This is an optimization exercise on Yosys and OpenROAD, whose aim is small area, a short achievable clock period and few clock cycles, not a production implementation.
In this exercise RTL edits were held to simulation tests only and were not proved equivalent to the original.
Power figures rest on the tool's default switching activity, not on a simulated workload.

===== design/flow/run.sh =====
#!/bin/bash
# synth_recipe.tcl (not shown) runs the flow's synth.tcl, then flattens the netlist and writes it again
# the make line also repeats each setting of config.mk as NAME=value (left out here)
make -C /OpenROAD-flow-scripts/flow DESIGN_CONFIG=/design/flow/config.mk WORK_HOME=/design/flow/orfs CLKGATE_MAP_FILE= SYNTH_SCRIPT=/design/flow/synth_recipe.tcl finish

===== design/flow/config.mk =====
export PLATFORM = sky130hd
export DESIGN_NAME = MC6809_cpu
export DESIGN_NICKNAME = MC6809_cpu
export VERILOG_FILES = /design/flow/design.v
export SDC_FILE = /design/flow/constraint.sdc
export NUM_CORES = 4
export LEC_CHECK = 0
export CAP_MARGIN = 20
export CORE_MARGIN = 2
export CORE_UTILIZATION = 40
export SLEW_MARGIN = 20

===== design/flow/constraint.sdc =====
create_clock -name core_clock -period 10.0 [get_ports {cpu_clk}]
set_input_delay 2.0000 -clock core_clock [delete_from_list [all_inputs] [get_ports {cpu_clk}]]
set_output_delay 2.0000 -clock core_clock [all_outputs]
set_load 0.01 [all_outputs]

===== design/flow/design.v =====
`default_nettype none 
`default_nettype none 
module alu(
	input wire clk_in,
	input wire [15:0] a_in,
	input wire [15:0] b_in,
	input wire [7:0] CCR,  
	input wire [4:0] opcode_in,  
	input wire sz_in,  
	output reg [15:0] q_out,  
	output reg [7:0] CCRo
	);
wire [7:0] ccr8_out, q8_out;
wire [15:0] q16_out;
wire [3:0] ccr16_out;
wire [15:0] q16_mul;
reg [15:0] ra_in, rb_in;
reg [4:0] rop_in;
mul8x8 mulu(clk_in, a_in[7:0], b_in[7:0], q16_mul);
alu8 alu8(clk_in, ra_in[7:0], rb_in[7:0], CCR, rop_in, q8_out, ccr8_out);
alu16 alu16(clk_in, ra_in, rb_in, CCR, rop_in, q16_mul, q16_out, ccr16_out);
always @(posedge clk_in)
	begin
		ra_in <= a_in;
		rb_in <= b_in;
		rop_in <= opcode_in;
	end
always @(*)
	begin
		if (sz_in)
			begin
				q_out = q16_out;
				CCRo = { CCR[7:4], ccr16_out };
			end
		else
			begin
				q_out = { 8'h0, q8_out };
				CCRo = ccr8_out;
			end
	end
endmodule
module logic8(
	input wire [7:0] a_in,
	input wire [7:0] b_in,
	input wire [1:0] opcode_in,  
	output reg [7:0] q_out  
	);
always @(*)
	begin
		case (opcode_in)
			2'b00: q_out = b_in;
			2'b01: q_out = a_in & b_in;
			2'b10: q_out = a_in | b_in;
			2'b11: q_out = a_in ^ b_in;
		endcase
	end
endmodule
module arith8(
	input wire [7:0] a_in,
	input wire [7:0] b_in,
	input wire carry_in,  
	input wire half_c_in,
	input wire [1:0] opcode_in,  
	output reg [7:0] q_out,  
	output reg carry_out, 
	output reg overflow_out,
	output reg half_c_out
	);
wire carry;
assign carry = opcode_in[1] ? carry_in:1'b0;
always @(*)
	begin
		case (opcode_in[0])
			1'b0: { carry_out, q_out } = { 1'b0, a_in } + { 1'b0, b_in } + { 8'h0, carry };  
			1'b1: { carry_out, q_out } = { 1'b0, a_in } - { 1'b0, b_in } - { 8'h0, carry };  
		endcase
	end
always @(*)
	begin
		case (opcode_in[0])
			1'b0: overflow_out = (a_in[7] & b_in[7] & (~q_out[7])) | ((~a_in[7]) & (~b_in[7]) & q_out[7]);
			1'b1: overflow_out = (a_in[7] & (~b_in[7]) & (~q_out[7])) | ((~a_in[7]) & b_in[7] & q_out[7]);
		endcase
	end
always @(*)
	begin
		case (opcode_in[0])
			1'b0: half_c_out = (a_in[4] ^ b_in[4] ^ q_out[4]);
			1'b1: half_c_out = half_c_in;
		endcase
	end
endmodule
module arith16(
	input wire [15:0] a_in,
	input wire [15:0] b_in,
	input wire carry_in,  
	input wire [1:0] opcode_in,  
	output reg [15:0] q_out,  
	output reg carry_out, 
	output reg overflow_out
	);
always @(*)
	begin
		case (opcode_in)
			2'b00: { carry_out, q_out } = { 1'b0, a_in } + { 1'b0, b_in };  
			2'b01: { carry_out, q_out } = { 1'b0, a_in } - { 1'b0, b_in };  
			2'b10: { carry_out, q_out } = { 1'b0, a_in } + { 1'b0, b_in } + { 8'h0, carry_in };  
			2'b11: { carry_out, q_out } = { 1'b0, a_in } - { 1'b0, b_in } - { 8'h0, carry_in };  
		endcase
	end
always @(*)
	begin
		case (opcode_in)
			2'b00, 2'b10: overflow_out = (a_in[15] & b_in[15] & (~q_out[15])) | ((~a_in[15]) & (~b_in[15]) & q_out[15]);
			2'b01, 2'b11: overflow_out = (a_in[15] & (~b_in[15]) & (~q_out[15])) | ((~a_in[15]) & b_in[15] & q_out[15]);
		endcase
	end
endmodule
module shift8(
	input wire [7:0] a_in,
	input wire [7:0] b_in,
	input wire carry_in,  
	input wire overflow_in,  
	input wire [2:0] opcode_in,  
	output reg [7:0] q_out,  
	output wire carry_out,
	output reg overflow_out
	);
always @(*)
	begin
		q_out = { a_in[7], a_in[7:1] };  
		case (opcode_in)
			3'b000: q_out = { 1'b0, a_in[7:1] };  
			3'b001: q_out = { a_in[6:0], 1'b0 };  
			3'b010: q_out = { carry_in, a_in[7:1] };  
			3'b011: q_out = { a_in[6:0], carry_in };  
			3'b100: q_out = { a_in[7], a_in[7:1] };  
		endcase
	end
always @(*)
	begin
		overflow_out = overflow_in;
		case (opcode_in)
			3'b000: overflow_out = overflow_in;  
			3'b001: overflow_out = a_in[7] ^ a_in[6];  
			3'b010: overflow_out = overflow_in;  
			3'b011: overflow_out = a_in[7] ^ a_in[6];  
			3'b100: overflow_out = overflow_in;  
		endcase
	end
assign carry_out = opcode_in[0] ? a_in[7]:a_in[0];
endmodule
module alu8(
	input wire clk_in,
	input wire [7:0] a_in,
	input wire [7:0] b_in,
	input wire [7:0] CCR,  
	input wire [4:0] opcode_in,  
	output reg [7:0] q_out,  
	output reg [7:0] CCRo
	);
wire c_in, n_in, v_in, z_in, h_in;
assign c_in = CCR[0];  
assign n_in = CCR[3];  
assign v_in = CCR[1];  
assign z_in = CCR[2];  
assign h_in = CCR[5];  
wire [7:0] com8_r, neg8_r, daa_p0_r;
wire [3:0] daa8h_r;
wire [7:0] com8_w, neg8_w;
wire ccom8_r, cneg8_r, cdaa8_r;
wire vcom8_r, vneg8_r;
assign com8_w = ~a_in[7:0];
assign neg8_w = 8'h0 - a_in[7:0];
assign com8_r = com8_w;
assign ccom8_r = com8_w != 8'h0 ? 1'b1:1'b0;
assign vcom8_r = 1'b0;
assign neg8_r = neg8_w;
assign cneg8_r = neg8_w[7] | neg8_w[6] | neg8_w[5] | neg8_w[4] | neg8_w[3] | neg8_w[2] | neg8_w[1] | neg8_w[0];
assign vneg8_r = neg8_w[7] & (~neg8_w[6]) & (~neg8_w[5]) & (~neg8_w[4]) & (~neg8_w[3]) & (~neg8_w[2]) & (~neg8_w[1]) & (~neg8_w[0]);
reg c8, h8, v8;
reg [7:0] q8;
wire [7:0] logic_q, arith_q, shift_q;
wire arith_c, arith_v, arith_h;
wire shift_c, shift_v;
reg [7:0] alu8_b_in;
always @(*)
	begin
        alu8_b_in = b_in[7:0];
        case (opcode_in)
            5'b11000, 5'b11001: alu8_b_in = 8'h01;
            5'b11101: alu8_b_in = 8'h0;
        endcase
    end
logic8 l8(a_in, b_in, opcode_in[1:0], logic_q);
arith8 a8(a_in, alu8_b_in, c_in, h_in, opcode_in[1:0], arith_q, arith_c, arith_v, arith_h);
shift8 s8(a_in, b_in, c_in, v_in, opcode_in[2:0], shift_q, shift_c, shift_v);
assign daa_p0_r = ((a_in[3:0] > 4'h9) | h_in ) ? a_in[7:0] + 8'h6:a_in[7:0];
assign { cdaa8_r, daa8h_r } = ((daa_p0_r[7:4] > 9) || (c_in == 1'b1)) ? { 1'b0, daa_p0_r[7:4] } + 5'h6:{ 1'b0, daa_p0_r[7:4] };
always @(*)
	begin
		q8 = 8'h0;
		c8 = c_in;
		h8 = h_in;
		v8 = v_in;
		case (opcode_in)
			5'b00001:
				begin
					q8 = a_in[7] ? 8'hff:8'h00;
				end
			5'b01000, 5'b01010, 5'b01001, 5'b01011:
				begin
					q8 = arith_q;
					c8 = arith_c;
					v8 = arith_v;
					h8 = arith_h;
				end
			5'b11001, 5'b11000:
				begin
					q8 = arith_q;
					v8 = arith_v;
				end
			5'b10110:
				begin
					q8 = com8_r;
					c8 = com8_r;
					v8 = vcom8_r;
				end
			5'b10101:
				begin
					q8 = neg8_r;
					c8 = cneg8_r;
					v8 = vneg8_r;
				end
			5'b10000, 5'b10001, 5'b10011, 5'b10010,5'b10100:
				begin
					q8 = shift_q;
					c8 = shift_c;
					v8 = shift_v;
				end
			5'b00101, 5'b00110, 5'b00111, 5'b00100:
				begin
					q8 = logic_q;
					v8 = 1'b0;
					end
			5'b11110:
				begin
					q8 = a_in;
					v8 = 1'b0;
					end
			5'b11010:
				begin  
					q8 = { daa8h_r, daa_p0_r[3:0] };
					c8 = cdaa8_r;
				end
			5'b00010:
				begin
					q8 = a_in[7:0];
				end
		endcase
	end
always @(*)
	begin
		q_out[7:0] = q8;  
		CCRo = { CCR[7:6], h8, CCR[4], q8[7], (q8 == 8'h0), v8, c8 };
	end
endmodule
module alu16(
	input wire clk_in,
	input wire [15:0] a_in,
	input wire [15:0] b_in,
	input wire [7:0] CCR,  
	input wire [4:0] opcode_in,  
	input wire [15:0] q_mul_in,
	output reg [15:0] q_out,  
	output reg [3:0] CCRo
	);
wire c_in, n_in, v_in, z_in;
assign c_in = CCR[0];  
assign n_in = CCR[3];  
assign v_in = CCR[1];  
assign z_in = CCR[2];  
reg c16, n16, v16, z16;
reg [15:0] q16;
wire [15:0] arith_q;
wire arith_c, arith_v;
arith16 a16(a_in, b_in, c_in, opcode_in[1:0], arith_q, arith_c, arith_v);
always @(*)
	begin
		q16 = 16'h0;
		c16 = c_in;
		v16 = v_in;
		case (opcode_in)
			5'b01000, 5'b01010, 5'b01001, 5'b01011:
				begin
					q16 = arith_q;
					c16 = arith_c;
					v16 = arith_v;
				end
			5'b11011:
				begin
					q16 = q_mul_in;
					c16 = q_mul_in[7];
				end
			5'b00100:
				begin
					v16 = 0;
					q16 = b_in[15:0];
				end
			5'b00010:
				begin
					q16 = a_in[15:0];
				end
			5'b00001:  
				begin
					q16 = { b_in[7] ? 8'hff:8'h00, b_in[7:0] };
				end
			5'b11100:
				begin
					q16 = a_in[15:0];
				end			
		endcase
	end
reg reg_n_in, reg_z_in;
always @(posedge clk_in)
	begin
		reg_n_in <= n_in;
		reg_z_in <= z_in;
	end
always @(*)
	begin
		n16 = q16[15];
		z16 = q16 == 16'h0;
		case (opcode_in)
			5'b01000:
				begin
				end
			5'b01010:
				begin
				end
			5'b01001:  
				begin
				end
			5'b01011:
				begin
				end
			5'b10110:
				begin
				end
			5'b10101:
				begin
				end
			5'b10100:
				begin
				end
			5'b10000:
				begin
				end
			5'b10001:
				begin
				end
			5'b10010:
				begin
				end
			5'b10011:
				begin
				end
			5'b00101:
				begin
				end
			5'b00110:
				begin
				end
			5'b00111:
				begin
				end
			5'b11011:
				begin
					n16 = reg_n_in;
				end
			5'b00100:
				begin
				end
			5'b00010:
				begin
				end
			5'b00001:  
				begin
					n16 = reg_n_in;
					z16 = reg_z_in;
				end
			5'b11100:  
				begin
					n16 = reg_n_in;
				end
		endcase
	end
always @(*)
	begin
		q_out = q16;
		CCRo = { n16, z16, v16, c16 };
	end
endmodule
module mul8x8(
	input wire clk_in,
	input wire [7:0] a,
	input wire [7:0] b,
	output wire [15:0] q
	);
reg [15:0] pipe0, pipe1; 
assign q = pipe1;
always @(posedge clk_in)
	begin
		pipe0 <= (a[0] ? {8'h0, b}:16'h0) + (a[1] ? { 7'h0, b, 1'h0}:16'h0) + 
		         (a[2] ? {6'h0, b, 2'h0}:16'h0) + (a[3] ? { 5'h0, b, 3'h0}:16'h0);
		pipe1 <= (a[4] ? {4'h0, b, 4'h0}:16'h0) + (a[5] ? { 3'h0, b, 5'h0}:16'h0) + 
		         (a[6] ? {2'h0, b, 6'h0}:16'h0) + (a[7] ? { 1'h0, b, 7'h0}:16'h0) + pipe0;
	end
endmodule
`default_nettype none 
module regblock(
	input wire clk_in,
	input wire [3:0] path_left_addr,
	input wire [3:0] path_right_addr,
	input wire [3:0] write_reg_addr,
	input wire [3:0] exg_dest_r,
	input wire [7:0] eapostbyte,  
	input wire [15:0] offset16,  
	input wire write_reg,
	input wire write_post,
	input wire write_pc,
	input wire write_tfr,
	input wire write_exg,
	input wire inc_pc,
	input wire inc_su,  
	input wire dec_su,  
	input wire use_s,  
	input wire [15:0] data_w,
	input wire [15:0] new_pc,
	input wire [7:0] CCR_in,
	input wire write_flags,
	input wire set_e,
	input wire clear_e,
	input wire set_i,
	input wire set_f,
	output wire [7:0] CCR_o,
	output reg [15:0] path_left_data,
	output reg [15:0] path_right_data,
	output wire [15:0] eamem_addr_o,
	output wire [15:0] reg_pc,
	output wire [7:0] reg_dp,
	output wire [15:0] reg_su	
	);
reg [15:0] IX;
reg [15:0] IY;
reg [15:0] SU;
reg [15:0] SS;
reg [15:0] PC;
reg [7:0] ACCA;
reg [7:0] ACCB;	
reg [7:0] DP;
reg eflag, fflag, hflag;
reg intff, nff, zff, vff, cff;
wire [15:0] eamem_addr, ea_reg_post;
assign CCR_o = { eflag, fflag, hflag, intff, nff, zff, vff, cff };
assign reg_pc = PC;
assign reg_dp = DP;
assign reg_su = (use_s) ? SS:SU;  
calc_ea ea(eapostbyte,
			offset16,
			ACCA,
			ACCB,
			IX,
			IY,
			SS,
			SU,
			PC,
			eamem_addr,
			ea_reg_post);
assign eamem_addr_o = eamem_addr;		
always @(*)
	begin
		case (path_left_addr)
			4'h8: 	path_left_data = { 8'hff, ACCA };
			4'h9: 	path_left_data = { 8'h00, ACCB };
			4'h0: 	path_left_data = { ACCA, ACCB };
			4'h1: 	path_left_data = IX;
			4'h2: 	path_left_data = IY;
			4'h3: 		path_left_data = SU;
			4'h4: 		path_left_data = SS;
			4'h5: 	path_left_data = PC;
			4'hb: 	path_left_data = { DP, DP };
			4'ha: 	path_left_data = { { eflag, fflag, hflag, intff, nff, zff, vff, cff }, { eflag, fflag, hflag, intff, nff, zff, vff, cff } };
			default:
				path_left_data = 16'hFFFF;
		endcase
	end
always @(*)
	begin
		case (path_right_addr)
			4'h8: 	path_right_data = { 8'hff, ACCA };
			4'h9: 	path_right_data = { 8'h00, ACCB };  
			4'h0: 	path_right_data = { ACCA, ACCB };
			4'h1: 	path_right_data = IX;
			4'h2: 	path_right_data = IY;
			4'h3: 		path_right_data = SU;
			4'h4: 		path_right_data = SS;
			4'h5: 	path_right_data = PC;
			4'hb: 	path_right_data = { DP, DP };
			4'ha: 	path_right_data = { { eflag, fflag, hflag, intff, nff, zff, vff, cff }, { eflag, fflag, hflag, intff, nff, zff, vff, cff } };
			default:
				path_right_data = 16'hFFFF;
		endcase		
	end
wire [15:0] left, right;
wire [3:0] right_reg;
wire [15:0] pc_plus_1;
assign pc_plus_1 = PC + 16'h0001;
assign left = (write_tfr | write_exg) ? path_left_data:data_w;
assign right = (inc_pc) ? pc_plus_1:path_right_data;
assign right_reg = (inc_pc | write_pc) ? 4'h5:exg_dest_r;
always @(posedge clk_in)
	begin
		if (write_exg | inc_pc) 
			case (right_reg)
				0: { ACCA, ACCB } <= right;
				1: IX <= right;
				2: IY <= right;
				3: SU <= right;
				4: SS <= right;
				5: PC <= right;
				8: ACCA <= right[7:0];
				9: ACCB <= right[7:0];
				10: { eflag, fflag, hflag, intff, nff, zff, vff, cff } <= right[7:0];
				11: DP <= right[7:0];
			endcase
		if (write_tfr | write_exg | write_reg)
			case (write_reg_addr)
				0: { ACCA, ACCB } <= left;
				1: IX <= left;
				2: IY <= left;
				3: SU <= left;
				4: SS <= left;
				5: PC <= left;
				8: ACCA <= left[7:0];
				9: ACCB <= left[7:0];
				10: { eflag, fflag, hflag, intff, nff, zff, vff, cff } <= left[7:0];
				11: DP <= left[7:0];
			endcase
		if (write_post)  
			begin
				case (eapostbyte[6:5])
					2'b00: IX <= ea_reg_post;
					2'b01: IY <= ea_reg_post;
					2'b10: SU <= ea_reg_post;
					2'b11: SS <= ea_reg_post;
				endcase
			end
		if (write_flags) 
			begin
				{ eflag, fflag, hflag, intff, nff, zff, vff, cff } <= CCR_in;
			end
		if (set_e | clear_e) eflag <= set_e;
		if (set_i) intff <= 1;
		if (set_f) fflag <= 1;
		if (write_pc) PC <= new_pc;
		if (inc_su) 
			if (use_s) SS <= SS + 16'h1;
			else SU <= SU + 16'h1;
		if (dec_su) 
			if (use_s) SS <= SS - 16'h1;
			else SU <= SU - 16'h1;
	end
endmodule
module calc_ea(
	input wire [7:0] eapostbyte,
	input wire [15:0] offset16,
	input wire [7:0] acca,
	input wire [7:0] accb,
	input wire [15:0] ix,
	input wire [15:0] iy,
	input wire [15:0] s,
	input wire [15:0] u,
	input wire [15:0] pc,
	output wire [15:0] eamem_addr_o,
	output wire [15:0] ea_reg_post_o
	);
reg [15:0] ea_reg, ea_reg_post, eamem_addr;
assign eamem_addr_o = eamem_addr;
assign ea_reg_post_o = ea_reg_post;
always @(*)
	begin
		case (eapostbyte[6:5])
			2'b00: ea_reg = ix;
			2'b01: ea_reg = iy;
			2'b10: ea_reg = u;
			2'b11: ea_reg = s;
		endcase
	end
always @(*)
	begin
		case (eapostbyte[1:0])
			2'b00: ea_reg_post = ea_reg + 16'h1;
			2'b01: ea_reg_post = ea_reg + 16'h2;
			2'b10: ea_reg_post = ea_reg - 16'h1;
			2'b11: ea_reg_post = ea_reg - 16'h2;
		endcase
	end
always @(*)
	begin
		eamem_addr = 16'hFEED;  
		casex (eapostbyte)
			8'b0xx0xxxx:  
				eamem_addr = ea_reg + { 12'h0, eapostbyte[3:0] };
			8'b0xx1xxxx:  
				eamem_addr = ea_reg + { 12'hfff, eapostbyte[3:0] };
			8'b1xx_x_0000,  
			8'b1xx_x_0001,  
			8'b1xx_x_0100:  
				eamem_addr = ea_reg;
			8'b1xx_x_0010,  
			8'b1xx_x_0011:  
				eamem_addr = ea_reg_post;  
			8'b1xx_x_0101:  
				eamem_addr = ea_reg + { {8{accb[7]}}, accb };
			8'b1xx_x_0110:  
				eamem_addr = ea_reg + { {8{acca[7]}}, acca };
			8'b1xx_x_1011:  
				eamem_addr = ea_reg + { acca, accb };
			8'b1xx_x_1000:  
				eamem_addr = ea_reg + { offset16[7] ? 8'hff:8'h0, offset16[7:0] };  
			8'b1xx_x_1001:  
				eamem_addr = ea_reg + offset16;
			8'b1xx_x_1100:  
				eamem_addr = pc + { offset16[7] ? 8'hff:8'h0, offset16[7:0] };
			8'b1xx_x_1101:  
				eamem_addr = pc + offset16;
			8'b1xx_x_1111:  
				eamem_addr = offset16;
		endcase
	end
endmodule
`default_nettype none 
module decoders(
    input wire clk_in,
	input wire [7:0] opcode,
	input wire [7:0] postbyte0,
	input wire page2_valid,  
	input wire page3_valid,  
	output reg [3:0] path_left_addr_lo,
	output reg [3:0] path_right_addr_lo,
	output reg [3:0] dest_reg_lo,
	output wire write_dest,
	output wire source_size,
	output wire result_size,
	output wire [1:0] path_left_memtype_o,
	output wire [1:0] path_right_memtype_o,
	output wire [1:0] dest_memtype_o,
	output reg [1:0] path_left_memtype_lo,
	output reg [1:0] path_right_memtype_lo,
	output reg [1:0] dest_memtype_lo,
	output wire operand_read_o,  
	output wire operand_write_o,  
    output wire [2:0] mode,
	output reg op_SYNC,
	output reg op_EXG,
	output reg op_TFR,
	output reg op_RTS,
	output reg op_RTI,
	output reg op_CWAI,
	output reg op_MUL,
	output reg op_SWI,
	output reg op_PUSH,
	output reg op_PULL,
	output reg op_LEA,
	output reg op_JMP,
	output reg op_JSR,
	output wire use_s,
    output wire [4:0] alu_opcode,
	output wire dest_flags_o
    );
reg [3:0] lr, rr, dr;  
reg [1:0] lm, rm, dm;  
reg ss, sz, p2, p3;  
reg [2:0] mo;  
reg [4:0] aop;  
assign write_dest = (dr != 4'hf);
assign source_size = (lr < 4'h8) | sz | (rm == 3'h2);
assign result_size = (dr == 4'hf) ? (lr < 4'h8):
                     (dr < 4'h8) ? 1:0;
assign operand_read_o = (lm != 3'h0) | (rm != 3'h0);
assign operand_write_o = dm != 3'h0;
assign path_left_memtype_o = lm;
assign path_right_memtype_o = rm;
assign dest_memtype_o = dm;
assign dest_flags_o = (aop != 5'b00000) && (opcode != 8'h1a) && (opcode != 8'h1c);
assign use_s = ss;
assign mode = mo;
assign alu_opcode = aop;
always @(*)
    begin
        lr = 4'hf;
        rr = 4'hf;
        dr = 4'hf;
        lm = 3'h0;
        rm = 3'h0;
        dm = 3'h0;
        mo = 3'h0;
        aop = 5'b00000;
        ss = 1;
        sz = 0;
        op_SYNC = 0;
		op_EXG = 0;
		op_TFR = 0;
		op_RTS = 0;
		op_RTI = 0;
		op_CWAI = 0;
		op_MUL = 0;
		op_SWI = 0;
		op_PUSH = 0;
		op_PULL = 0;
		op_LEA = 0;
		op_JMP = 0;
		op_JSR = 0;
        p2 = 0;
        p3 = 0;
        case (opcode[7:4])
            4'h0:
                begin
                    mo = 3'h3;
                    lm = 3'h1; 
                    dm = 3'h1;
                    case (opcode[3:0])  
                        4'h0: begin lm = 3'h1; dm = 3'h1; aop = 5'b10101; end  
                        4'h1: begin end 
                        4'h2: begin end
                        4'h3: begin lm = 3'h1; dm = 3'h1; aop = 5'b10110; end  
                        4'h4: begin lm = 3'h1; dm = 3'h1; aop = 5'b10000; end
                        4'h5: begin end
                        4'h6: begin lm = 3'h1; dm = 3'h1; aop = 5'b10010; end
                        4'h7: begin lm = 3'h1; dm = 3'h1; aop = 5'b10100; end
                        4'h8: begin lm = 3'h1; dm = 3'h1; aop = 5'b10001; end
                        4'h9: begin lm = 3'h1; dm = 3'h1; aop = 5'b10011; end
                        4'ha: begin lm = 3'h1; dm = 3'h1; aop = 5'b11001; end
                        4'hb: begin end
                        4'hc: begin lm = 3'h1; dm = 3'h1; aop = 5'b11000; end
                        4'hd: begin lm = 3'h1; aop = 5'b11110; end
                        4'he: begin op_JMP = 1; end  
                        4'hf: begin dm = 3'h1; aop = 5'b11101; end 
                    endcase
                end
            4'h1:
                begin
                    case (opcode[3:0])
                        4'h0: begin p2 = 1; end
                        4'h1: begin p3 = 1; end
                        4'h2: begin end  
                        4'h3: begin op_SYNC = 1; end
                        4'h4: begin end
                        4'h5: begin end
                        4'h6: begin mo = 3'h7; end  
                        4'h7: begin mo = 3'h7; op_JSR = 1; end
                        4'h8: begin end
                        4'h9: begin mo = 3'h2; lr = 4'h8; dr = 4'h8; aop = 5'b11010; end
                        4'ha: begin mo = 3'h1; lr = 4'ha; dr = 4'ha; aop = 5'b00110; end
                        4'hb: begin end
                        4'hc: begin mo = 3'h1; lr = 4'ha; dr = 4'ha; aop = 5'b00101; end
                        4'hd: begin mo = 3'h2; lr = 4'h9; dr = 4'h8; aop = 5'b00001; end
                        4'he: begin op_EXG = 1; lr = postbyte0[7:4]; rr = postbyte0[3:0]; dr = postbyte0[3:0]; end
                        4'hf: begin op_TFR = 1; lr = postbyte0[7:4]; rr = postbyte0[3:0]; dr = postbyte0[3:0]; end
                    endcase
                end
            4'h2:
                begin
                    mo = 3'h6;
                    case (opcode[3:0])
                        4'h0: begin end
                        4'h1: begin end
                        4'h2: begin end
                        4'h3: begin end
                        4'h4: begin end
                        4'h5: begin end
                        4'h6: begin end
                        4'h7: begin end
                        4'h8: begin end
                        4'h9: begin end
                        4'ha: begin end
                        4'hb: begin end
                        4'hc: begin end
                        4'hd: begin end
                        4'he: begin end
                        4'hf: begin end
                    endcase
                end
            4'h3:
                begin
                    case (opcode[3:0])
                        4'h0: begin mo = 3'h4; op_LEA = 1; aop = 5'b11100; dr = 4'h1; end
                        4'h1: begin mo = 3'h4; op_LEA = 1; aop = 5'b11100; dr = 4'h2; end
                        4'h2: begin mo = 3'h4; op_LEA = 1; aop = 5'b11100; dr = 4'h4; end
                        4'h3: begin mo = 3'h4; op_LEA = 1; aop = 5'b11100; dr = 4'h3; end
                        4'h4: begin op_PUSH = 1; end
                        4'h5: begin op_PULL = 1; end
                        4'h6: begin op_PUSH = 1; ss = 0; end
                        4'h7: begin op_PULL = 1; ss = 0; end
                        4'h8: begin end
                        4'h9: begin mo = 3'h2; op_RTS = 1; end
                        4'ha: begin mo = 3'h2; lr = 4'h9; rr = 4'h1; dr = 4'h1; aop = 5'b01000; end  
                        4'hb: begin mo = 3'h2; op_RTI = 1; end
                        4'hc: begin op_CWAI = 1; end
                        4'hd: begin mo = 3'h2; lr = 4'h8; rr = 4'h9; dr = 4'h0; aop = 5'b11011; op_MUL = 1; end
                        4'he: begin end
                        4'hf: begin op_SWI = 1; end
                    endcase
                end
            4'h4:
                begin
                    mo = 3'h2;
                    case (opcode[3:0])
                        4'h0: begin lr = 4'h8; dr = 4'h8; aop = 5'b10101; end  
                        4'h1: begin end 
                        4'h2: begin end
                        4'h3: begin lr = 4'h8; dr = 4'h8; aop = 5'b10110; end  
                        4'h4: begin lr = 4'h8; dr = 4'h8; aop = 5'b10000; end
                        4'h5: begin end
                        4'h6: begin lr = 4'h8; dr = 4'h8; aop = 5'b10010; end
                        4'h7: begin lr = 4'h8; dr = 4'h8; aop = 5'b10100; end
                        4'h8: begin lr = 4'h8; dr = 4'h8; aop = 5'b10001; end
                        4'h9: begin lr = 4'h8; dr = 4'h8; aop = 5'b10011; end
                        4'ha: begin lr = 4'h8; dr = 4'h8; aop = 5'b11001; end
                        4'hb: begin end
                        4'hc: begin lr = 4'h8; dr = 4'h8; aop = 5'b11000; end
                        4'hd: begin lr = 4'h8; aop = 5'b11110; end
                        4'he: begin end
                        4'hf: begin dr = 4'h8; aop = 5'b11101; end
                    endcase
                end
            4'h5:
                begin
                    mo = 3'h2;
                    case (opcode[3:0])
                        4'h0: begin lr = 4'h9; dr = 4'h9; aop = 5'b10101; end  
                        4'h1: begin end 
                        4'h2: begin end
                        4'h3: begin lr = 4'h9; dr = 4'h9; aop = 5'b10110; end  
                        4'h4: begin lr = 4'h9; dr = 4'h9; aop = 5'b10000; end
                        4'h5: begin end
                        4'h6: begin lr = 4'h9; dr = 4'h9; aop = 5'b10010; end
                        4'h7: begin lr = 4'h9; dr = 4'h9; aop = 5'b10100; end
                        4'h8: begin lr = 4'h9; dr = 4'h9; aop = 5'b10001; end
                        4'h9: begin lr = 4'h9; dr = 4'h9; aop = 5'b10011; end
                        4'ha: begin lr = 4'h9; dr = 4'h9; aop = 5'b11001; end
                        4'hb: begin end
                        4'hc: begin lr = 4'h9; dr = 4'h9; aop = 5'b11000; end
                        4'hd: begin lr = 4'h9; aop = 5'b11110; end
                        4'he: begin end
                        4'hf: begin dr = 4'h9; aop = 5'b11101; end
                    endcase
                end
            4'h6:
                begin
                    mo = 3'h4;
                    case (opcode[3:0])
                        4'h0: begin lm = 3'h1; dm = 3'h1; aop = 5'b10101; end  
                        4'h1: begin end 
                        4'h2: begin end
                        4'h3: begin lm = 3'h1; dm = 3'h1; aop = 5'b10110; end  
                        4'h4: begin lm = 3'h1; dm = 3'h1; aop = 5'b10000; end
                        4'h5: begin end
                        4'h6: begin lm = 3'h1; dm = 3'h1; aop = 5'b10010; end
                        4'h7: begin lm = 3'h1; dm = 3'h1; aop = 5'b10100; end
                        4'h8: begin lm = 3'h1; dm = 3'h1; aop = 5'b10001; end
                        4'h9: begin lm = 3'h1; dm = 3'h1; aop = 5'b10011; end
                        4'ha: begin lm = 3'h1; dm = 3'h1; aop = 5'b11001; end
                        4'hb: begin end
                        4'hc: begin lm = 3'h1; dm = 3'h1; aop = 5'b11000; end
                        4'hd: begin lm = 3'h1; dm = 3'h1; aop = 5'b00101; end 
                        4'he: begin op_JMP = 1; end  
                        4'hf: begin dm = 3'h1; aop = 5'b11101; end  
                    endcase
                end
            4'h7:
                begin
                    mo = 3'h5;
                    case (opcode[3:0])
                        4'h0: begin lm = 3'h1; dm = 3'h1; aop = 5'b10101; end  
                        4'h1: begin end 
                        4'h2: begin end
                        4'h3: begin lm = 3'h1; dm = 3'h1; aop = 5'b10110; end  
                        4'h4: begin lm = 3'h1; dm = 3'h1; aop = 5'b10000; end
                        4'h5: begin end
                        4'h6: begin lm = 3'h1; dm = 3'h1; aop = 5'b10010; end
                        4'h7: begin lm = 3'h1; dm = 3'h1; aop = 5'b10100; end
                        4'h8: begin lm = 3'h1; dm = 3'h1; aop = 5'b10001; end
                        4'h9: begin lm = 3'h1; dm = 3'h1; aop = 5'b10011; end
                        4'ha: begin lm = 3'h1; dm = 3'h1; aop = 5'b11001; end
                        4'hb: begin end
                        4'hc: begin lm = 3'h1; dm = 3'h1; aop = 5'b11000; end
                        4'hd: begin lm = 3'h1; dm = 3'h1; aop = 5'b00101; end  
                        4'he: begin op_JMP = 1; end  
                        4'hf: begin dm = 3'h1; aop = 5'b11101; end  
                    endcase
                end
            4'h8:
                begin
                    mo = 3'h1;  
                    case (opcode[3:0])
                        4'h0: begin lr = 4'h8; dr = 4'h8; aop = 5'b01001; end
                        4'h1: begin lr = 4'h8; aop = 5'b01001; end  
                        4'h2: begin lr = 4'h8; dr = 4'h8; aop = 5'b01011; end
                        4'h3: begin lr = 4'h0; dr = 4'h0; aop = 5'b01001; end
                        4'h4: begin lr = 4'h8; dr = 4'h8; aop = 5'b00101; end
                        4'h5: begin lr = 4'h8; dr = 4'h8; aop = 5'b00101; end
                        4'h6: begin dr = 4'h8; aop = 5'b00100; end
                        4'h7: begin end
                        4'h8: begin lr = 4'h8; dr = 4'h8; aop = 5'b00111; end
                        4'h9: begin lr = 4'h8; dr = 4'h8; aop = 5'b01010; end
                        4'ha: begin lr = 4'h8; dr = 4'h8; aop = 5'b00110; end
                        4'hb: begin lr = 4'h8; dr = 4'h8; aop = 5'b01000; end
                        4'hc: begin lr = 4'h1; aop = 5'b01001; end  
                        4'hd: begin mo = 3'h6; op_JSR = 1; end
                        4'he: begin dr = 4'h1; aop = 5'b00100; end
                        4'hf: begin end
                    endcase
                end
            4'h9:
                begin
                    mo = 3'h3;
                    case (opcode[3:0])
                        4'h0: begin lr = 4'h8; rm = 3'h1; dr = 4'h8; aop = 5'b01001; end
                        4'h1: begin lr = 4'h8; rm = 3'h1; aop = 5'b01001; end  
                        4'h2: begin lr = 4'h8; rm = 3'h1; dr = 4'h8; aop = 5'b01011; end
                        4'h3: begin lr = 4'h0; rm = 3'h1; dr = 4'h0; aop = 5'b01001; end
                        4'h4: begin lr = 4'h8; rm = 3'h1; dr = 4'h8; aop = 5'b00101; end
                        4'h5: begin lr = 4'h8; rm = 3'h1; dr = 4'h8; aop = 5'b00101; end
                        4'h6: begin rm = 3'h1; dr = 4'h8; aop = 5'b00100; end
                        4'h7: begin lr = 4'h8; dm = 3'h1; aop = 5'b00010; end
                        4'h8: begin lr = 4'h8; rm = 3'h1; dr = 4'h8; aop = 5'b00111; end
                        4'h9: begin lr = 4'h8; rm = 3'h1; dr = 4'h8; aop = 5'b01010; end
                        4'ha: begin lr = 4'h8; rm = 3'h1; dr = 4'h8; aop = 5'b00110; end
                        4'hb: begin lr = 4'h8; rm = 3'h1; dr = 4'h8; aop = 5'b01000; end
                        4'hc: begin lr = 4'h1; rm = 3'h2; aop = 5'b01001; end  
                        4'hd: begin op_JSR = 1; end
                        4'he: begin rm = 3'h2; dr = 4'h1; aop = 5'b00100; end
                        4'hf: begin lr = 4'h1; dm = 3'h2; aop = 5'b00010; end
                    endcase
                end
            4'ha:
                begin
                    mo = 3'h4;
                    case (opcode[3:0])
                        4'h0: begin lr = 4'h8; rm = 3'h1; dr = 4'h8; aop = 5'b01001; end
                        4'h1: begin lr = 4'h8; rm = 3'h1; aop = 5'b01001; end  
                        4'h2: begin lr = 4'h8; rm = 3'h1; dr = 4'h8; aop = 5'b01011; end
                        4'h3: begin lr = 4'h0; rm = 3'h1; dr = 4'h0; aop = 5'b01001; end
                        4'h4: begin lr = 4'h8; rm = 3'h1; dr = 4'h8; aop = 5'b00101; end
                        4'h5: begin lr = 4'h8; rm = 3'h1; dr = 4'h8; aop = 5'b00101; end
                        4'h6: begin rm = 3'h1; dr = 4'h8; aop = 5'b00100; end
                        4'h7: begin lr = 4'h8; dm = 3'h1; aop = 5'b00010; end
                        4'h8: begin lr = 4'h8; rm = 3'h1; dr = 4'h8; aop = 5'b00111; end
                        4'h9: begin lr = 4'h8; rm = 3'h1; dr = 4'h8; aop = 5'b01010; end
                        4'ha: begin lr = 4'h8; rm = 3'h1; dr = 4'h8; aop = 5'b00110; end
                        4'hb: begin lr = 4'h8; rm = 3'h1; dr = 4'h8; aop = 5'b01000; end
                        4'hc: begin lr = 4'h1; rm = 3'h2; aop = 5'b01001; end  
                        4'hd: begin op_JSR = 1; end
                        4'he: begin rm = 3'h2; dr = 4'h1; aop = 5'b00100; end
                        4'hf: begin lr = 4'h1; dm = 3'h2; aop = 5'b00010; end
                    endcase
                end
            4'hb:
                begin
                    mo = 3'h5;
                    case (opcode[3:0])
                        4'h0: begin lr = 4'h8; rm = 3'h1; dr = 4'h8; aop = 5'b01001; end
                        4'h1: begin lr = 4'h8; rm = 3'h1; aop = 5'b01001; end  
                        4'h2: begin lr = 4'h8; rm = 3'h1; dr = 4'h8; aop = 5'b01011; end
                        4'h3: begin lr = 4'h0; rm = 3'h1; dr = 4'h0; aop = 5'b01001; end
                        4'h4: begin lr = 4'h8; rm = 3'h1; dr = 4'h8; aop = 5'b00101; end
                        4'h5: begin lr = 4'h8; rm = 3'h1; dr = 4'h8; aop = 5'b00101; end
                        4'h6: begin rm = 3'h1; dr = 4'h8; aop = 5'b00100; end
                        4'h7: begin lr = 4'h8; dm = 3'h1; aop = 5'b00010; end
                        4'h8: begin lr = 4'h8; rm = 3'h1; dr = 4'h8; aop = 5'b00111; end
                        4'h9: begin lr = 4'h8; rm = 3'h1; dr = 4'h8; aop = 5'b01010; end
                        4'ha: begin lr = 4'h8; rm = 3'h1; dr = 4'h8; aop = 5'b00110; end
                        4'hb: begin lr = 4'h8; rm = 3'h1; dr = 4'h8; aop = 5'b01000; end
                        4'hc: begin lr = 4'h1; rm = 3'h2; aop = 5'b01001; end  
                        4'hd: begin op_JSR = 1; end
                        4'he: begin rm = 3'h2; dr = 4'h1; aop = 5'b00100; end
                        4'hf: begin lr = 4'h1; dm = 3'h2; aop = 5'b00010; end
                    endcase
                end
            4'hc:
                begin
                    mo = 3'h1;  
                    case (opcode[3:0])
                        4'h0: begin lr = 4'h9; dr = 4'h9; aop = 5'b01001; end
                        4'h1: begin lr = 4'h9; aop = 5'b01001; end  
                        4'h2: begin lr = 4'h9; dr = 4'h9; aop = 5'b01011; end
                        4'h3: begin sz = 1; lr = 4'h0; dr = 4'h0; aop = 5'b01000; end
                        4'h4: begin lr = 4'h9; dr = 4'h9; aop = 5'b00101; end
                        4'h5: begin lr = 4'h9; dr = 4'h9; aop = 5'b00101; end  
                        4'h6: begin lr = 4'h9; dr = 4'h9; aop = 5'b00100; end
                        4'h7: begin end
                        4'h8: begin lr = 4'h9; dr = 4'h9; aop = 5'b00111; end
                        4'h9: begin lr = 4'h9; dr = 4'h9; aop = 5'b01010; end
                        4'ha: begin lr = 4'h9; dr = 4'h9; aop = 5'b00110; end
                        4'hb: begin lr = 4'h9; dr = 4'h9; aop = 5'b01000; end
                        4'hc: begin sz = 1; dr = 4'h0; aop = 5'b00100; end 
                        4'hd: begin end
                        4'he: begin sz = 1; dr = 4'h3; aop = 5'b00100; end
                        4'hf: begin end
                    endcase
                end
            4'hd:
                begin
                    mo = 3'h3;
                    case (opcode[3:0])
                        4'h0: begin lr = 4'h9; rm = 3'h1; dr = 4'h9; aop = 5'b01001; end
                        4'h1: begin lr = 4'h9; rm = 3'h1; aop = 5'b01001; end  
                        4'h2: begin lr = 4'h9; rm = 3'h1; dr = 4'h9; aop = 5'b01011; end
                        4'h3: begin lr = 4'h0; rm = 3'h1; dr = 4'h0; aop = 5'b01000; end
                        4'h4: begin lr = 4'h9; rm = 3'h1; dr = 4'h9; aop = 5'b00101; end
                        4'h5: begin lr = 4'h9; rm = 3'h1; dr = 4'h9; aop = 5'b00101; end  
                        4'h6: begin rm = 3'h1; dr = 4'h9; aop = 5'b00100; end
                        4'h7: begin lr = 4'h9; dm = 3'h1; aop = 5'b00010; end
                        4'h8: begin lr = 4'h9; rm = 3'h1; dr = 4'h9; aop = 5'b00111; end
                        4'h9: begin lr = 4'h9; rm = 3'h1; dr = 4'h9; aop = 5'b01010; end
                        4'ha: begin lr = 4'h9; rm = 3'h1; dr = 4'h9; aop = 5'b00110; end
                        4'hb: begin lr = 4'h9; rm = 3'h1; dr = 4'h9; aop = 5'b01000; end
                        4'hc: begin rm = 3'h2; dr = 4'h0; aop = 5'b00100; end 
                        4'hd: begin lr = 4'h0; dm = 3'h2; aop = 5'b00010; end
                        4'he: begin rm = 3'h2; dr = 4'h3; aop = 5'b00100; end
                        4'hf: begin lr = 4'h3; dm = 3'h2; aop = 5'b00010; end
                    endcase
                end
            4'he:
                begin
                    mo = 3'h4;
                    case (opcode[3:0])
                        4'h0: begin lr = 4'h9; rm = 3'h1; dr = 4'h9; aop = 5'b01001; end
                        4'h1: begin lr = 4'h9; rm = 3'h1; aop = 5'b01001; end  
                        4'h2: begin lr = 4'h9; rm = 3'h1; dr = 4'h9; aop = 5'b01011; end
                        4'h3: begin lr = 4'h0; rm = 3'h1; dr = 4'h0; aop = 5'b01000; end
                        4'h4: begin lr = 4'h9; rm = 3'h1; dr = 4'h9; aop = 5'b00101; end
                        4'h5: begin lr = 4'h9; rm = 3'h1; dr = 4'h9; aop = 5'b00101; end  
                        4'h6: begin rm = 3'h1; dr = 4'h9; aop = 5'b00100; end
                        4'h7: begin lr = 4'h9; dm = 3'h1; aop = 5'b00010; end
                        4'h8: begin lr = 4'h9; rm = 3'h1; dr = 4'h9; aop = 5'b00111; end
                        4'h9: begin lr = 4'h9; rm = 3'h1; dr = 4'h9; aop = 5'b01010; end
                        4'ha: begin lr = 4'h9; rm = 3'h1; dr = 4'h9; aop = 5'b00110; end
                        4'hb: begin lr = 4'h9; rm = 3'h1; dr = 4'h9; aop = 5'b01000; end
                        4'hc: begin rm = 3'h2; dr = 4'h0; aop = 5'b00100; end 
                        4'hd: begin lr = 4'h0; dm = 3'h2; aop = 5'b00010; end
                        4'he: begin rm = 3'h2; dr = 4'h3; aop = 5'b00100; end
                        4'hf: begin lr = 4'h3; dm = 3'h2; aop = 5'b00010; end
                    endcase
                end
            4'hf:
                 begin
                    mo = 3'h5;
                    case (opcode[3:0])
                        4'h0: begin lr = 4'h9; rm = 3'h1; dr = 4'h9; aop = 5'b01001; end
                        4'h1: begin lr = 4'h9; rm = 3'h1; aop = 5'b01001; end  
                        4'h2: begin lr = 4'h9; rm = 3'h1; dr = 4'h9; aop = 5'b01011; end
                        4'h3: begin lr = 4'h0; rm = 3'h1; dr = 4'h0; aop = 5'b01000; end
                        4'h4: begin lr = 4'h9; rm = 3'h1; dr = 4'h9; aop = 5'b00101; end
                        4'h5: begin lr = 4'h9; rm = 3'h1; dr = 4'h9; aop = 5'b00101; end  
                        4'h6: begin rm = 3'h1; dr = 4'h9; aop = 5'b00100; end
                        4'h7: begin lr = 4'h9; dm = 3'h1; aop = 5'b00010; end
                        4'h8: begin lr = 4'h9; rm = 3'h1; dr = 4'h9; aop = 5'b00111; end
                        4'h9: begin lr = 4'h9; rm = 3'h1; dr = 4'h9; aop = 5'b01010; end
                        4'ha: begin lr = 4'h9; rm = 3'h1; dr = 4'h9; aop = 5'b00110; end
                        4'hb: begin lr = 4'h9; rm = 3'h1; dr = 4'h9; aop = 5'b01000; end
                        4'hc: begin rm = 3'h2; dr = 4'h0; aop = 5'b00100; end 
                        4'hd: begin lr = 4'h0; dm = 3'h2; aop = 5'b00010; end
                        4'he: begin rm = 3'h2; dr = 4'h3; aop = 5'b00100; end
                        4'hf: begin lr = 4'h3; dm = 3'h2; aop = 5'b00010; end
                    endcase
                end
        endcase
        if (p2)
            case (postbyte0[7:4])
                4'h0, 4'h1, 4'h4, 4'h5, 4'h6, 4'h7: begin end
                4'h2: mo = 3'h7;
                4'h3: if (postbyte0[3:0] == 4'hf) op_SWI = 1;
                4'h8:
                    begin
                        case (postbyte0[3:0])
                            4'h0: begin end
                            4'h1: begin end
                            4'h2: begin end
                            4'h3: begin mo = 3'h1; sz = 1; lr = 4'h0; aop = 5'b01001; end  
                            4'h4: begin end
                            4'h5: begin end
                            4'h6: begin end
                            4'h7: begin end
                            4'h8: begin end
                            4'h9: begin end
                            4'ha: begin end
                            4'hb: begin end
                            4'hc: begin mo = 3'h1; sz = 1; lr = 4'h2; aop = 5'b01001; end
                            4'hd: begin end
                            4'he: begin mo = 3'h1; sz = 1; dr = 4'h2; aop = 5'b00100; end
                            4'hf: begin end
                        endcase
                    end
                4'h9:
                    begin
                        case (postbyte0[3:0])
                            4'h0: begin end
                            4'h1: begin end
                            4'h2: begin end
                            4'h3: begin mo = 3'h3; lr = 4'h0; rm = 3'h2; aop = 5'b01001; end  
                            4'h4: begin end
                            4'h5: begin end
                            4'h6: begin end
                            4'h7: begin end
                            4'h8: begin end
                            4'h9: begin end
                            4'ha: begin end
                            4'hb: begin end
                            4'hc: begin mo = 3'h3; lr = 4'h2; rm = 3'h2; aop = 5'b01001; end
                            4'hd: begin end
                            4'he: begin mo = 3'h3; rm = 3'h2; dr = 4'h2; aop = 5'b00100; end
                            4'hf: begin mo = 3'h3; lr = 4'h2; dm = 3'h2; aop = 5'b00010; end
                        endcase
                    end
                4'ha:
                    begin
                        case (postbyte0[3:0])
                            4'h0: begin end
                            4'h1: begin end
                            4'h2: begin end
                            4'h3: begin mo = 3'h4; lr = 4'h0; rm = 3'h2; aop = 5'b01001; end  
                            4'h4: begin end
                            4'h5: begin end
                            4'h6: begin end
                            4'h7: begin end
                            4'h8: begin end
                            4'h9: begin end
                            4'ha: begin end
                            4'hb: begin end
                            4'hc: begin mo = 3'h4; lr = 4'h2; rm = 3'h2; aop = 5'b01001; end
                            4'hd: begin end
                            4'he: begin mo = 3'h4; rm = 3'h2; dr = 4'h2; aop = 5'b00100; end
                            4'hf: begin mo = 3'h4; lr = 4'h2; dm = 3'h2; aop = 5'b00010; end
                        endcase
                    end
                4'hb:
                    begin
                        case (postbyte0[3:0])
                            4'h0: begin end
                            4'h1: begin end
                            4'h2: begin end
                            4'h3: begin mo = 3'h5; lr = 4'h0; rm = 3'h2; aop = 5'b01001; end  
                            4'h4: begin end
                            4'h5: begin end
                            4'h6: begin end
                            4'h7: begin end
                            4'h8: begin end
                            4'h9: begin end
                            4'ha: begin end
                            4'hb: begin end
                            4'hc: begin mo = 3'h5; lr = 4'h2; rm = 3'h2; aop = 5'b01001; end
                            4'hd: begin end
                            4'he: begin mo = 3'h5; rm = 3'h2; dr = 4'h2; aop = 5'b00100; end
                            4'hf: begin mo = 3'h5; lr = 4'h2; dm = 3'h2; aop = 5'b00010; end
                        endcase
                    end
                 4'hc:
                    begin
                        case (postbyte0[3:0])
                            4'h0: begin end
                            4'h1: begin end
                            4'h2: begin end
                            4'h3: begin end 
                            4'h4: begin end
                            4'h5: begin end
                            4'h6: begin end
                            4'h7: begin end
                            4'h8: begin end
                            4'h9: begin end
                            4'ha: begin end
                            4'hb: begin end
                            4'hc: begin end
                            4'hd: begin end
                            4'he: begin mo = 3'h1; sz = 1; dr = 4'h4; aop = 5'b00100; end
                            4'hf: begin end
                        endcase
                    end
                4'hd:
                    begin
                        case (postbyte0[3:0])
                            4'h0: begin end
                            4'h1: begin end
                            4'h2: begin end
                            4'h3: begin end
                            4'h4: begin end
                            4'h5: begin end
                            4'h6: begin end
                            4'h7: begin end
                            4'h8: begin end
                            4'h9: begin end
                            4'ha: begin end
                            4'hb: begin end
                            4'hc: begin end
                            4'hd: begin end
                            4'he: begin mo = 3'h3; rm = 3'h2; dr = 4'h4; aop = 5'b00100; end
                            4'hf: begin mo = 3'h3; lr = 4'h4; dm = 3'h2; aop = 5'b00010; end
                        endcase
                    end
                4'he:
                    begin
                        case (postbyte0[3:0])
                            4'h0: begin end
                            4'h1: begin end
                            4'h2: begin end
                            4'h3: begin end
                            4'h4: begin end
                            4'h5: begin end
                            4'h6: begin end
                            4'h7: begin end
                            4'h8: begin end
                            4'h9: begin end
                            4'ha: begin end
                            4'hb: begin end
                            4'hc: begin end
                            4'hd: begin end
                            4'he: begin mo = 3'h4; rm = 3'h2; dr = 4'h4; aop = 5'b00100; end
                            4'hf: begin mo = 3'h4; lr = 4'h4; dm = 3'h2; aop = 5'b00010; end
                        endcase
                    end
                4'hf:
                    begin
                        case (postbyte0[3:0])
                            4'h0: begin end
                            4'h1: begin end
                            4'h2: begin end
                            4'h3: begin end  
                            4'h4: begin end
                            4'h5: begin end
                            4'h6: begin end
                            4'h7: begin end
                            4'h8: begin end
                            4'h9: begin end
                            4'ha: begin end
                            4'hb: begin end
                            4'hc: begin end
                            4'hd: begin end
                            4'he: begin mo = 3'h5; rm = 3'h2; dr = 4'h4; aop = 5'b00100; end
                            4'hf: begin mo = 3'h5; lr = 4'h4; dm = 3'h2; aop = 5'b00010; end
                        endcase 
                    end          
            endcase
        if (p3)
            case (postbyte0[7:4])
                4'h0, 4'h1, 4'h4, 4'h5, 4'h6, 4'h7,
                4'hc, 4'hd, 4'he, 4'hf: begin end
                4'h3: if (postbyte0[3:0] == 4'hf) op_SWI = 1;
                4'h8:
                    begin
                        case (postbyte0[3:0])
                            4'h0: begin end
                            4'h1: begin end
                            4'h2: begin end
                            4'h3: begin mo = 3'h1; sz = 1; lr = 4'h3; aop = 5'b01001; end  
                            4'h4: begin end
                            4'h5: begin end
                            4'h6: begin end
                            4'h7: begin end
                            4'h8: begin end
                            4'h9: begin end
                            4'ha: begin end
                            4'hb: begin end
                            4'hc: begin mo = 3'h1; sz = 1; lr = 4'h4; aop = 5'b01001; end
                            4'hd: begin end
                            4'he: begin end
                            4'hf: begin end
                        endcase
                    end
                4'h9:
                    begin
                        case (postbyte0[3:0])
                            4'h0: begin end
                            4'h1: begin end
                            4'h2: begin end
                            4'h3: begin mo = 3'h3; lr = 4'h3; rm = 3'h2; aop = 5'b01001; end  
                            4'h4: begin end
                            4'h5: begin end
                            4'h6: begin end
                            4'h7: begin end
                            4'h8: begin end
                            4'h9: begin end
                            4'ha: begin end
                            4'hb: begin end
                            4'hc: begin mo = 3'h3; lr = 4'h4; rm = 3'h2; aop = 5'b01001; end
                            4'hd: begin end
                            4'he: begin end
                            4'hf: begin end
                        endcase
                    end
                4'ha:
                    begin
                        case (postbyte0[3:0])
                            4'h0: begin end
                            4'h1: begin end
                            4'h2: begin end
                            4'h3: begin mo = 3'h4; lr = 4'h3; rm = 3'h2; aop = 5'b01001; end  
                            4'h4: begin end
                            4'h5: begin end
                            4'h6: begin end
                            4'h7: begin end
                            4'h8: begin end
                            4'h9: begin end
                            4'ha: begin end
                            4'hb: begin end
                            4'hc: begin mo = 3'h4; lr = 4'h4; rm = 3'h2; aop = 5'b01001; end
                            4'hd: begin end
                            4'he: begin end
                            4'hf: begin end
                        endcase
                    end
                4'hb:
                    begin
                        case (postbyte0[3:0])
                            4'h0: begin end
                            4'h1: begin end
                            4'h2: begin end
                            4'h3: begin mo = 3'h5; lr = 4'h3; rm = 3'h2; aop = 5'b01001; end  
                            4'h4: begin end
                            4'h5: begin end
                            4'h6: begin end
                            4'h7: begin end
                            4'h8: begin end
                            4'h9: begin end
                            4'ha: begin end
                            4'hb: begin end
                            4'hc: begin mo = 3'h5; lr = 4'h4; rm = 3'h2; aop = 5'b01001; end
                            4'hd: begin end
                            4'he: begin end
                            4'hf: begin end
                        endcase
                    end
            endcase
    end
 always @(posedge clk_in)
	begin
		path_right_addr_lo <= rr;
		path_left_addr_lo <= lr;
		dest_reg_lo <= dr;
        path_right_memtype_lo <= rm;
		path_left_memtype_lo <= lm;
		dest_memtype_lo <= dm;
	end
endmodule
module decode_ea(
    input wire [7:0]    eapostbyte,
	output reg [3:0]    eabase_o,  
    output reg [3:0]    eaindex_o,  
    output reg          ea_ofs5_o,
    output reg          ea_ofs8_o,
    output reg          ea_ofs16_o,
    output wire         ea_is_indirect_o,
    output reg          ea_write_back_o
    );
assign ea_is_indirect_o = eapostbyte[7] & eapostbyte[4];
always @(*)
	begin
        eabase_o = 4'h5;
		if (eapostbyte[7] & eapostbyte[3] & eapostbyte[2] & (!eapostbyte[1]))
            eabase_o = 4'h5;
        else
            casex (eapostbyte)
                8'bx00_x_xxxx: eabase_o = 4'h1;
                8'bx01_x_xxxx: eabase_o = 4'h2;
                8'bx10_x_xxxx: eabase_o = 4'h3;
                8'bx11_x_xxxx: eabase_o = 4'h4;
            endcase
    end
always @(*)
	begin
        ea_ofs5_o = 1'b0;
        ea_ofs8_o = 1'b0;
        ea_ofs16_o = 1'b0;
        ea_write_back_o = 1'b0;
		eaindex_o = 4'h8;
		casex (eapostbyte)
			8'b0xx0xxxx:  
				ea_ofs5_o = 1'b1;
			8'b0xx1xxxx:  
				ea_ofs5_o = 1'b1;
			8'b1xx_x_0000,  
			8'b1xx_x_0001: ea_write_back_o = 1'b1;
			8'b1xx_x_0100: begin end
			8'b1xx_x_0010,  
			8'b1xx_x_0011: ea_write_back_o = 1'b1;
			8'b1xx_x_0101:  
				eaindex_o = 4'h9;
			8'b1xx_x_0110:  
				eaindex_o = 4'h8;
			8'b1xx_x_1011:  
				eaindex_o = 4'h0;
			8'b1xx_x_1000:  
				ea_ofs8_o = 1'b1;
			8'b1xx_x_1001:  
				ea_ofs16_o = 1'b1;
			8'b1xx_x_1100:  
				ea_ofs8_o = 1'b1;
			8'b1xx_x_1101:  
				ea_ofs16_o = 1'b1;
			8'b1xx_x_1111:  
				ea_ofs16_o = 1'b1;
		endcase
	end
endmodule
module test_condition(
	input wire [7:0] opcode,
	input wire [7:0] postbyte0,
	input wire page2_valid,
	input wire [7:0] CCR,
	output reg cond_taken
	);
wire [7:0] op = page2_valid ? postbyte0:opcode;
always @(*)
	begin
		cond_taken = 1'b0;
		if ((opcode == 8'h16) || (opcode == 8'h17) || (opcode == 8'h8D) ||
			(opcode == 8'h0e) || (opcode == 8'h6e) || (opcode == 8'h7e))  
			cond_taken = 1'b1;  
		if (op[7:4] == 4'h2)
			case (op[3:0])
				4'h0: cond_taken = 1'b1;  
				4'h1: cond_taken = 0;  
				4'h2: cond_taken = !(CCR[0] & CCR[2]);  
				4'h3: cond_taken = CCR[0] | CCR[2];  
				4'h4: cond_taken = !CCR[0];  
				4'h5: cond_taken = CCR[0];  
				4'h6: cond_taken = !CCR[2];  
				4'h7: cond_taken = CCR[2];  
				4'h8: cond_taken = !CCR[1];  
				4'h9: cond_taken = CCR[1];  
				4'ha: cond_taken = !CCR[3];  
				4'hb: cond_taken = CCR[3];  
				4'hc: cond_taken = CCR[3] == CCR[1];  
				4'hd: cond_taken = CCR[3] != CCR[1];  
				4'he: cond_taken = (CCR[3] == CCR[1]) & (!CCR[2]);  
				4'hf: cond_taken = (CCR[3] != CCR[1]) | (CCR[2]);  
		endcase
	end
endmodule
`default_nettype none 
module MC6809_cpu(
	input  wire cpu_clk,
	input  wire cpu_reset,
	input  wire cpu_nmi_n,
	input  wire cpu_irq_n,
	input  wire cpu_firq_n,
	output wire [5:0] cpu_state_o,
	output wire cpu_we_o,
	output wire cpu_oe_o,
	output wire [15:0] cpu_addr_o,
	input  wire [7:0] cpu_data_i,
	output wire [7:0] cpu_data_o
	);
wire k_reset;
reg [7:0] k_opcode, k_postbyte, k_ind_ea;  
reg [7:0] k_pp_regs;  
reg [3:0] k_pp_active_reg;  
reg [7:0] k_memhi, k_memlo, k_cpu_data_o;  
reg [7:0] k_ofslo, k_ofshi, k_eahi, k_ealo;
reg [5:0] state,  
          next_state,  
		  next_mem_state,  
		  next_push_state;  
reg k_write_tfr, k_write_exg;
reg k_cpu_oe, k_cpu_we, k_inc_pc;
reg k_indirect_loaded;  
reg [15:0] k_cpu_addr, k_new_pc;
reg k_write_pc, k_inc_su, k_dec_su, k_set_e, k_clear_e, k_set_i, k_set_f;
reg k_mul_cnt;  
reg k_write_dest;  
reg k_write_post_incdec;  
reg k_force_read_word_from_mem;  
reg k_exception_process;  
wire [2:0] dec_o_p1_mode;  
wire dec_o_use_s;  
wire dec_o_alu_size;  
wire op_SYNC, op_EXG, op_TFR, op_RTS, op_RTI, op_CWAI;
wire op_MUL, op_SWI, op_PUSH, op_PULL, op_LEA, op_JMP, op_JSR;
wire dec_o_ea_ofs8, dec_o_ea_ofs16, dec_o_ea_wpost, dec_o_ea_ofs5, dec_o_ea_indirect;
wire [3:0] dec_o_eabase, dec_o_eaidx;
wire [4:0] dec_o_alu_opcode;
wire dec_o_wdest, dec_o_source_size, dec_o_write_flags;
wire [3:0] dec_lo_left_path_addr, dec_lo_right_path_addr, dec_lo_dest_reg_addr;
wire [1:0] dec_o_left_path_memtype, dec_o_right_path_memtype, dec_o_dest_memtype;
wire [1:0] dec_lo_left_path_memtype, dec_lo_right_path_memtype, dec_lo_dest_memtype;
wire dec_o_operand_read, dec_o_operand_write;
wire dec_o_cond_taken;
wire [15:0] alu_o_result;
wire [7:0] alu_o_CCR;
wire [15:0] regs_o_left_path_data, regs_o_right_path_data, regs_o_eamem_addr, regs_o_su;
wire [7:0] regs_o_dp;
wire [15:0] regs_o_pc;
wire [7:0] regs_o_CCR;
reg [3:0] datamux_o_dest_reg_addr, datamux_o_alu_in_left_path_addr;
reg [15:0] datamux_o_alu_in_left_path_data, datamux_o_alu_in_right_path_data, datamux_o_dest;
reg k_p2_valid, k_p3_valid;  
reg [2:0] k_mem_state;  
reg [2:0] k_reg_nmi, k_reg_irq, k_reg_firq;
wire k_nmi_req, k_firq_req, k_irq_req;
assign k_nmi_req = k_reg_nmi[2] & k_reg_nmi[1];
assign k_firq_req = k_reg_firq[2] & k_reg_firq[1];
assign k_irq_req = k_reg_irq[2] & k_reg_irq[1];
alu alu(
	.clk_in(cpu_clk),
	.a_in(datamux_o_alu_in_left_path_data),
	.b_in(datamux_o_alu_in_right_path_data),
	.CCR(regs_o_CCR),  
	.opcode_in(dec_o_alu_opcode),  
	.sz_in(dec_o_alu_size),
	.q_out(alu_o_result),  
	.CCRo(alu_o_CCR)
	);
regblock regs(
	.clk_in(cpu_clk),
	.path_left_addr(datamux_o_alu_in_left_path_addr),
	.path_right_addr(dec_lo_right_path_addr),
	.write_reg_addr(datamux_o_dest_reg_addr),
	.exg_dest_r(k_postbyte[7:4]),
	.eapostbyte( k_ind_ea ),
	.offset16({ k_ofshi, k_ofslo }),
	.write_reg(k_write_dest),
	.write_tfr(k_write_tfr),
	.write_exg(k_write_exg),
	.write_post(k_write_post_incdec),
	.write_pc(k_write_pc),
	.inc_pc(k_inc_pc),
	.inc_su(k_inc_su),
	.dec_su(k_dec_su),
	.use_s(dec_o_use_s),
	.data_w(datamux_o_dest),
	.new_pc(k_new_pc),
	.CCR_in(alu_o_CCR), 
	.write_flags(dec_o_write_flags & (state == 'h12)),
	.set_e(k_set_e),
	.clear_e(k_clear_e),
	.set_i(k_set_i & (state == 'h36)),
	.set_f(k_set_f & (state == 'h36)),
	.CCR_o(regs_o_CCR), 
	.path_left_data(regs_o_left_path_data),
	.path_right_data(regs_o_right_path_data),
	.eamem_addr_o(regs_o_eamem_addr),
	.reg_pc(regs_o_pc),
	.reg_dp(regs_o_dp),
	.reg_su(regs_o_su)
);
decoders decs(
	.clk_in(cpu_clk),
    .opcode(k_opcode),
	.postbyte0(k_postbyte),
	.page2_valid(k_p2_valid),
	.page3_valid(k_p3_valid),
	.path_left_addr_lo(dec_lo_left_path_addr),
	.path_right_addr_lo(dec_lo_right_path_addr),
	.dest_reg_lo(dec_lo_dest_reg_addr),
	.write_dest(dec_o_wdest),
	.source_size(dec_o_source_size),
	.result_size(dec_o_alu_size),
	.path_left_memtype_o(dec_o_left_path_memtype),
	.path_right_memtype_o(dec_o_right_path_memtype),
	.dest_memtype_o(dec_o_dest_memtype),
	.path_left_memtype_lo(dec_lo_left_path_memtype),
	.path_right_memtype_lo(dec_lo_right_path_memtype),
	.dest_memtype_lo(dec_lo_dest_memtype),
	.operand_read_o(dec_o_operand_read),
	.operand_write_o(dec_o_operand_write),
	.mode(dec_o_p1_mode),
	.op_SYNC(op_SYNC),
	.op_EXG (op_EXG ),
	.op_TFR (op_TFR ),
	.op_RTS (op_RTS ),
	.op_RTI (op_RTI ),
	.op_CWAI(op_CWAI),
	.op_MUL (op_MUL ),
	.op_SWI (op_SWI ),
	.op_PUSH(op_PUSH),
	.op_PULL(op_PULL),
	.op_LEA (op_LEA ),
	.op_JSR (op_JSR ),
	.op_JMP (op_JMP ),
	.use_s(dec_o_use_s),
	.alu_opcode(dec_o_alu_opcode),
	.dest_flags_o(dec_o_write_flags)
	);	
decode_ea dec_ea(
    .eapostbyte( k_ind_ea ),
	.eabase_o(dec_o_eabase),  
    .eaindex_o(dec_o_eaidx),  
    .ea_ofs5_o(dec_o_ea_ofs5),
    .ea_ofs8_o(dec_o_ea_ofs8),
    .ea_ofs16_o(dec_o_ea_ofs16),
    .ea_is_indirect_o(dec_o_ea_indirect),
    .ea_write_back_o(dec_o_ea_wpost)
    );
test_condition test_cond(
	.opcode(k_opcode),
	.postbyte0(k_postbyte),
	.page2_valid(k_p2_valid),
	.CCR(regs_o_CCR),
	.cond_taken(dec_o_cond_taken)
	);
assign cpu_oe_o = k_cpu_oe;  
assign cpu_we_o = k_cpu_we;
assign cpu_addr_o = k_cpu_addr;
assign cpu_data_o = k_cpu_data_o;
assign k_reset = cpu_reset;
assign cpu_state_o = regs_o_CCR;
wire cpu_dtack_i = 1;
always @(*)
	begin
		if (k_pp_active_reg != 4'hf)
			datamux_o_alu_in_left_path_addr = k_pp_active_reg;
		else
			datamux_o_alu_in_left_path_addr = dec_lo_left_path_addr;
	end
always @(*)
	begin
		if (k_pp_active_reg != 4'hf)
			datamux_o_dest_reg_addr = k_pp_active_reg;
		else
			datamux_o_dest_reg_addr = dec_lo_dest_reg_addr;
	end
always @(*)
	begin
		if (op_PULL | op_RTS | op_RTI)  
			datamux_o_dest = { k_memhi, k_memlo };
		else 
			if (op_LEA)
				begin
				if (dec_o_ea_indirect) 
					datamux_o_dest = { k_memhi, k_memlo };
				else
					datamux_o_dest = regs_o_eamem_addr;
				end
			else
				datamux_o_dest = alu_o_result;
	end
always @(*)
	begin
		if (dec_lo_left_path_memtype == 3'h1)
			datamux_o_alu_in_left_path_data = { k_memhi, k_memlo };
		else
			if (op_LEA)
				begin
					if (dec_o_ea_indirect) 
						datamux_o_alu_in_left_path_data = { k_memhi, k_memlo };
					else
						datamux_o_alu_in_left_path_data = regs_o_eamem_addr;
				end
			else
				datamux_o_alu_in_left_path_data = regs_o_left_path_data;
	end
always @(*)
	begin
		k_new_pc = { k_memhi,k_memlo };  
        case (dec_o_p1_mode)
            3'h7: k_new_pc = regs_o_pc + { k_memhi,k_memlo };
            3'h6: k_new_pc = regs_o_pc + { {8{k_memlo[7]}}, k_memlo };
            3'h5: k_new_pc = { k_eahi,k_ealo };
            3'h3: k_new_pc = { regs_o_dp, k_ealo };
            3'h4:
                if (dec_o_ea_indirect)
                    k_new_pc = { k_memhi,k_memlo };
                else
                    k_new_pc = regs_o_eamem_addr;
            default:
                k_new_pc = { k_memhi,k_memlo };  
        endcase
	end
always @(*)
	begin
        datamux_o_alu_in_right_path_data = { k_memhi, k_memlo };
        if ((dec_lo_right_path_memtype == 3'h0) && 
            (dec_o_p1_mode != 3'h1))
                datamux_o_alu_in_right_path_data = regs_o_right_path_data;
	end
always @(posedge cpu_clk or posedge k_reset)
	begin
		if (k_reset == 1'b1)
			begin
				state <= 'h00;
				k_reg_nmi <= 0;
				k_reg_firq <= 0;
				k_reg_irq <= 0;
				k_mem_state <= 0;
				k_cpu_oe <= 0;
				k_cpu_we <= 0;
				k_write_tfr <= 0;
				k_write_exg <= 0;
				k_mul_cnt <= 0;
				k_write_dest <= 0;
				k_indirect_loaded <= 0;
				k_inc_pc <= 0;
				k_write_pc <= 0;
				k_write_post_incdec <= 0;
				k_inc_su <= 0;
				k_dec_su <= 0;
				k_set_e <= 0;
				k_clear_e <= 0;
				k_set_i <= 0;
				k_set_f <= 0;
			end
		else
			begin
				if (!k_reg_nmi[2])
					k_reg_nmi <= { k_reg_nmi[1:0], !cpu_nmi_n };
				if (!k_reg_irq[2])
					k_reg_irq <= { k_reg_irq[1:0], !cpu_irq_n };
				if (!k_reg_firq[2])
					k_reg_firq <= { k_reg_firq[1:0], !cpu_firq_n };
				if (k_inc_pc)
					k_inc_pc <= 0;
				if (k_write_pc)
					k_write_pc <= 0;
				if (k_cpu_we)
					k_cpu_we <= 0;					
				if (k_cpu_oe)
					k_cpu_oe <= 0;
				if (k_write_post_incdec)
					k_write_post_incdec <= 0;
				if (k_dec_su)
					k_dec_su <= 0;
				if (k_inc_su)
					k_inc_su <= 0;
				if (k_set_e)
					k_set_e <= 0;
				if (k_clear_e)
					k_clear_e <= 0;
				if (k_write_dest)
					k_write_dest <= 0;
				if (k_write_exg)
					k_write_exg <= 0;
				if (k_write_tfr)
					k_write_tfr <= 0;
			case (state)
				'h00: 
					begin
						k_exception_process <= 1;
						state <= 'h36;
						k_eahi <= 8'hff;
						k_ealo <= 8'hfe;
						next_mem_state <= 'h08;
                        k_opcode <= 8'h15;  
					end
				'h01:
					begin
						k_exception_process <= 1;
						k_reg_nmi <= 3'h0;
						{ k_eahi, k_ealo } <= 16'hfffc;
						k_pp_regs <= 8'hff;
						k_set_e <= 1;
						k_set_i <= 1;
						k_set_f <= 1;
						state <= 'h20;  
						next_push_state <= 'h36;  
						next_mem_state <= 'h08;  
					end
				'h02:
					begin
						k_exception_process <= 1;
						{ k_eahi, k_ealo } <= 16'hfffa;
						k_pp_regs <= 8'hff;
						state <= 'h20;  
						next_push_state <= 'h36;  
						next_mem_state <= 'h08;  
						k_set_e <= 1;
					end
				'h03:
					begin
						k_exception_process <= 1;
						k_reg_irq <= 3'h0;
						{ k_eahi, k_ealo } <= 16'hfff8;
						k_pp_regs <= 8'hff;
						k_set_e <= 1;
						k_set_i <= 1;
						state <= 'h20;  
						next_push_state <= 'h36;  
						next_mem_state <= 'h08;  
					end
				'h04:
					begin
						k_exception_process <= 1;
						k_reg_firq <= 3'h0;
						{ k_eahi, k_ealo } <= 16'hfff6;
						k_pp_regs <= 8'h81;  
						k_clear_e <= 1;
						k_set_i <= 1;
						k_set_f <= 1;
						state <= 'h20;  
						next_push_state <= 'h36;  
						next_mem_state <= 'h08;  
					end
				'h05:
					begin
						k_exception_process <= 1;
						{ k_eahi, k_ealo } <= 16'hfff4;
						k_pp_regs <= 8'hff;
						k_set_e <= 1;
						state <= 'h20;  
						next_push_state <= 'h36;  
						next_mem_state <= 'h08;  
					end
				'h06:
					begin
						k_exception_process <= 1;
						{ k_eahi, k_ealo } <= 16'hfff2;
						k_pp_regs <= 8'hff;
						k_set_e <= 1;
						state <= 'h20;  
						next_push_state <= 'h36;  
						next_mem_state <= 'h08;  
					end
				'h07:
					begin
						k_exception_process <= 1;
						{ k_eahi, k_ealo } <= 16'hfff0;
						k_pp_regs <= 8'hff;
						k_set_e <= 1;
						state <= 'h20;  
						next_push_state <= 'h36;  
						next_mem_state <= 'h08;  
					end
				'h08:  
					begin
						state <= 'h09;
					end
				'h09:  
					begin
                        case (k_mem_state)
                            3'h0:  
                                begin
                                    k_p2_valid <= 0;  
                                    k_p3_valid <= 0;  
                                    k_opcode <= 8'h12;  
                                    k_pp_active_reg <= 4'hf;  
												k_set_i <= 0;
												k_set_f <= 0;
                                    if (k_nmi_req)
                                        state <= 'h01;
                                    else
                                    if (k_firq_req & (!regs_o_CCR[6]))  
                                        state <= 'h04;
                                    else
                                    if (k_irq_req & (!regs_o_CCR[4]))
                                        state <= 'h03;
                                    else
                                        begin
                                            k_mem_state <= k_mem_state + 3'h1;
                                            k_cpu_addr <= regs_o_pc;
                                            k_inc_pc <= 1;
                                        end
                                end
                            3'h1:
                                begin
                                    k_cpu_oe <= 1;
                                    k_mem_state <= k_mem_state + 3'h1;
                                end
                            3'h2:
                                if (cpu_dtack_i)
                                    begin
                                        k_opcode <= cpu_data_i;
                                        k_cpu_oe <= 0;
                                        case (cpu_data_i[7:0])  
                                            8'h10: 
                                                begin
                                                    k_p2_valid <= 1;
                                                    k_mem_state <= k_mem_state + 3'h1;
                                                end
                                            8'h11:
                                                begin
                                                    k_p3_valid <= 1;
                                                    k_mem_state <= k_mem_state + 3'h1;
                                                end
                                            8'h1e, 8'h1f:
                                                k_mem_state <= k_mem_state + 3'h1;  
                                            default:
                                                begin
                                                    state <= 'h0f;
                                                    k_mem_state <= 3'h0;
                                                end
                                        endcase
                                    end
                            3'h3:
                                begin
                                    k_cpu_addr <= regs_o_pc;
                                    k_inc_pc <= 1;
                                    k_mem_state <= k_mem_state + 3'h1;
                                end
                             3'h4:
                                begin
                                    k_cpu_oe <= 1;
                                    k_mem_state <= k_mem_state + 3'h1;
                                end
                            3'h5:
                                if (cpu_dtack_i)
                                    begin
                                        k_mem_state <= 3'h0;
                                        k_postbyte <= cpu_data_i;
                                        k_cpu_oe <= 0;
                                        state <= 'h0f;
                                    end
                        endcase
                    end
				'h0f:
					begin
						case (dec_o_p1_mode)
							3'h0:  
								begin
									if (op_SYNC) state <= 'h26;
									else if (op_PUSH)  
											begin
												state <= 'h33;
												next_state <= 'h20;
												next_push_state <= 'h09;
											end
									else if (op_PULL)  
											begin
												next_state <= 'h21;
												state <= 'h33;
											end
                                    else if (op_EXG) begin k_write_exg <= 1; state <= 'h15; end
                                    else if (op_TFR) begin k_write_tfr <= 1; state <= 'h15; end
									else  
										state <= 'h09;
								end
							3'h1:	 
								begin
									if (dec_o_alu_size)
										state <= 'h30;
									else
										state <= 'h33;
									next_state <= 'h11;
								end
							3'h2:
								begin
									if (op_RTI)  
										begin
											state <= 'h21;
											k_pp_regs <= 8'hff;  
										end
									else if (op_RTS)
											begin
												state <= 'h21;
												k_pp_regs <= 8'h80;  
											end
									else if (op_MUL)
										begin k_mul_cnt <= 1'h1; state <= 'h11; end  
									else if (op_SWI) 
                                            begin
                                                if (k_p2_valid) state <= 'h05;
                                                else if (k_p3_valid) state <= 'h06;
                                                else
                                                    state <= 'h02;
                                            end
									else
										state <= 'h11;
								end
							3'h3:
								begin
									state <= 'h33;  
									if (op_JSR) next_state <= 'h1c;
									else if (op_JMP) next_state <= 'h1b;
									else
										begin
											if (dec_o_operand_read)
												begin
													next_state <= 'h36;
													next_mem_state <= 'h11;  
												end
											else
												next_state <= 'h11;  
											k_eahi <= regs_o_dp;
										end
								end
							3'h4:
								state <= 'h16;
							3'h5:
								begin
									state <= 'h30;  
									if (op_JSR) next_state <= 'h1c;
									else if (op_JMP) next_state <= 'h1b;
									else
										begin
											if (dec_o_operand_read)
												begin
													next_state <= 'h36;
													next_mem_state <= 'h11;  
												end
											else
												next_state <= 'h11;  
										end
								end
							3'h6:
								begin
									state <= 'h33;  
									if (op_JSR)  
										next_state <= 'h1c;
									else
										next_state <= 'h1b;  
								end
							3'h7:
								begin
									state <= 'h30;  
									if (op_JSR)  
										next_state <= 'h1c;
									else
										next_state <= 'h1b;
								end
						endcase
					end
				'h11:
					begin
						if (!k_mul_cnt)
							begin
								state <= 'h12;
								k_write_dest <= 1;  
							end
						k_mul_cnt <= 1'h0;
					end
				'h12:
					begin
						next_mem_state <= 'h09;
						if (op_CWAI) state <= 'h13;  
						else if (dec_o_dest_memtype == 3'h1) state <= 'h3e;
                        else if (dec_o_dest_memtype == 3'h2) state <= 'h3c;
                        else
                            begin 
                                state <= 'h09; 
                                k_write_post_incdec <= dec_o_ea_wpost & (dec_o_p1_mode == 3'h4); 
                            end
					end
				'h13:
					begin
						k_pp_regs <= 8'hff;
						k_set_e <= 1;
						state <= 'h20;  
						next_push_state <= 'h14;  
					end
				'h14:  
					begin
						k_exception_process <= 1;
						next_mem_state <= 'h09;  
						k_eahi <= 8'hff;
						k_ealo[7:4] <= 4'hf;
						if (k_nmi_req)
							begin
								k_reg_nmi <= 3'h0;
								k_ealo[3:0] <= 4'hc;
								state <= 'h36;  
							end
						else
						if (k_firq_req & (~regs_o_CCR[6]))
							begin
								k_reg_firq <= 3'h0;
								k_ealo[3:0] <= 4'h6;
								state <= 'h36;  
							end
						else
						if (k_irq_req & (~regs_o_CCR[4]))
							begin
								k_reg_irq <= 3'h0;
								k_ealo[3:0] <= 4'h8;
								state <= 'h36;  
							end
					end
				'h26: 
					begin
						if (k_nmi_req)
							begin
								if (k_reg_nmi == 3'b111)  
									state <= 'h01;
								else
									begin
										state <= 'h09;
										k_reg_nmi <= 3'h0;
									end
							end
						else
						if (k_firq_req & regs_o_CCR[6])
							begin
								if (k_reg_firq == 3'b111)  
									state <= 'h04;
								else
									begin
										state <= 'h09;
										k_reg_firq <= 3'h0;
									end
							end
						else
						if (k_irq_req & regs_o_CCR[4])
							begin
								if (k_reg_irq == 3'b111)  
									state <= 'h03;
								else
									begin
										state <= 'h09;
										k_reg_irq <= 3'h0;
									end
							end
						else
							begin
								state <= 'h0a;
								k_cpu_addr <= regs_o_pc;
							end
					end
				'h15:
					state <= 'h09;
				'h16:  
					begin
						k_cpu_addr <= regs_o_pc;
						state <= 'h17;
						k_inc_pc <= 1;
					end
				'h17:
					begin
						k_cpu_oe <= 1;  
						state <= 'h18;
					end
				'h18:
					begin
						k_ind_ea <= cpu_data_i;
						state <= 'h19;
					end
				'h19:  
					begin
						k_indirect_loaded <= 1'b0;
						if (dec_o_ea_ofs8)
							begin  
								state <= 'h33;
								next_state <= 'h1a;  
							end
						else if (dec_o_ea_ofs16)
							begin  
								state <= 'h30;
								next_state <= 'h1a;  
							end
						else
							begin  
								if (dec_o_operand_read)
									begin
										next_mem_state <= 'h11;
										state <= 'h36;
										if (dec_o_ea_indirect)
											k_force_read_word_from_mem <= 1;  
									end
								else
									state <= 'h11;  
								end
					end
				'h1a:  
					begin
						if (op_JSR || op_JMP)
							begin
								next_mem_state <= op_JSR ? 'h1c : 'h1b;
								state <= 'h36;
								if (dec_o_ea_indirect)
									k_force_read_word_from_mem <= 1;  
							end
						else
							begin
								if (dec_o_operand_read)
									begin
										next_mem_state <= 'h11;
										state <= 'h36;
										if (dec_o_ea_indirect)
											k_force_read_word_from_mem <= 1;  
									end
								else
									state <= 'h11;  
							end
					end
				'h1b:
					begin
						state <= 'h09;
					end
				'h1c:
					begin
						k_pp_active_reg <= 4'h5;  
						state <= 'h22;
						next_state <= 'h1b;
                        k_cpu_addr <= regs_o_su - 16'h1;
					end
				'h20:
					begin
						next_state <= 'h20;
						if (k_pp_regs != 8'h0)
							begin
								state <= 'h22;
							end
						else
							state <= next_push_state;
						if (k_pp_regs[7]) begin k_pp_regs[7] <= 1'b0; k_pp_active_reg <= 4'h5; end
						else
						if (k_pp_regs[6]) begin k_pp_regs[6] <= 1'b0; k_pp_active_reg <= (dec_o_use_s) ? 4'h3:4'h4; end
						else
						if (k_pp_regs[5]) begin k_pp_regs[5] <= 1'b0; k_pp_active_reg <= 4'h2; end
						else
						if (k_pp_regs[4]) begin k_pp_regs[4] <= 1'b0; k_pp_active_reg <= 4'h1; end
						else
						if (k_pp_regs[3]) begin k_pp_regs[3] <= 1'b0; k_pp_active_reg <= 4'hb; end
						else
						if (k_pp_regs[2]) begin k_pp_regs[2] <= 1'b0; k_pp_active_reg <= 4'h9; end
						else
						if (k_pp_regs[1]) begin k_pp_regs[1] <= 1'b0; k_pp_active_reg <= 4'h8; end
						else
						if (k_pp_regs[0]) begin k_pp_regs[0] <= 1'b0; k_pp_active_reg <= 4'ha; end
                        k_cpu_addr <= regs_o_su - 16'h1;
					end
				'h21:
					begin
						if (k_pp_regs != 8'h0)
							begin
								next_mem_state <= 'h21;
                                if (k_pp_regs[0]) begin k_pp_active_reg <= 4'ha; k_pp_regs[0] <= 1'b0; state <= 'h39; end
                                else
                                if (op_RTI && (!regs_o_CCR[7]))  
                                    begin
                                        k_pp_active_reg <= 4'h5;  k_pp_regs <= 0; state <= 'h36;
                                    end
                                else
                                if (k_pp_regs[1]) begin k_pp_active_reg <= 4'h8; k_pp_regs[1] <= 1'b0; state <= 'h39; end
                                else
                                if (k_pp_regs[2]) begin k_pp_active_reg <= 4'h9; k_pp_regs[2] <= 1'b0; state <= 'h39; end
                                else
                                if (k_pp_regs[3]) begin k_pp_active_reg <= 4'hb; k_pp_regs[3] <= 1'b0; state <= 'h39; end
                                else
                                if (k_pp_regs[4]) begin k_pp_active_reg <= 4'h1; k_pp_regs[4] <= 1'b0; state <= 'h36;end
                                else
                                if (k_pp_regs[5]) begin k_pp_active_reg <= 4'h2; k_pp_regs[5] <= 1'b0; state <= 'h36;end
                                else
                                if (k_pp_regs[6]) begin k_pp_active_reg <= (dec_o_use_s) ? 4'h3:4'h4; k_pp_regs[6] <= 1'b0; state <= 'h36; end
                                else
                                if (k_pp_regs[7]) begin k_pp_active_reg <= 4'h5;  k_pp_regs[7] <= 1'b0; state <= 'h36; end
							end
						else
							state <= 'h09;  
                    end
				'h22:  
					begin
						k_cpu_data_o <= regs_o_left_path_data[7:0];
						state <= 'h23;
						k_cpu_we <= 1;  
						k_cpu_addr <= regs_o_su - 16'h1;
						k_dec_su <= 1;
					end
				'h23:
					begin
						if (k_pp_active_reg < 4'h8)
							state <= 'h24;
						else
							if (k_pp_regs[3:0] > 0)
								state <= 'h20;
							else
								state <= next_push_state;
						k_cpu_addr <= k_cpu_addr - 16'h1;  
					end
				'h24:  
					begin
						k_cpu_data_o <= regs_o_left_path_data[15:8];
						state <= 'h25;
						k_cpu_we <= 1;  
						if (k_pp_active_reg >= 4'h8)
							k_cpu_addr <= regs_o_su;  
						k_dec_su <= 1;  
					end
				'h25:
					begin
						if (next_state == 'h1b)
							k_write_pc <= 1;  
						state <= next_state;
					end
				'h30:  
					begin
						k_cpu_addr <= regs_o_pc;
						state <= 'h31;
						k_inc_pc <= 1;
					end
				'h31:
					begin
						k_cpu_oe <= 1;  
						state <= 'h32;
					end
				'h32:
					begin
						case (dec_o_p1_mode)
							3'h7, 3'h1: k_memhi <= cpu_data_i;
							3'h5: k_eahi <= cpu_data_i;
							3'h4: k_ofshi <= cpu_data_i;
						endcase
						state <= 'h33;
					end
				'h33:  
					begin
						k_cpu_addr <= regs_o_pc;
						state <= 'h34;
						k_inc_pc <= 1;
					end
				'h34:
					begin
						k_cpu_oe <= 1;  
						state <= 'h35;
					end
				'h35:
					begin
						case (dec_o_p1_mode)
							3'h0: k_pp_regs <= cpu_data_i;  
							3'h6, 3'h7, 3'h1: k_memlo <= cpu_data_i;
							3'h3, 3'h5: k_ealo <= cpu_data_i;
							3'h4: k_ofslo <= cpu_data_i;
						endcase
						if ((next_state == 'h1b) & (dec_o_cond_taken))
							k_write_pc <= 1;  
						state <= next_state;
					end
				'h36:  
					begin
                        k_cpu_addr <= { k_eahi, k_ealo };
                        state <= 'h37;
                        if (!k_exception_process)
                            begin
                                case (dec_o_p1_mode)
                                    3'h4: 
                                        if (k_indirect_loaded)
                                            k_cpu_addr <= { k_memhi, k_memlo };
                                        else
                                            begin
                                                k_cpu_addr <= regs_o_eamem_addr;
                                                if (op_JSR | op_JMP)
                                                    k_indirect_loaded <= 1'b1;
                                            end
                                    default: 
                                        if (op_PULL | op_RTI | op_RTS) 
                                            begin 
                                                k_cpu_addr <= regs_o_su; 
                                                k_inc_su <= 1'b1; 
                                            end
                                        else
                                            k_cpu_addr <= { k_eahi, k_ealo };
                                endcase
                                if (!(k_force_read_word_from_mem | dec_o_source_size | (k_pp_active_reg <  4'h8)))
                                    state <= 'h3a;
                            end
						k_force_read_word_from_mem <= 1'b0;  
                        k_exception_process <= 1'b0;
					end
				'h37:
					begin
						k_cpu_oe <= 1'b1;  
						state <= 'h38;
					end
				'h38:
					begin
						k_memhi <= cpu_data_i;
						state <= 'h3a;
						k_cpu_addr  <= k_cpu_addr + 16'h1;
						if (op_PULL | op_RTI | op_RTS) 
							k_inc_su <= 1;
					end
				'h39:  
					begin
						if (op_PULL | op_RTI | op_RTS) 
							begin 
								k_cpu_addr <= regs_o_su; 
								k_inc_su <= 1; 
							end
						state <= 'h3a;
					end
				'h3a:
					begin
						k_cpu_oe <= 1;  
						state <= 'h3b;
					end
				'h3b:
					begin
						k_memlo <= cpu_data_i;
						if (op_PULL | op_RTI | op_RTS)  k_write_dest <= 1;  
						if (next_mem_state == 'h08)  
							k_write_pc <= 1;
						case (dec_o_p1_mode)
							3'h4:  
								if (k_indirect_loaded | (!dec_o_ea_indirect))
									begin
										state <= next_mem_state;
										if (op_JMP)
											k_write_pc <= 1;
									end
								else
									begin
										state <= 'h36;
										k_indirect_loaded <= 1'b1;
									end
							default:
								state <= next_mem_state;
						endcase
					end
				'h3c:  
					begin
						case (dec_o_p1_mode)
							3'h4: k_cpu_addr <= regs_o_eamem_addr;
							default: k_cpu_addr <= { k_eahi, k_ealo };
						endcase
						k_cpu_data_o <= datamux_o_dest[15:8];
						state <= 'h3d;
						k_cpu_we <= 1;  
					end
				'h3d:
					begin
						state <= 'h3e;
						k_cpu_addr <= k_cpu_addr + 16'h1;
					end
				'h3e:  
					begin
						if (!dec_o_alu_size)  
							case (dec_o_p1_mode)
								3'h4: k_cpu_addr <= regs_o_eamem_addr;
								default: k_cpu_addr <= { k_eahi, k_ealo };
							endcase
						k_cpu_data_o <= datamux_o_dest[7:0];
						state <= 'h3f;
						k_cpu_we <= 1;  
					end
				'h3f:
					begin
						k_write_post_incdec <= dec_o_ea_wpost & (dec_o_p1_mode == 3'h4); 
						state <= next_mem_state;
					end
			endcase
		end
	end
endmodule

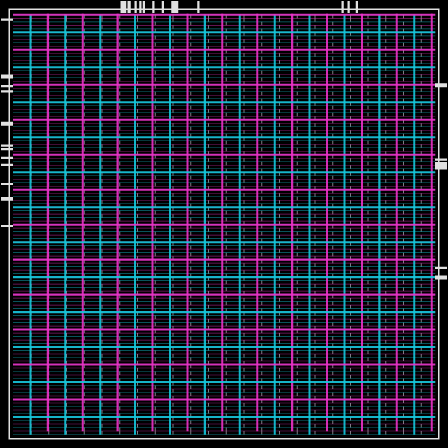
Fig. 1. Floorplan with the power grid.
Pins as bars on the die edge. Tap cells in gray.
net	color
VSS	cyan
VDD	magenta
rows	120
tap cells	1403
met4 straps	24
signal pins	45
met5 straps	24

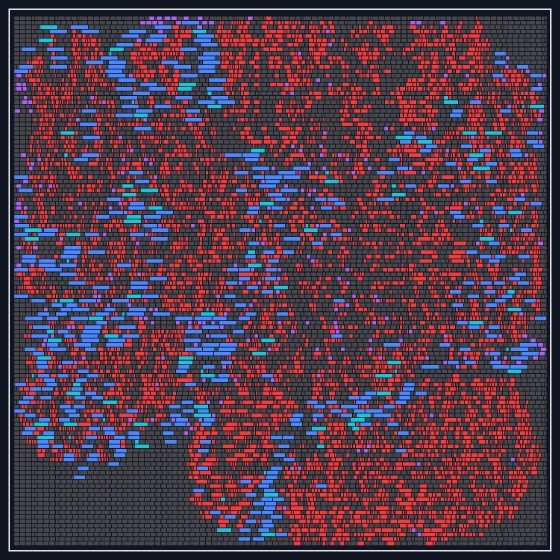
Fig. 2. Placed cells, one color a class.
Fill, decap, tap and diode cells in gray.
class	color	cells	share of their area
clock drivers and dummy loads	cyan	100	4.3%
other buffers and delay cells	purple	249	4.3%
combinational and other logic	red	4944	70%
flops	blue	424	22%
core area: 107000 um2
Core Rows: 120

==> results.ini <==
[power_and_ir_drop]
powerDensity_nw_per_um2 = 236
p_leak_uw = 0.0188

[floorplanning]
start_util_pct = 40.4
die_w_um = 333
ios = 45

[synth]
synth_area_leaders = dfxtp_1 12%, edfxtp_1 9.1%, ha_1 6.5%
synth_fp_nets = 6033
synth_compound_area_share_pct = 30.8
syn_area_per_cell_um2 = 7.53
synth-edff-count = 131
yosysUniqueCellTypes = 100
synth_top_cell_area_share_pct = 12.0
synth_common_cells = 634 x nand2_1, 570 x nor2_1, 467 x o21ai_0
yosysMostFrequentCell = nand2_1
synth_top_flop_cell = dfxtp_1
yosys.area_share.adder_pct = 8.76

[setup_path]
worst-path-buf-inv = 3
reg2reg_depth = 30
crit_fanout = 16
worstSetupPathType = reg -> reg
worst-path-stages = 30
crit_path_end = alu.mulu.pipe1[15]
start_kind = flop
slowest_stage = edfxtp_1
crit_family = compound AO/OA/AOI/OAI gates

[grt]
use_met3_pct = 12.1
grt_max_degree = 52
grt_pass1_vias = 44800
grt_antenna_before_repair = 11
grt_overflow = 0
met1_usage_pct = 52.7
grt.busiest_layer = met2

[cells_and_area]
finish.instance_area_um2 = 47800
fill_cells = 10900
final_util_pct = 44.5
areaGrowthSynthToFinish_pct = 10.4
most-common-layout-cells = 634 x nand2_1, 568 x nor2_1, 463 x o21ai_0
drive_gt1_share_pct = 9.10
fin_cells = 7126

[timing]
maxSlewHeadroom_pct = 8.04
worst_pin_slew_ps = 1370
finalWorstSetupSlack_ps = 1520
fmax_ghz = 0.118
report.final.slew_viol_count = 0
fin_crit_ps = 8480
whs_ps = 325
finalSetupViolCount = 0
final.setup.tns_ps = 0
rsz0062_at_grt = false

[routing]
num_vias = 49200
initialDrtViolationCount = 7891
drt_first_pass_iters = 9
vias_per_cell = 6.91
wl_per_cell_um = 31.9
routed.top_layer = met5
wirelength_met1_mm = 91.5
wl_met2_mm = 89.9
drc_errors = 0
route.met3.wl_mm = 29.5
wl_mm = 227

[cts]
cts_tree = done
clock-root-buffer = clkbuf_16
cts_resized = 0
clkTransAtPathRegs_ps = 60
postCtsSetupBuffers = 0

[flow_run]
maxCapViolations = 0

[worst_hold_path]
hp-class = reg -> reg

[run_status]
status = finished clean

[placement]
dp.cells = 7020
dp_hpwl_mm = 174
place_area_um2 = 45700
pre_cts_ws_ps = 1220

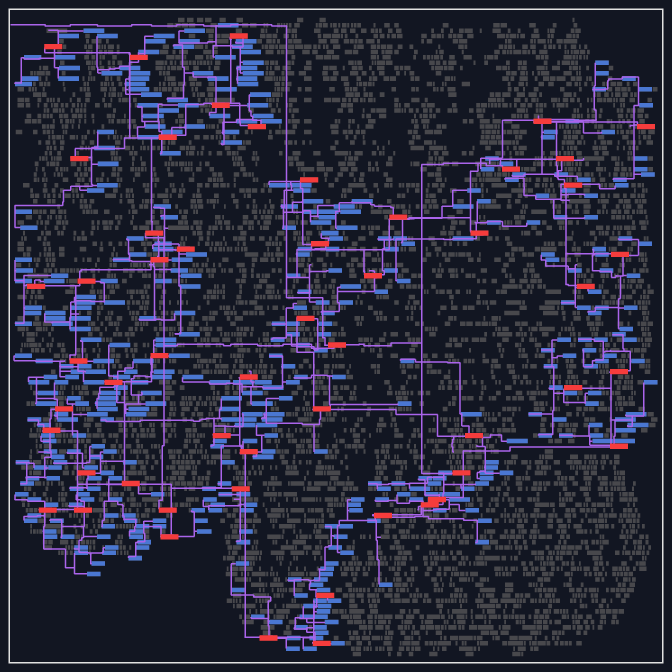
Fig. 3. Clock network drawn from the DEF.
[clock wires] purple | length: 7350 um
[clock drivers] red | count: 53
[flip-flops] blue | count: 424
routed clock nets	54
clk pwr: 2230 uW
Clk pwr share: 19.8%
Clock Skew: 29.4 ps
Clock Latency Late Sink: 700 ps

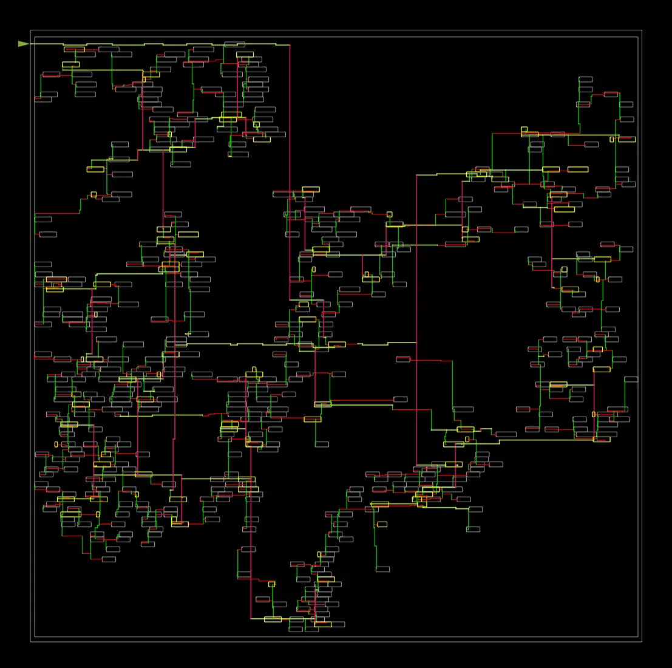
Fig. 4. Clock routing.
# clk buffers: 68
TritonCTS buffer count: 53
FF+latch count: 424
clk sink count: 424

## report_power, final
group	total [uW]	switching, uW	internal, uW
registers	2820	610	2210
logic	6240	4070	2170
clock network	2230	914	1320
total	11300	5590	5700
## layout make-up
type | count | area, um2 | area share (%)
Tap cell | 1403 | 1760 | 3.68
Inverter | 248 | 931 | 1.95
Sequential cell | 424 | 9970 | 20.9
Clock buffer | 68 | 1520 | 3.18
Timing Repair Buffer | 249 | 1980 | 4.14
Antenna cell | 6 | 15.0 | 0.0314
Multi-Input combinational cell | 4696 | 31100 | 65.1
Clock inverter | 32 | 473 | 0.990
## how the worst min path moves through the flow
stage | startpoint | endpoint | cells after the start
3_3_place_gp | alu.mulu.pipe0[0] | alu.mulu.pipe1[0] | 0
4_1_cts | alu.mulu.pipe0[2] | alu.mulu.pipe1[2] | 0
3_5_place_dp | alu.mulu.pipe0[2] | alu.mulu.pipe1[2] | 0
6_report | alu.mulu.pipe0[0] | alu.mulu.pipe1[0] | 0
5_1_grt | alu.mulu.pipe0[0] | alu.mulu.pipe1[0] | 0
2_1_floorplan | alu.mulu.pipe0[0] | alu.mulu.pipe1[0] | 0

-- separate check: timing with driven ports --
How much do the figures lean on ideal ports? The routed layout below was timed once more, with nothing changed but the port constraints. Step 1 (the two cells are an assumption about what drives the block):
set clk [get_ports {cpu_clk}]
set_driving_cell -lib_cell sky130_fd_sc_hd__clkbuf_16 $clk
set_driving_cell -lib_cell sky130_fd_sc_hd__buf_2 [delete_from_list [all_inputs] $clk]
Step 2, shift: input delay + t, output delay - t, t = (earliest + latest rising clock arrival at the registers) / 2. This alone moves slack from input paths to output paths. Slacks: ideal ports / drivers / drivers and shift; pairs: ideal ports / drivers.
shift t [ns]: 0.758
setup slack, ns: 1.517 / 1.517 / 1.517
worst setup path at the end: register to register
worst slew at a driven data input, ns: 0.05
After both steps setup and hold are still met in this run. For this run, drivers alone change the setup slack by 0.000 ns; drivers and shift together by 0.000 ns.
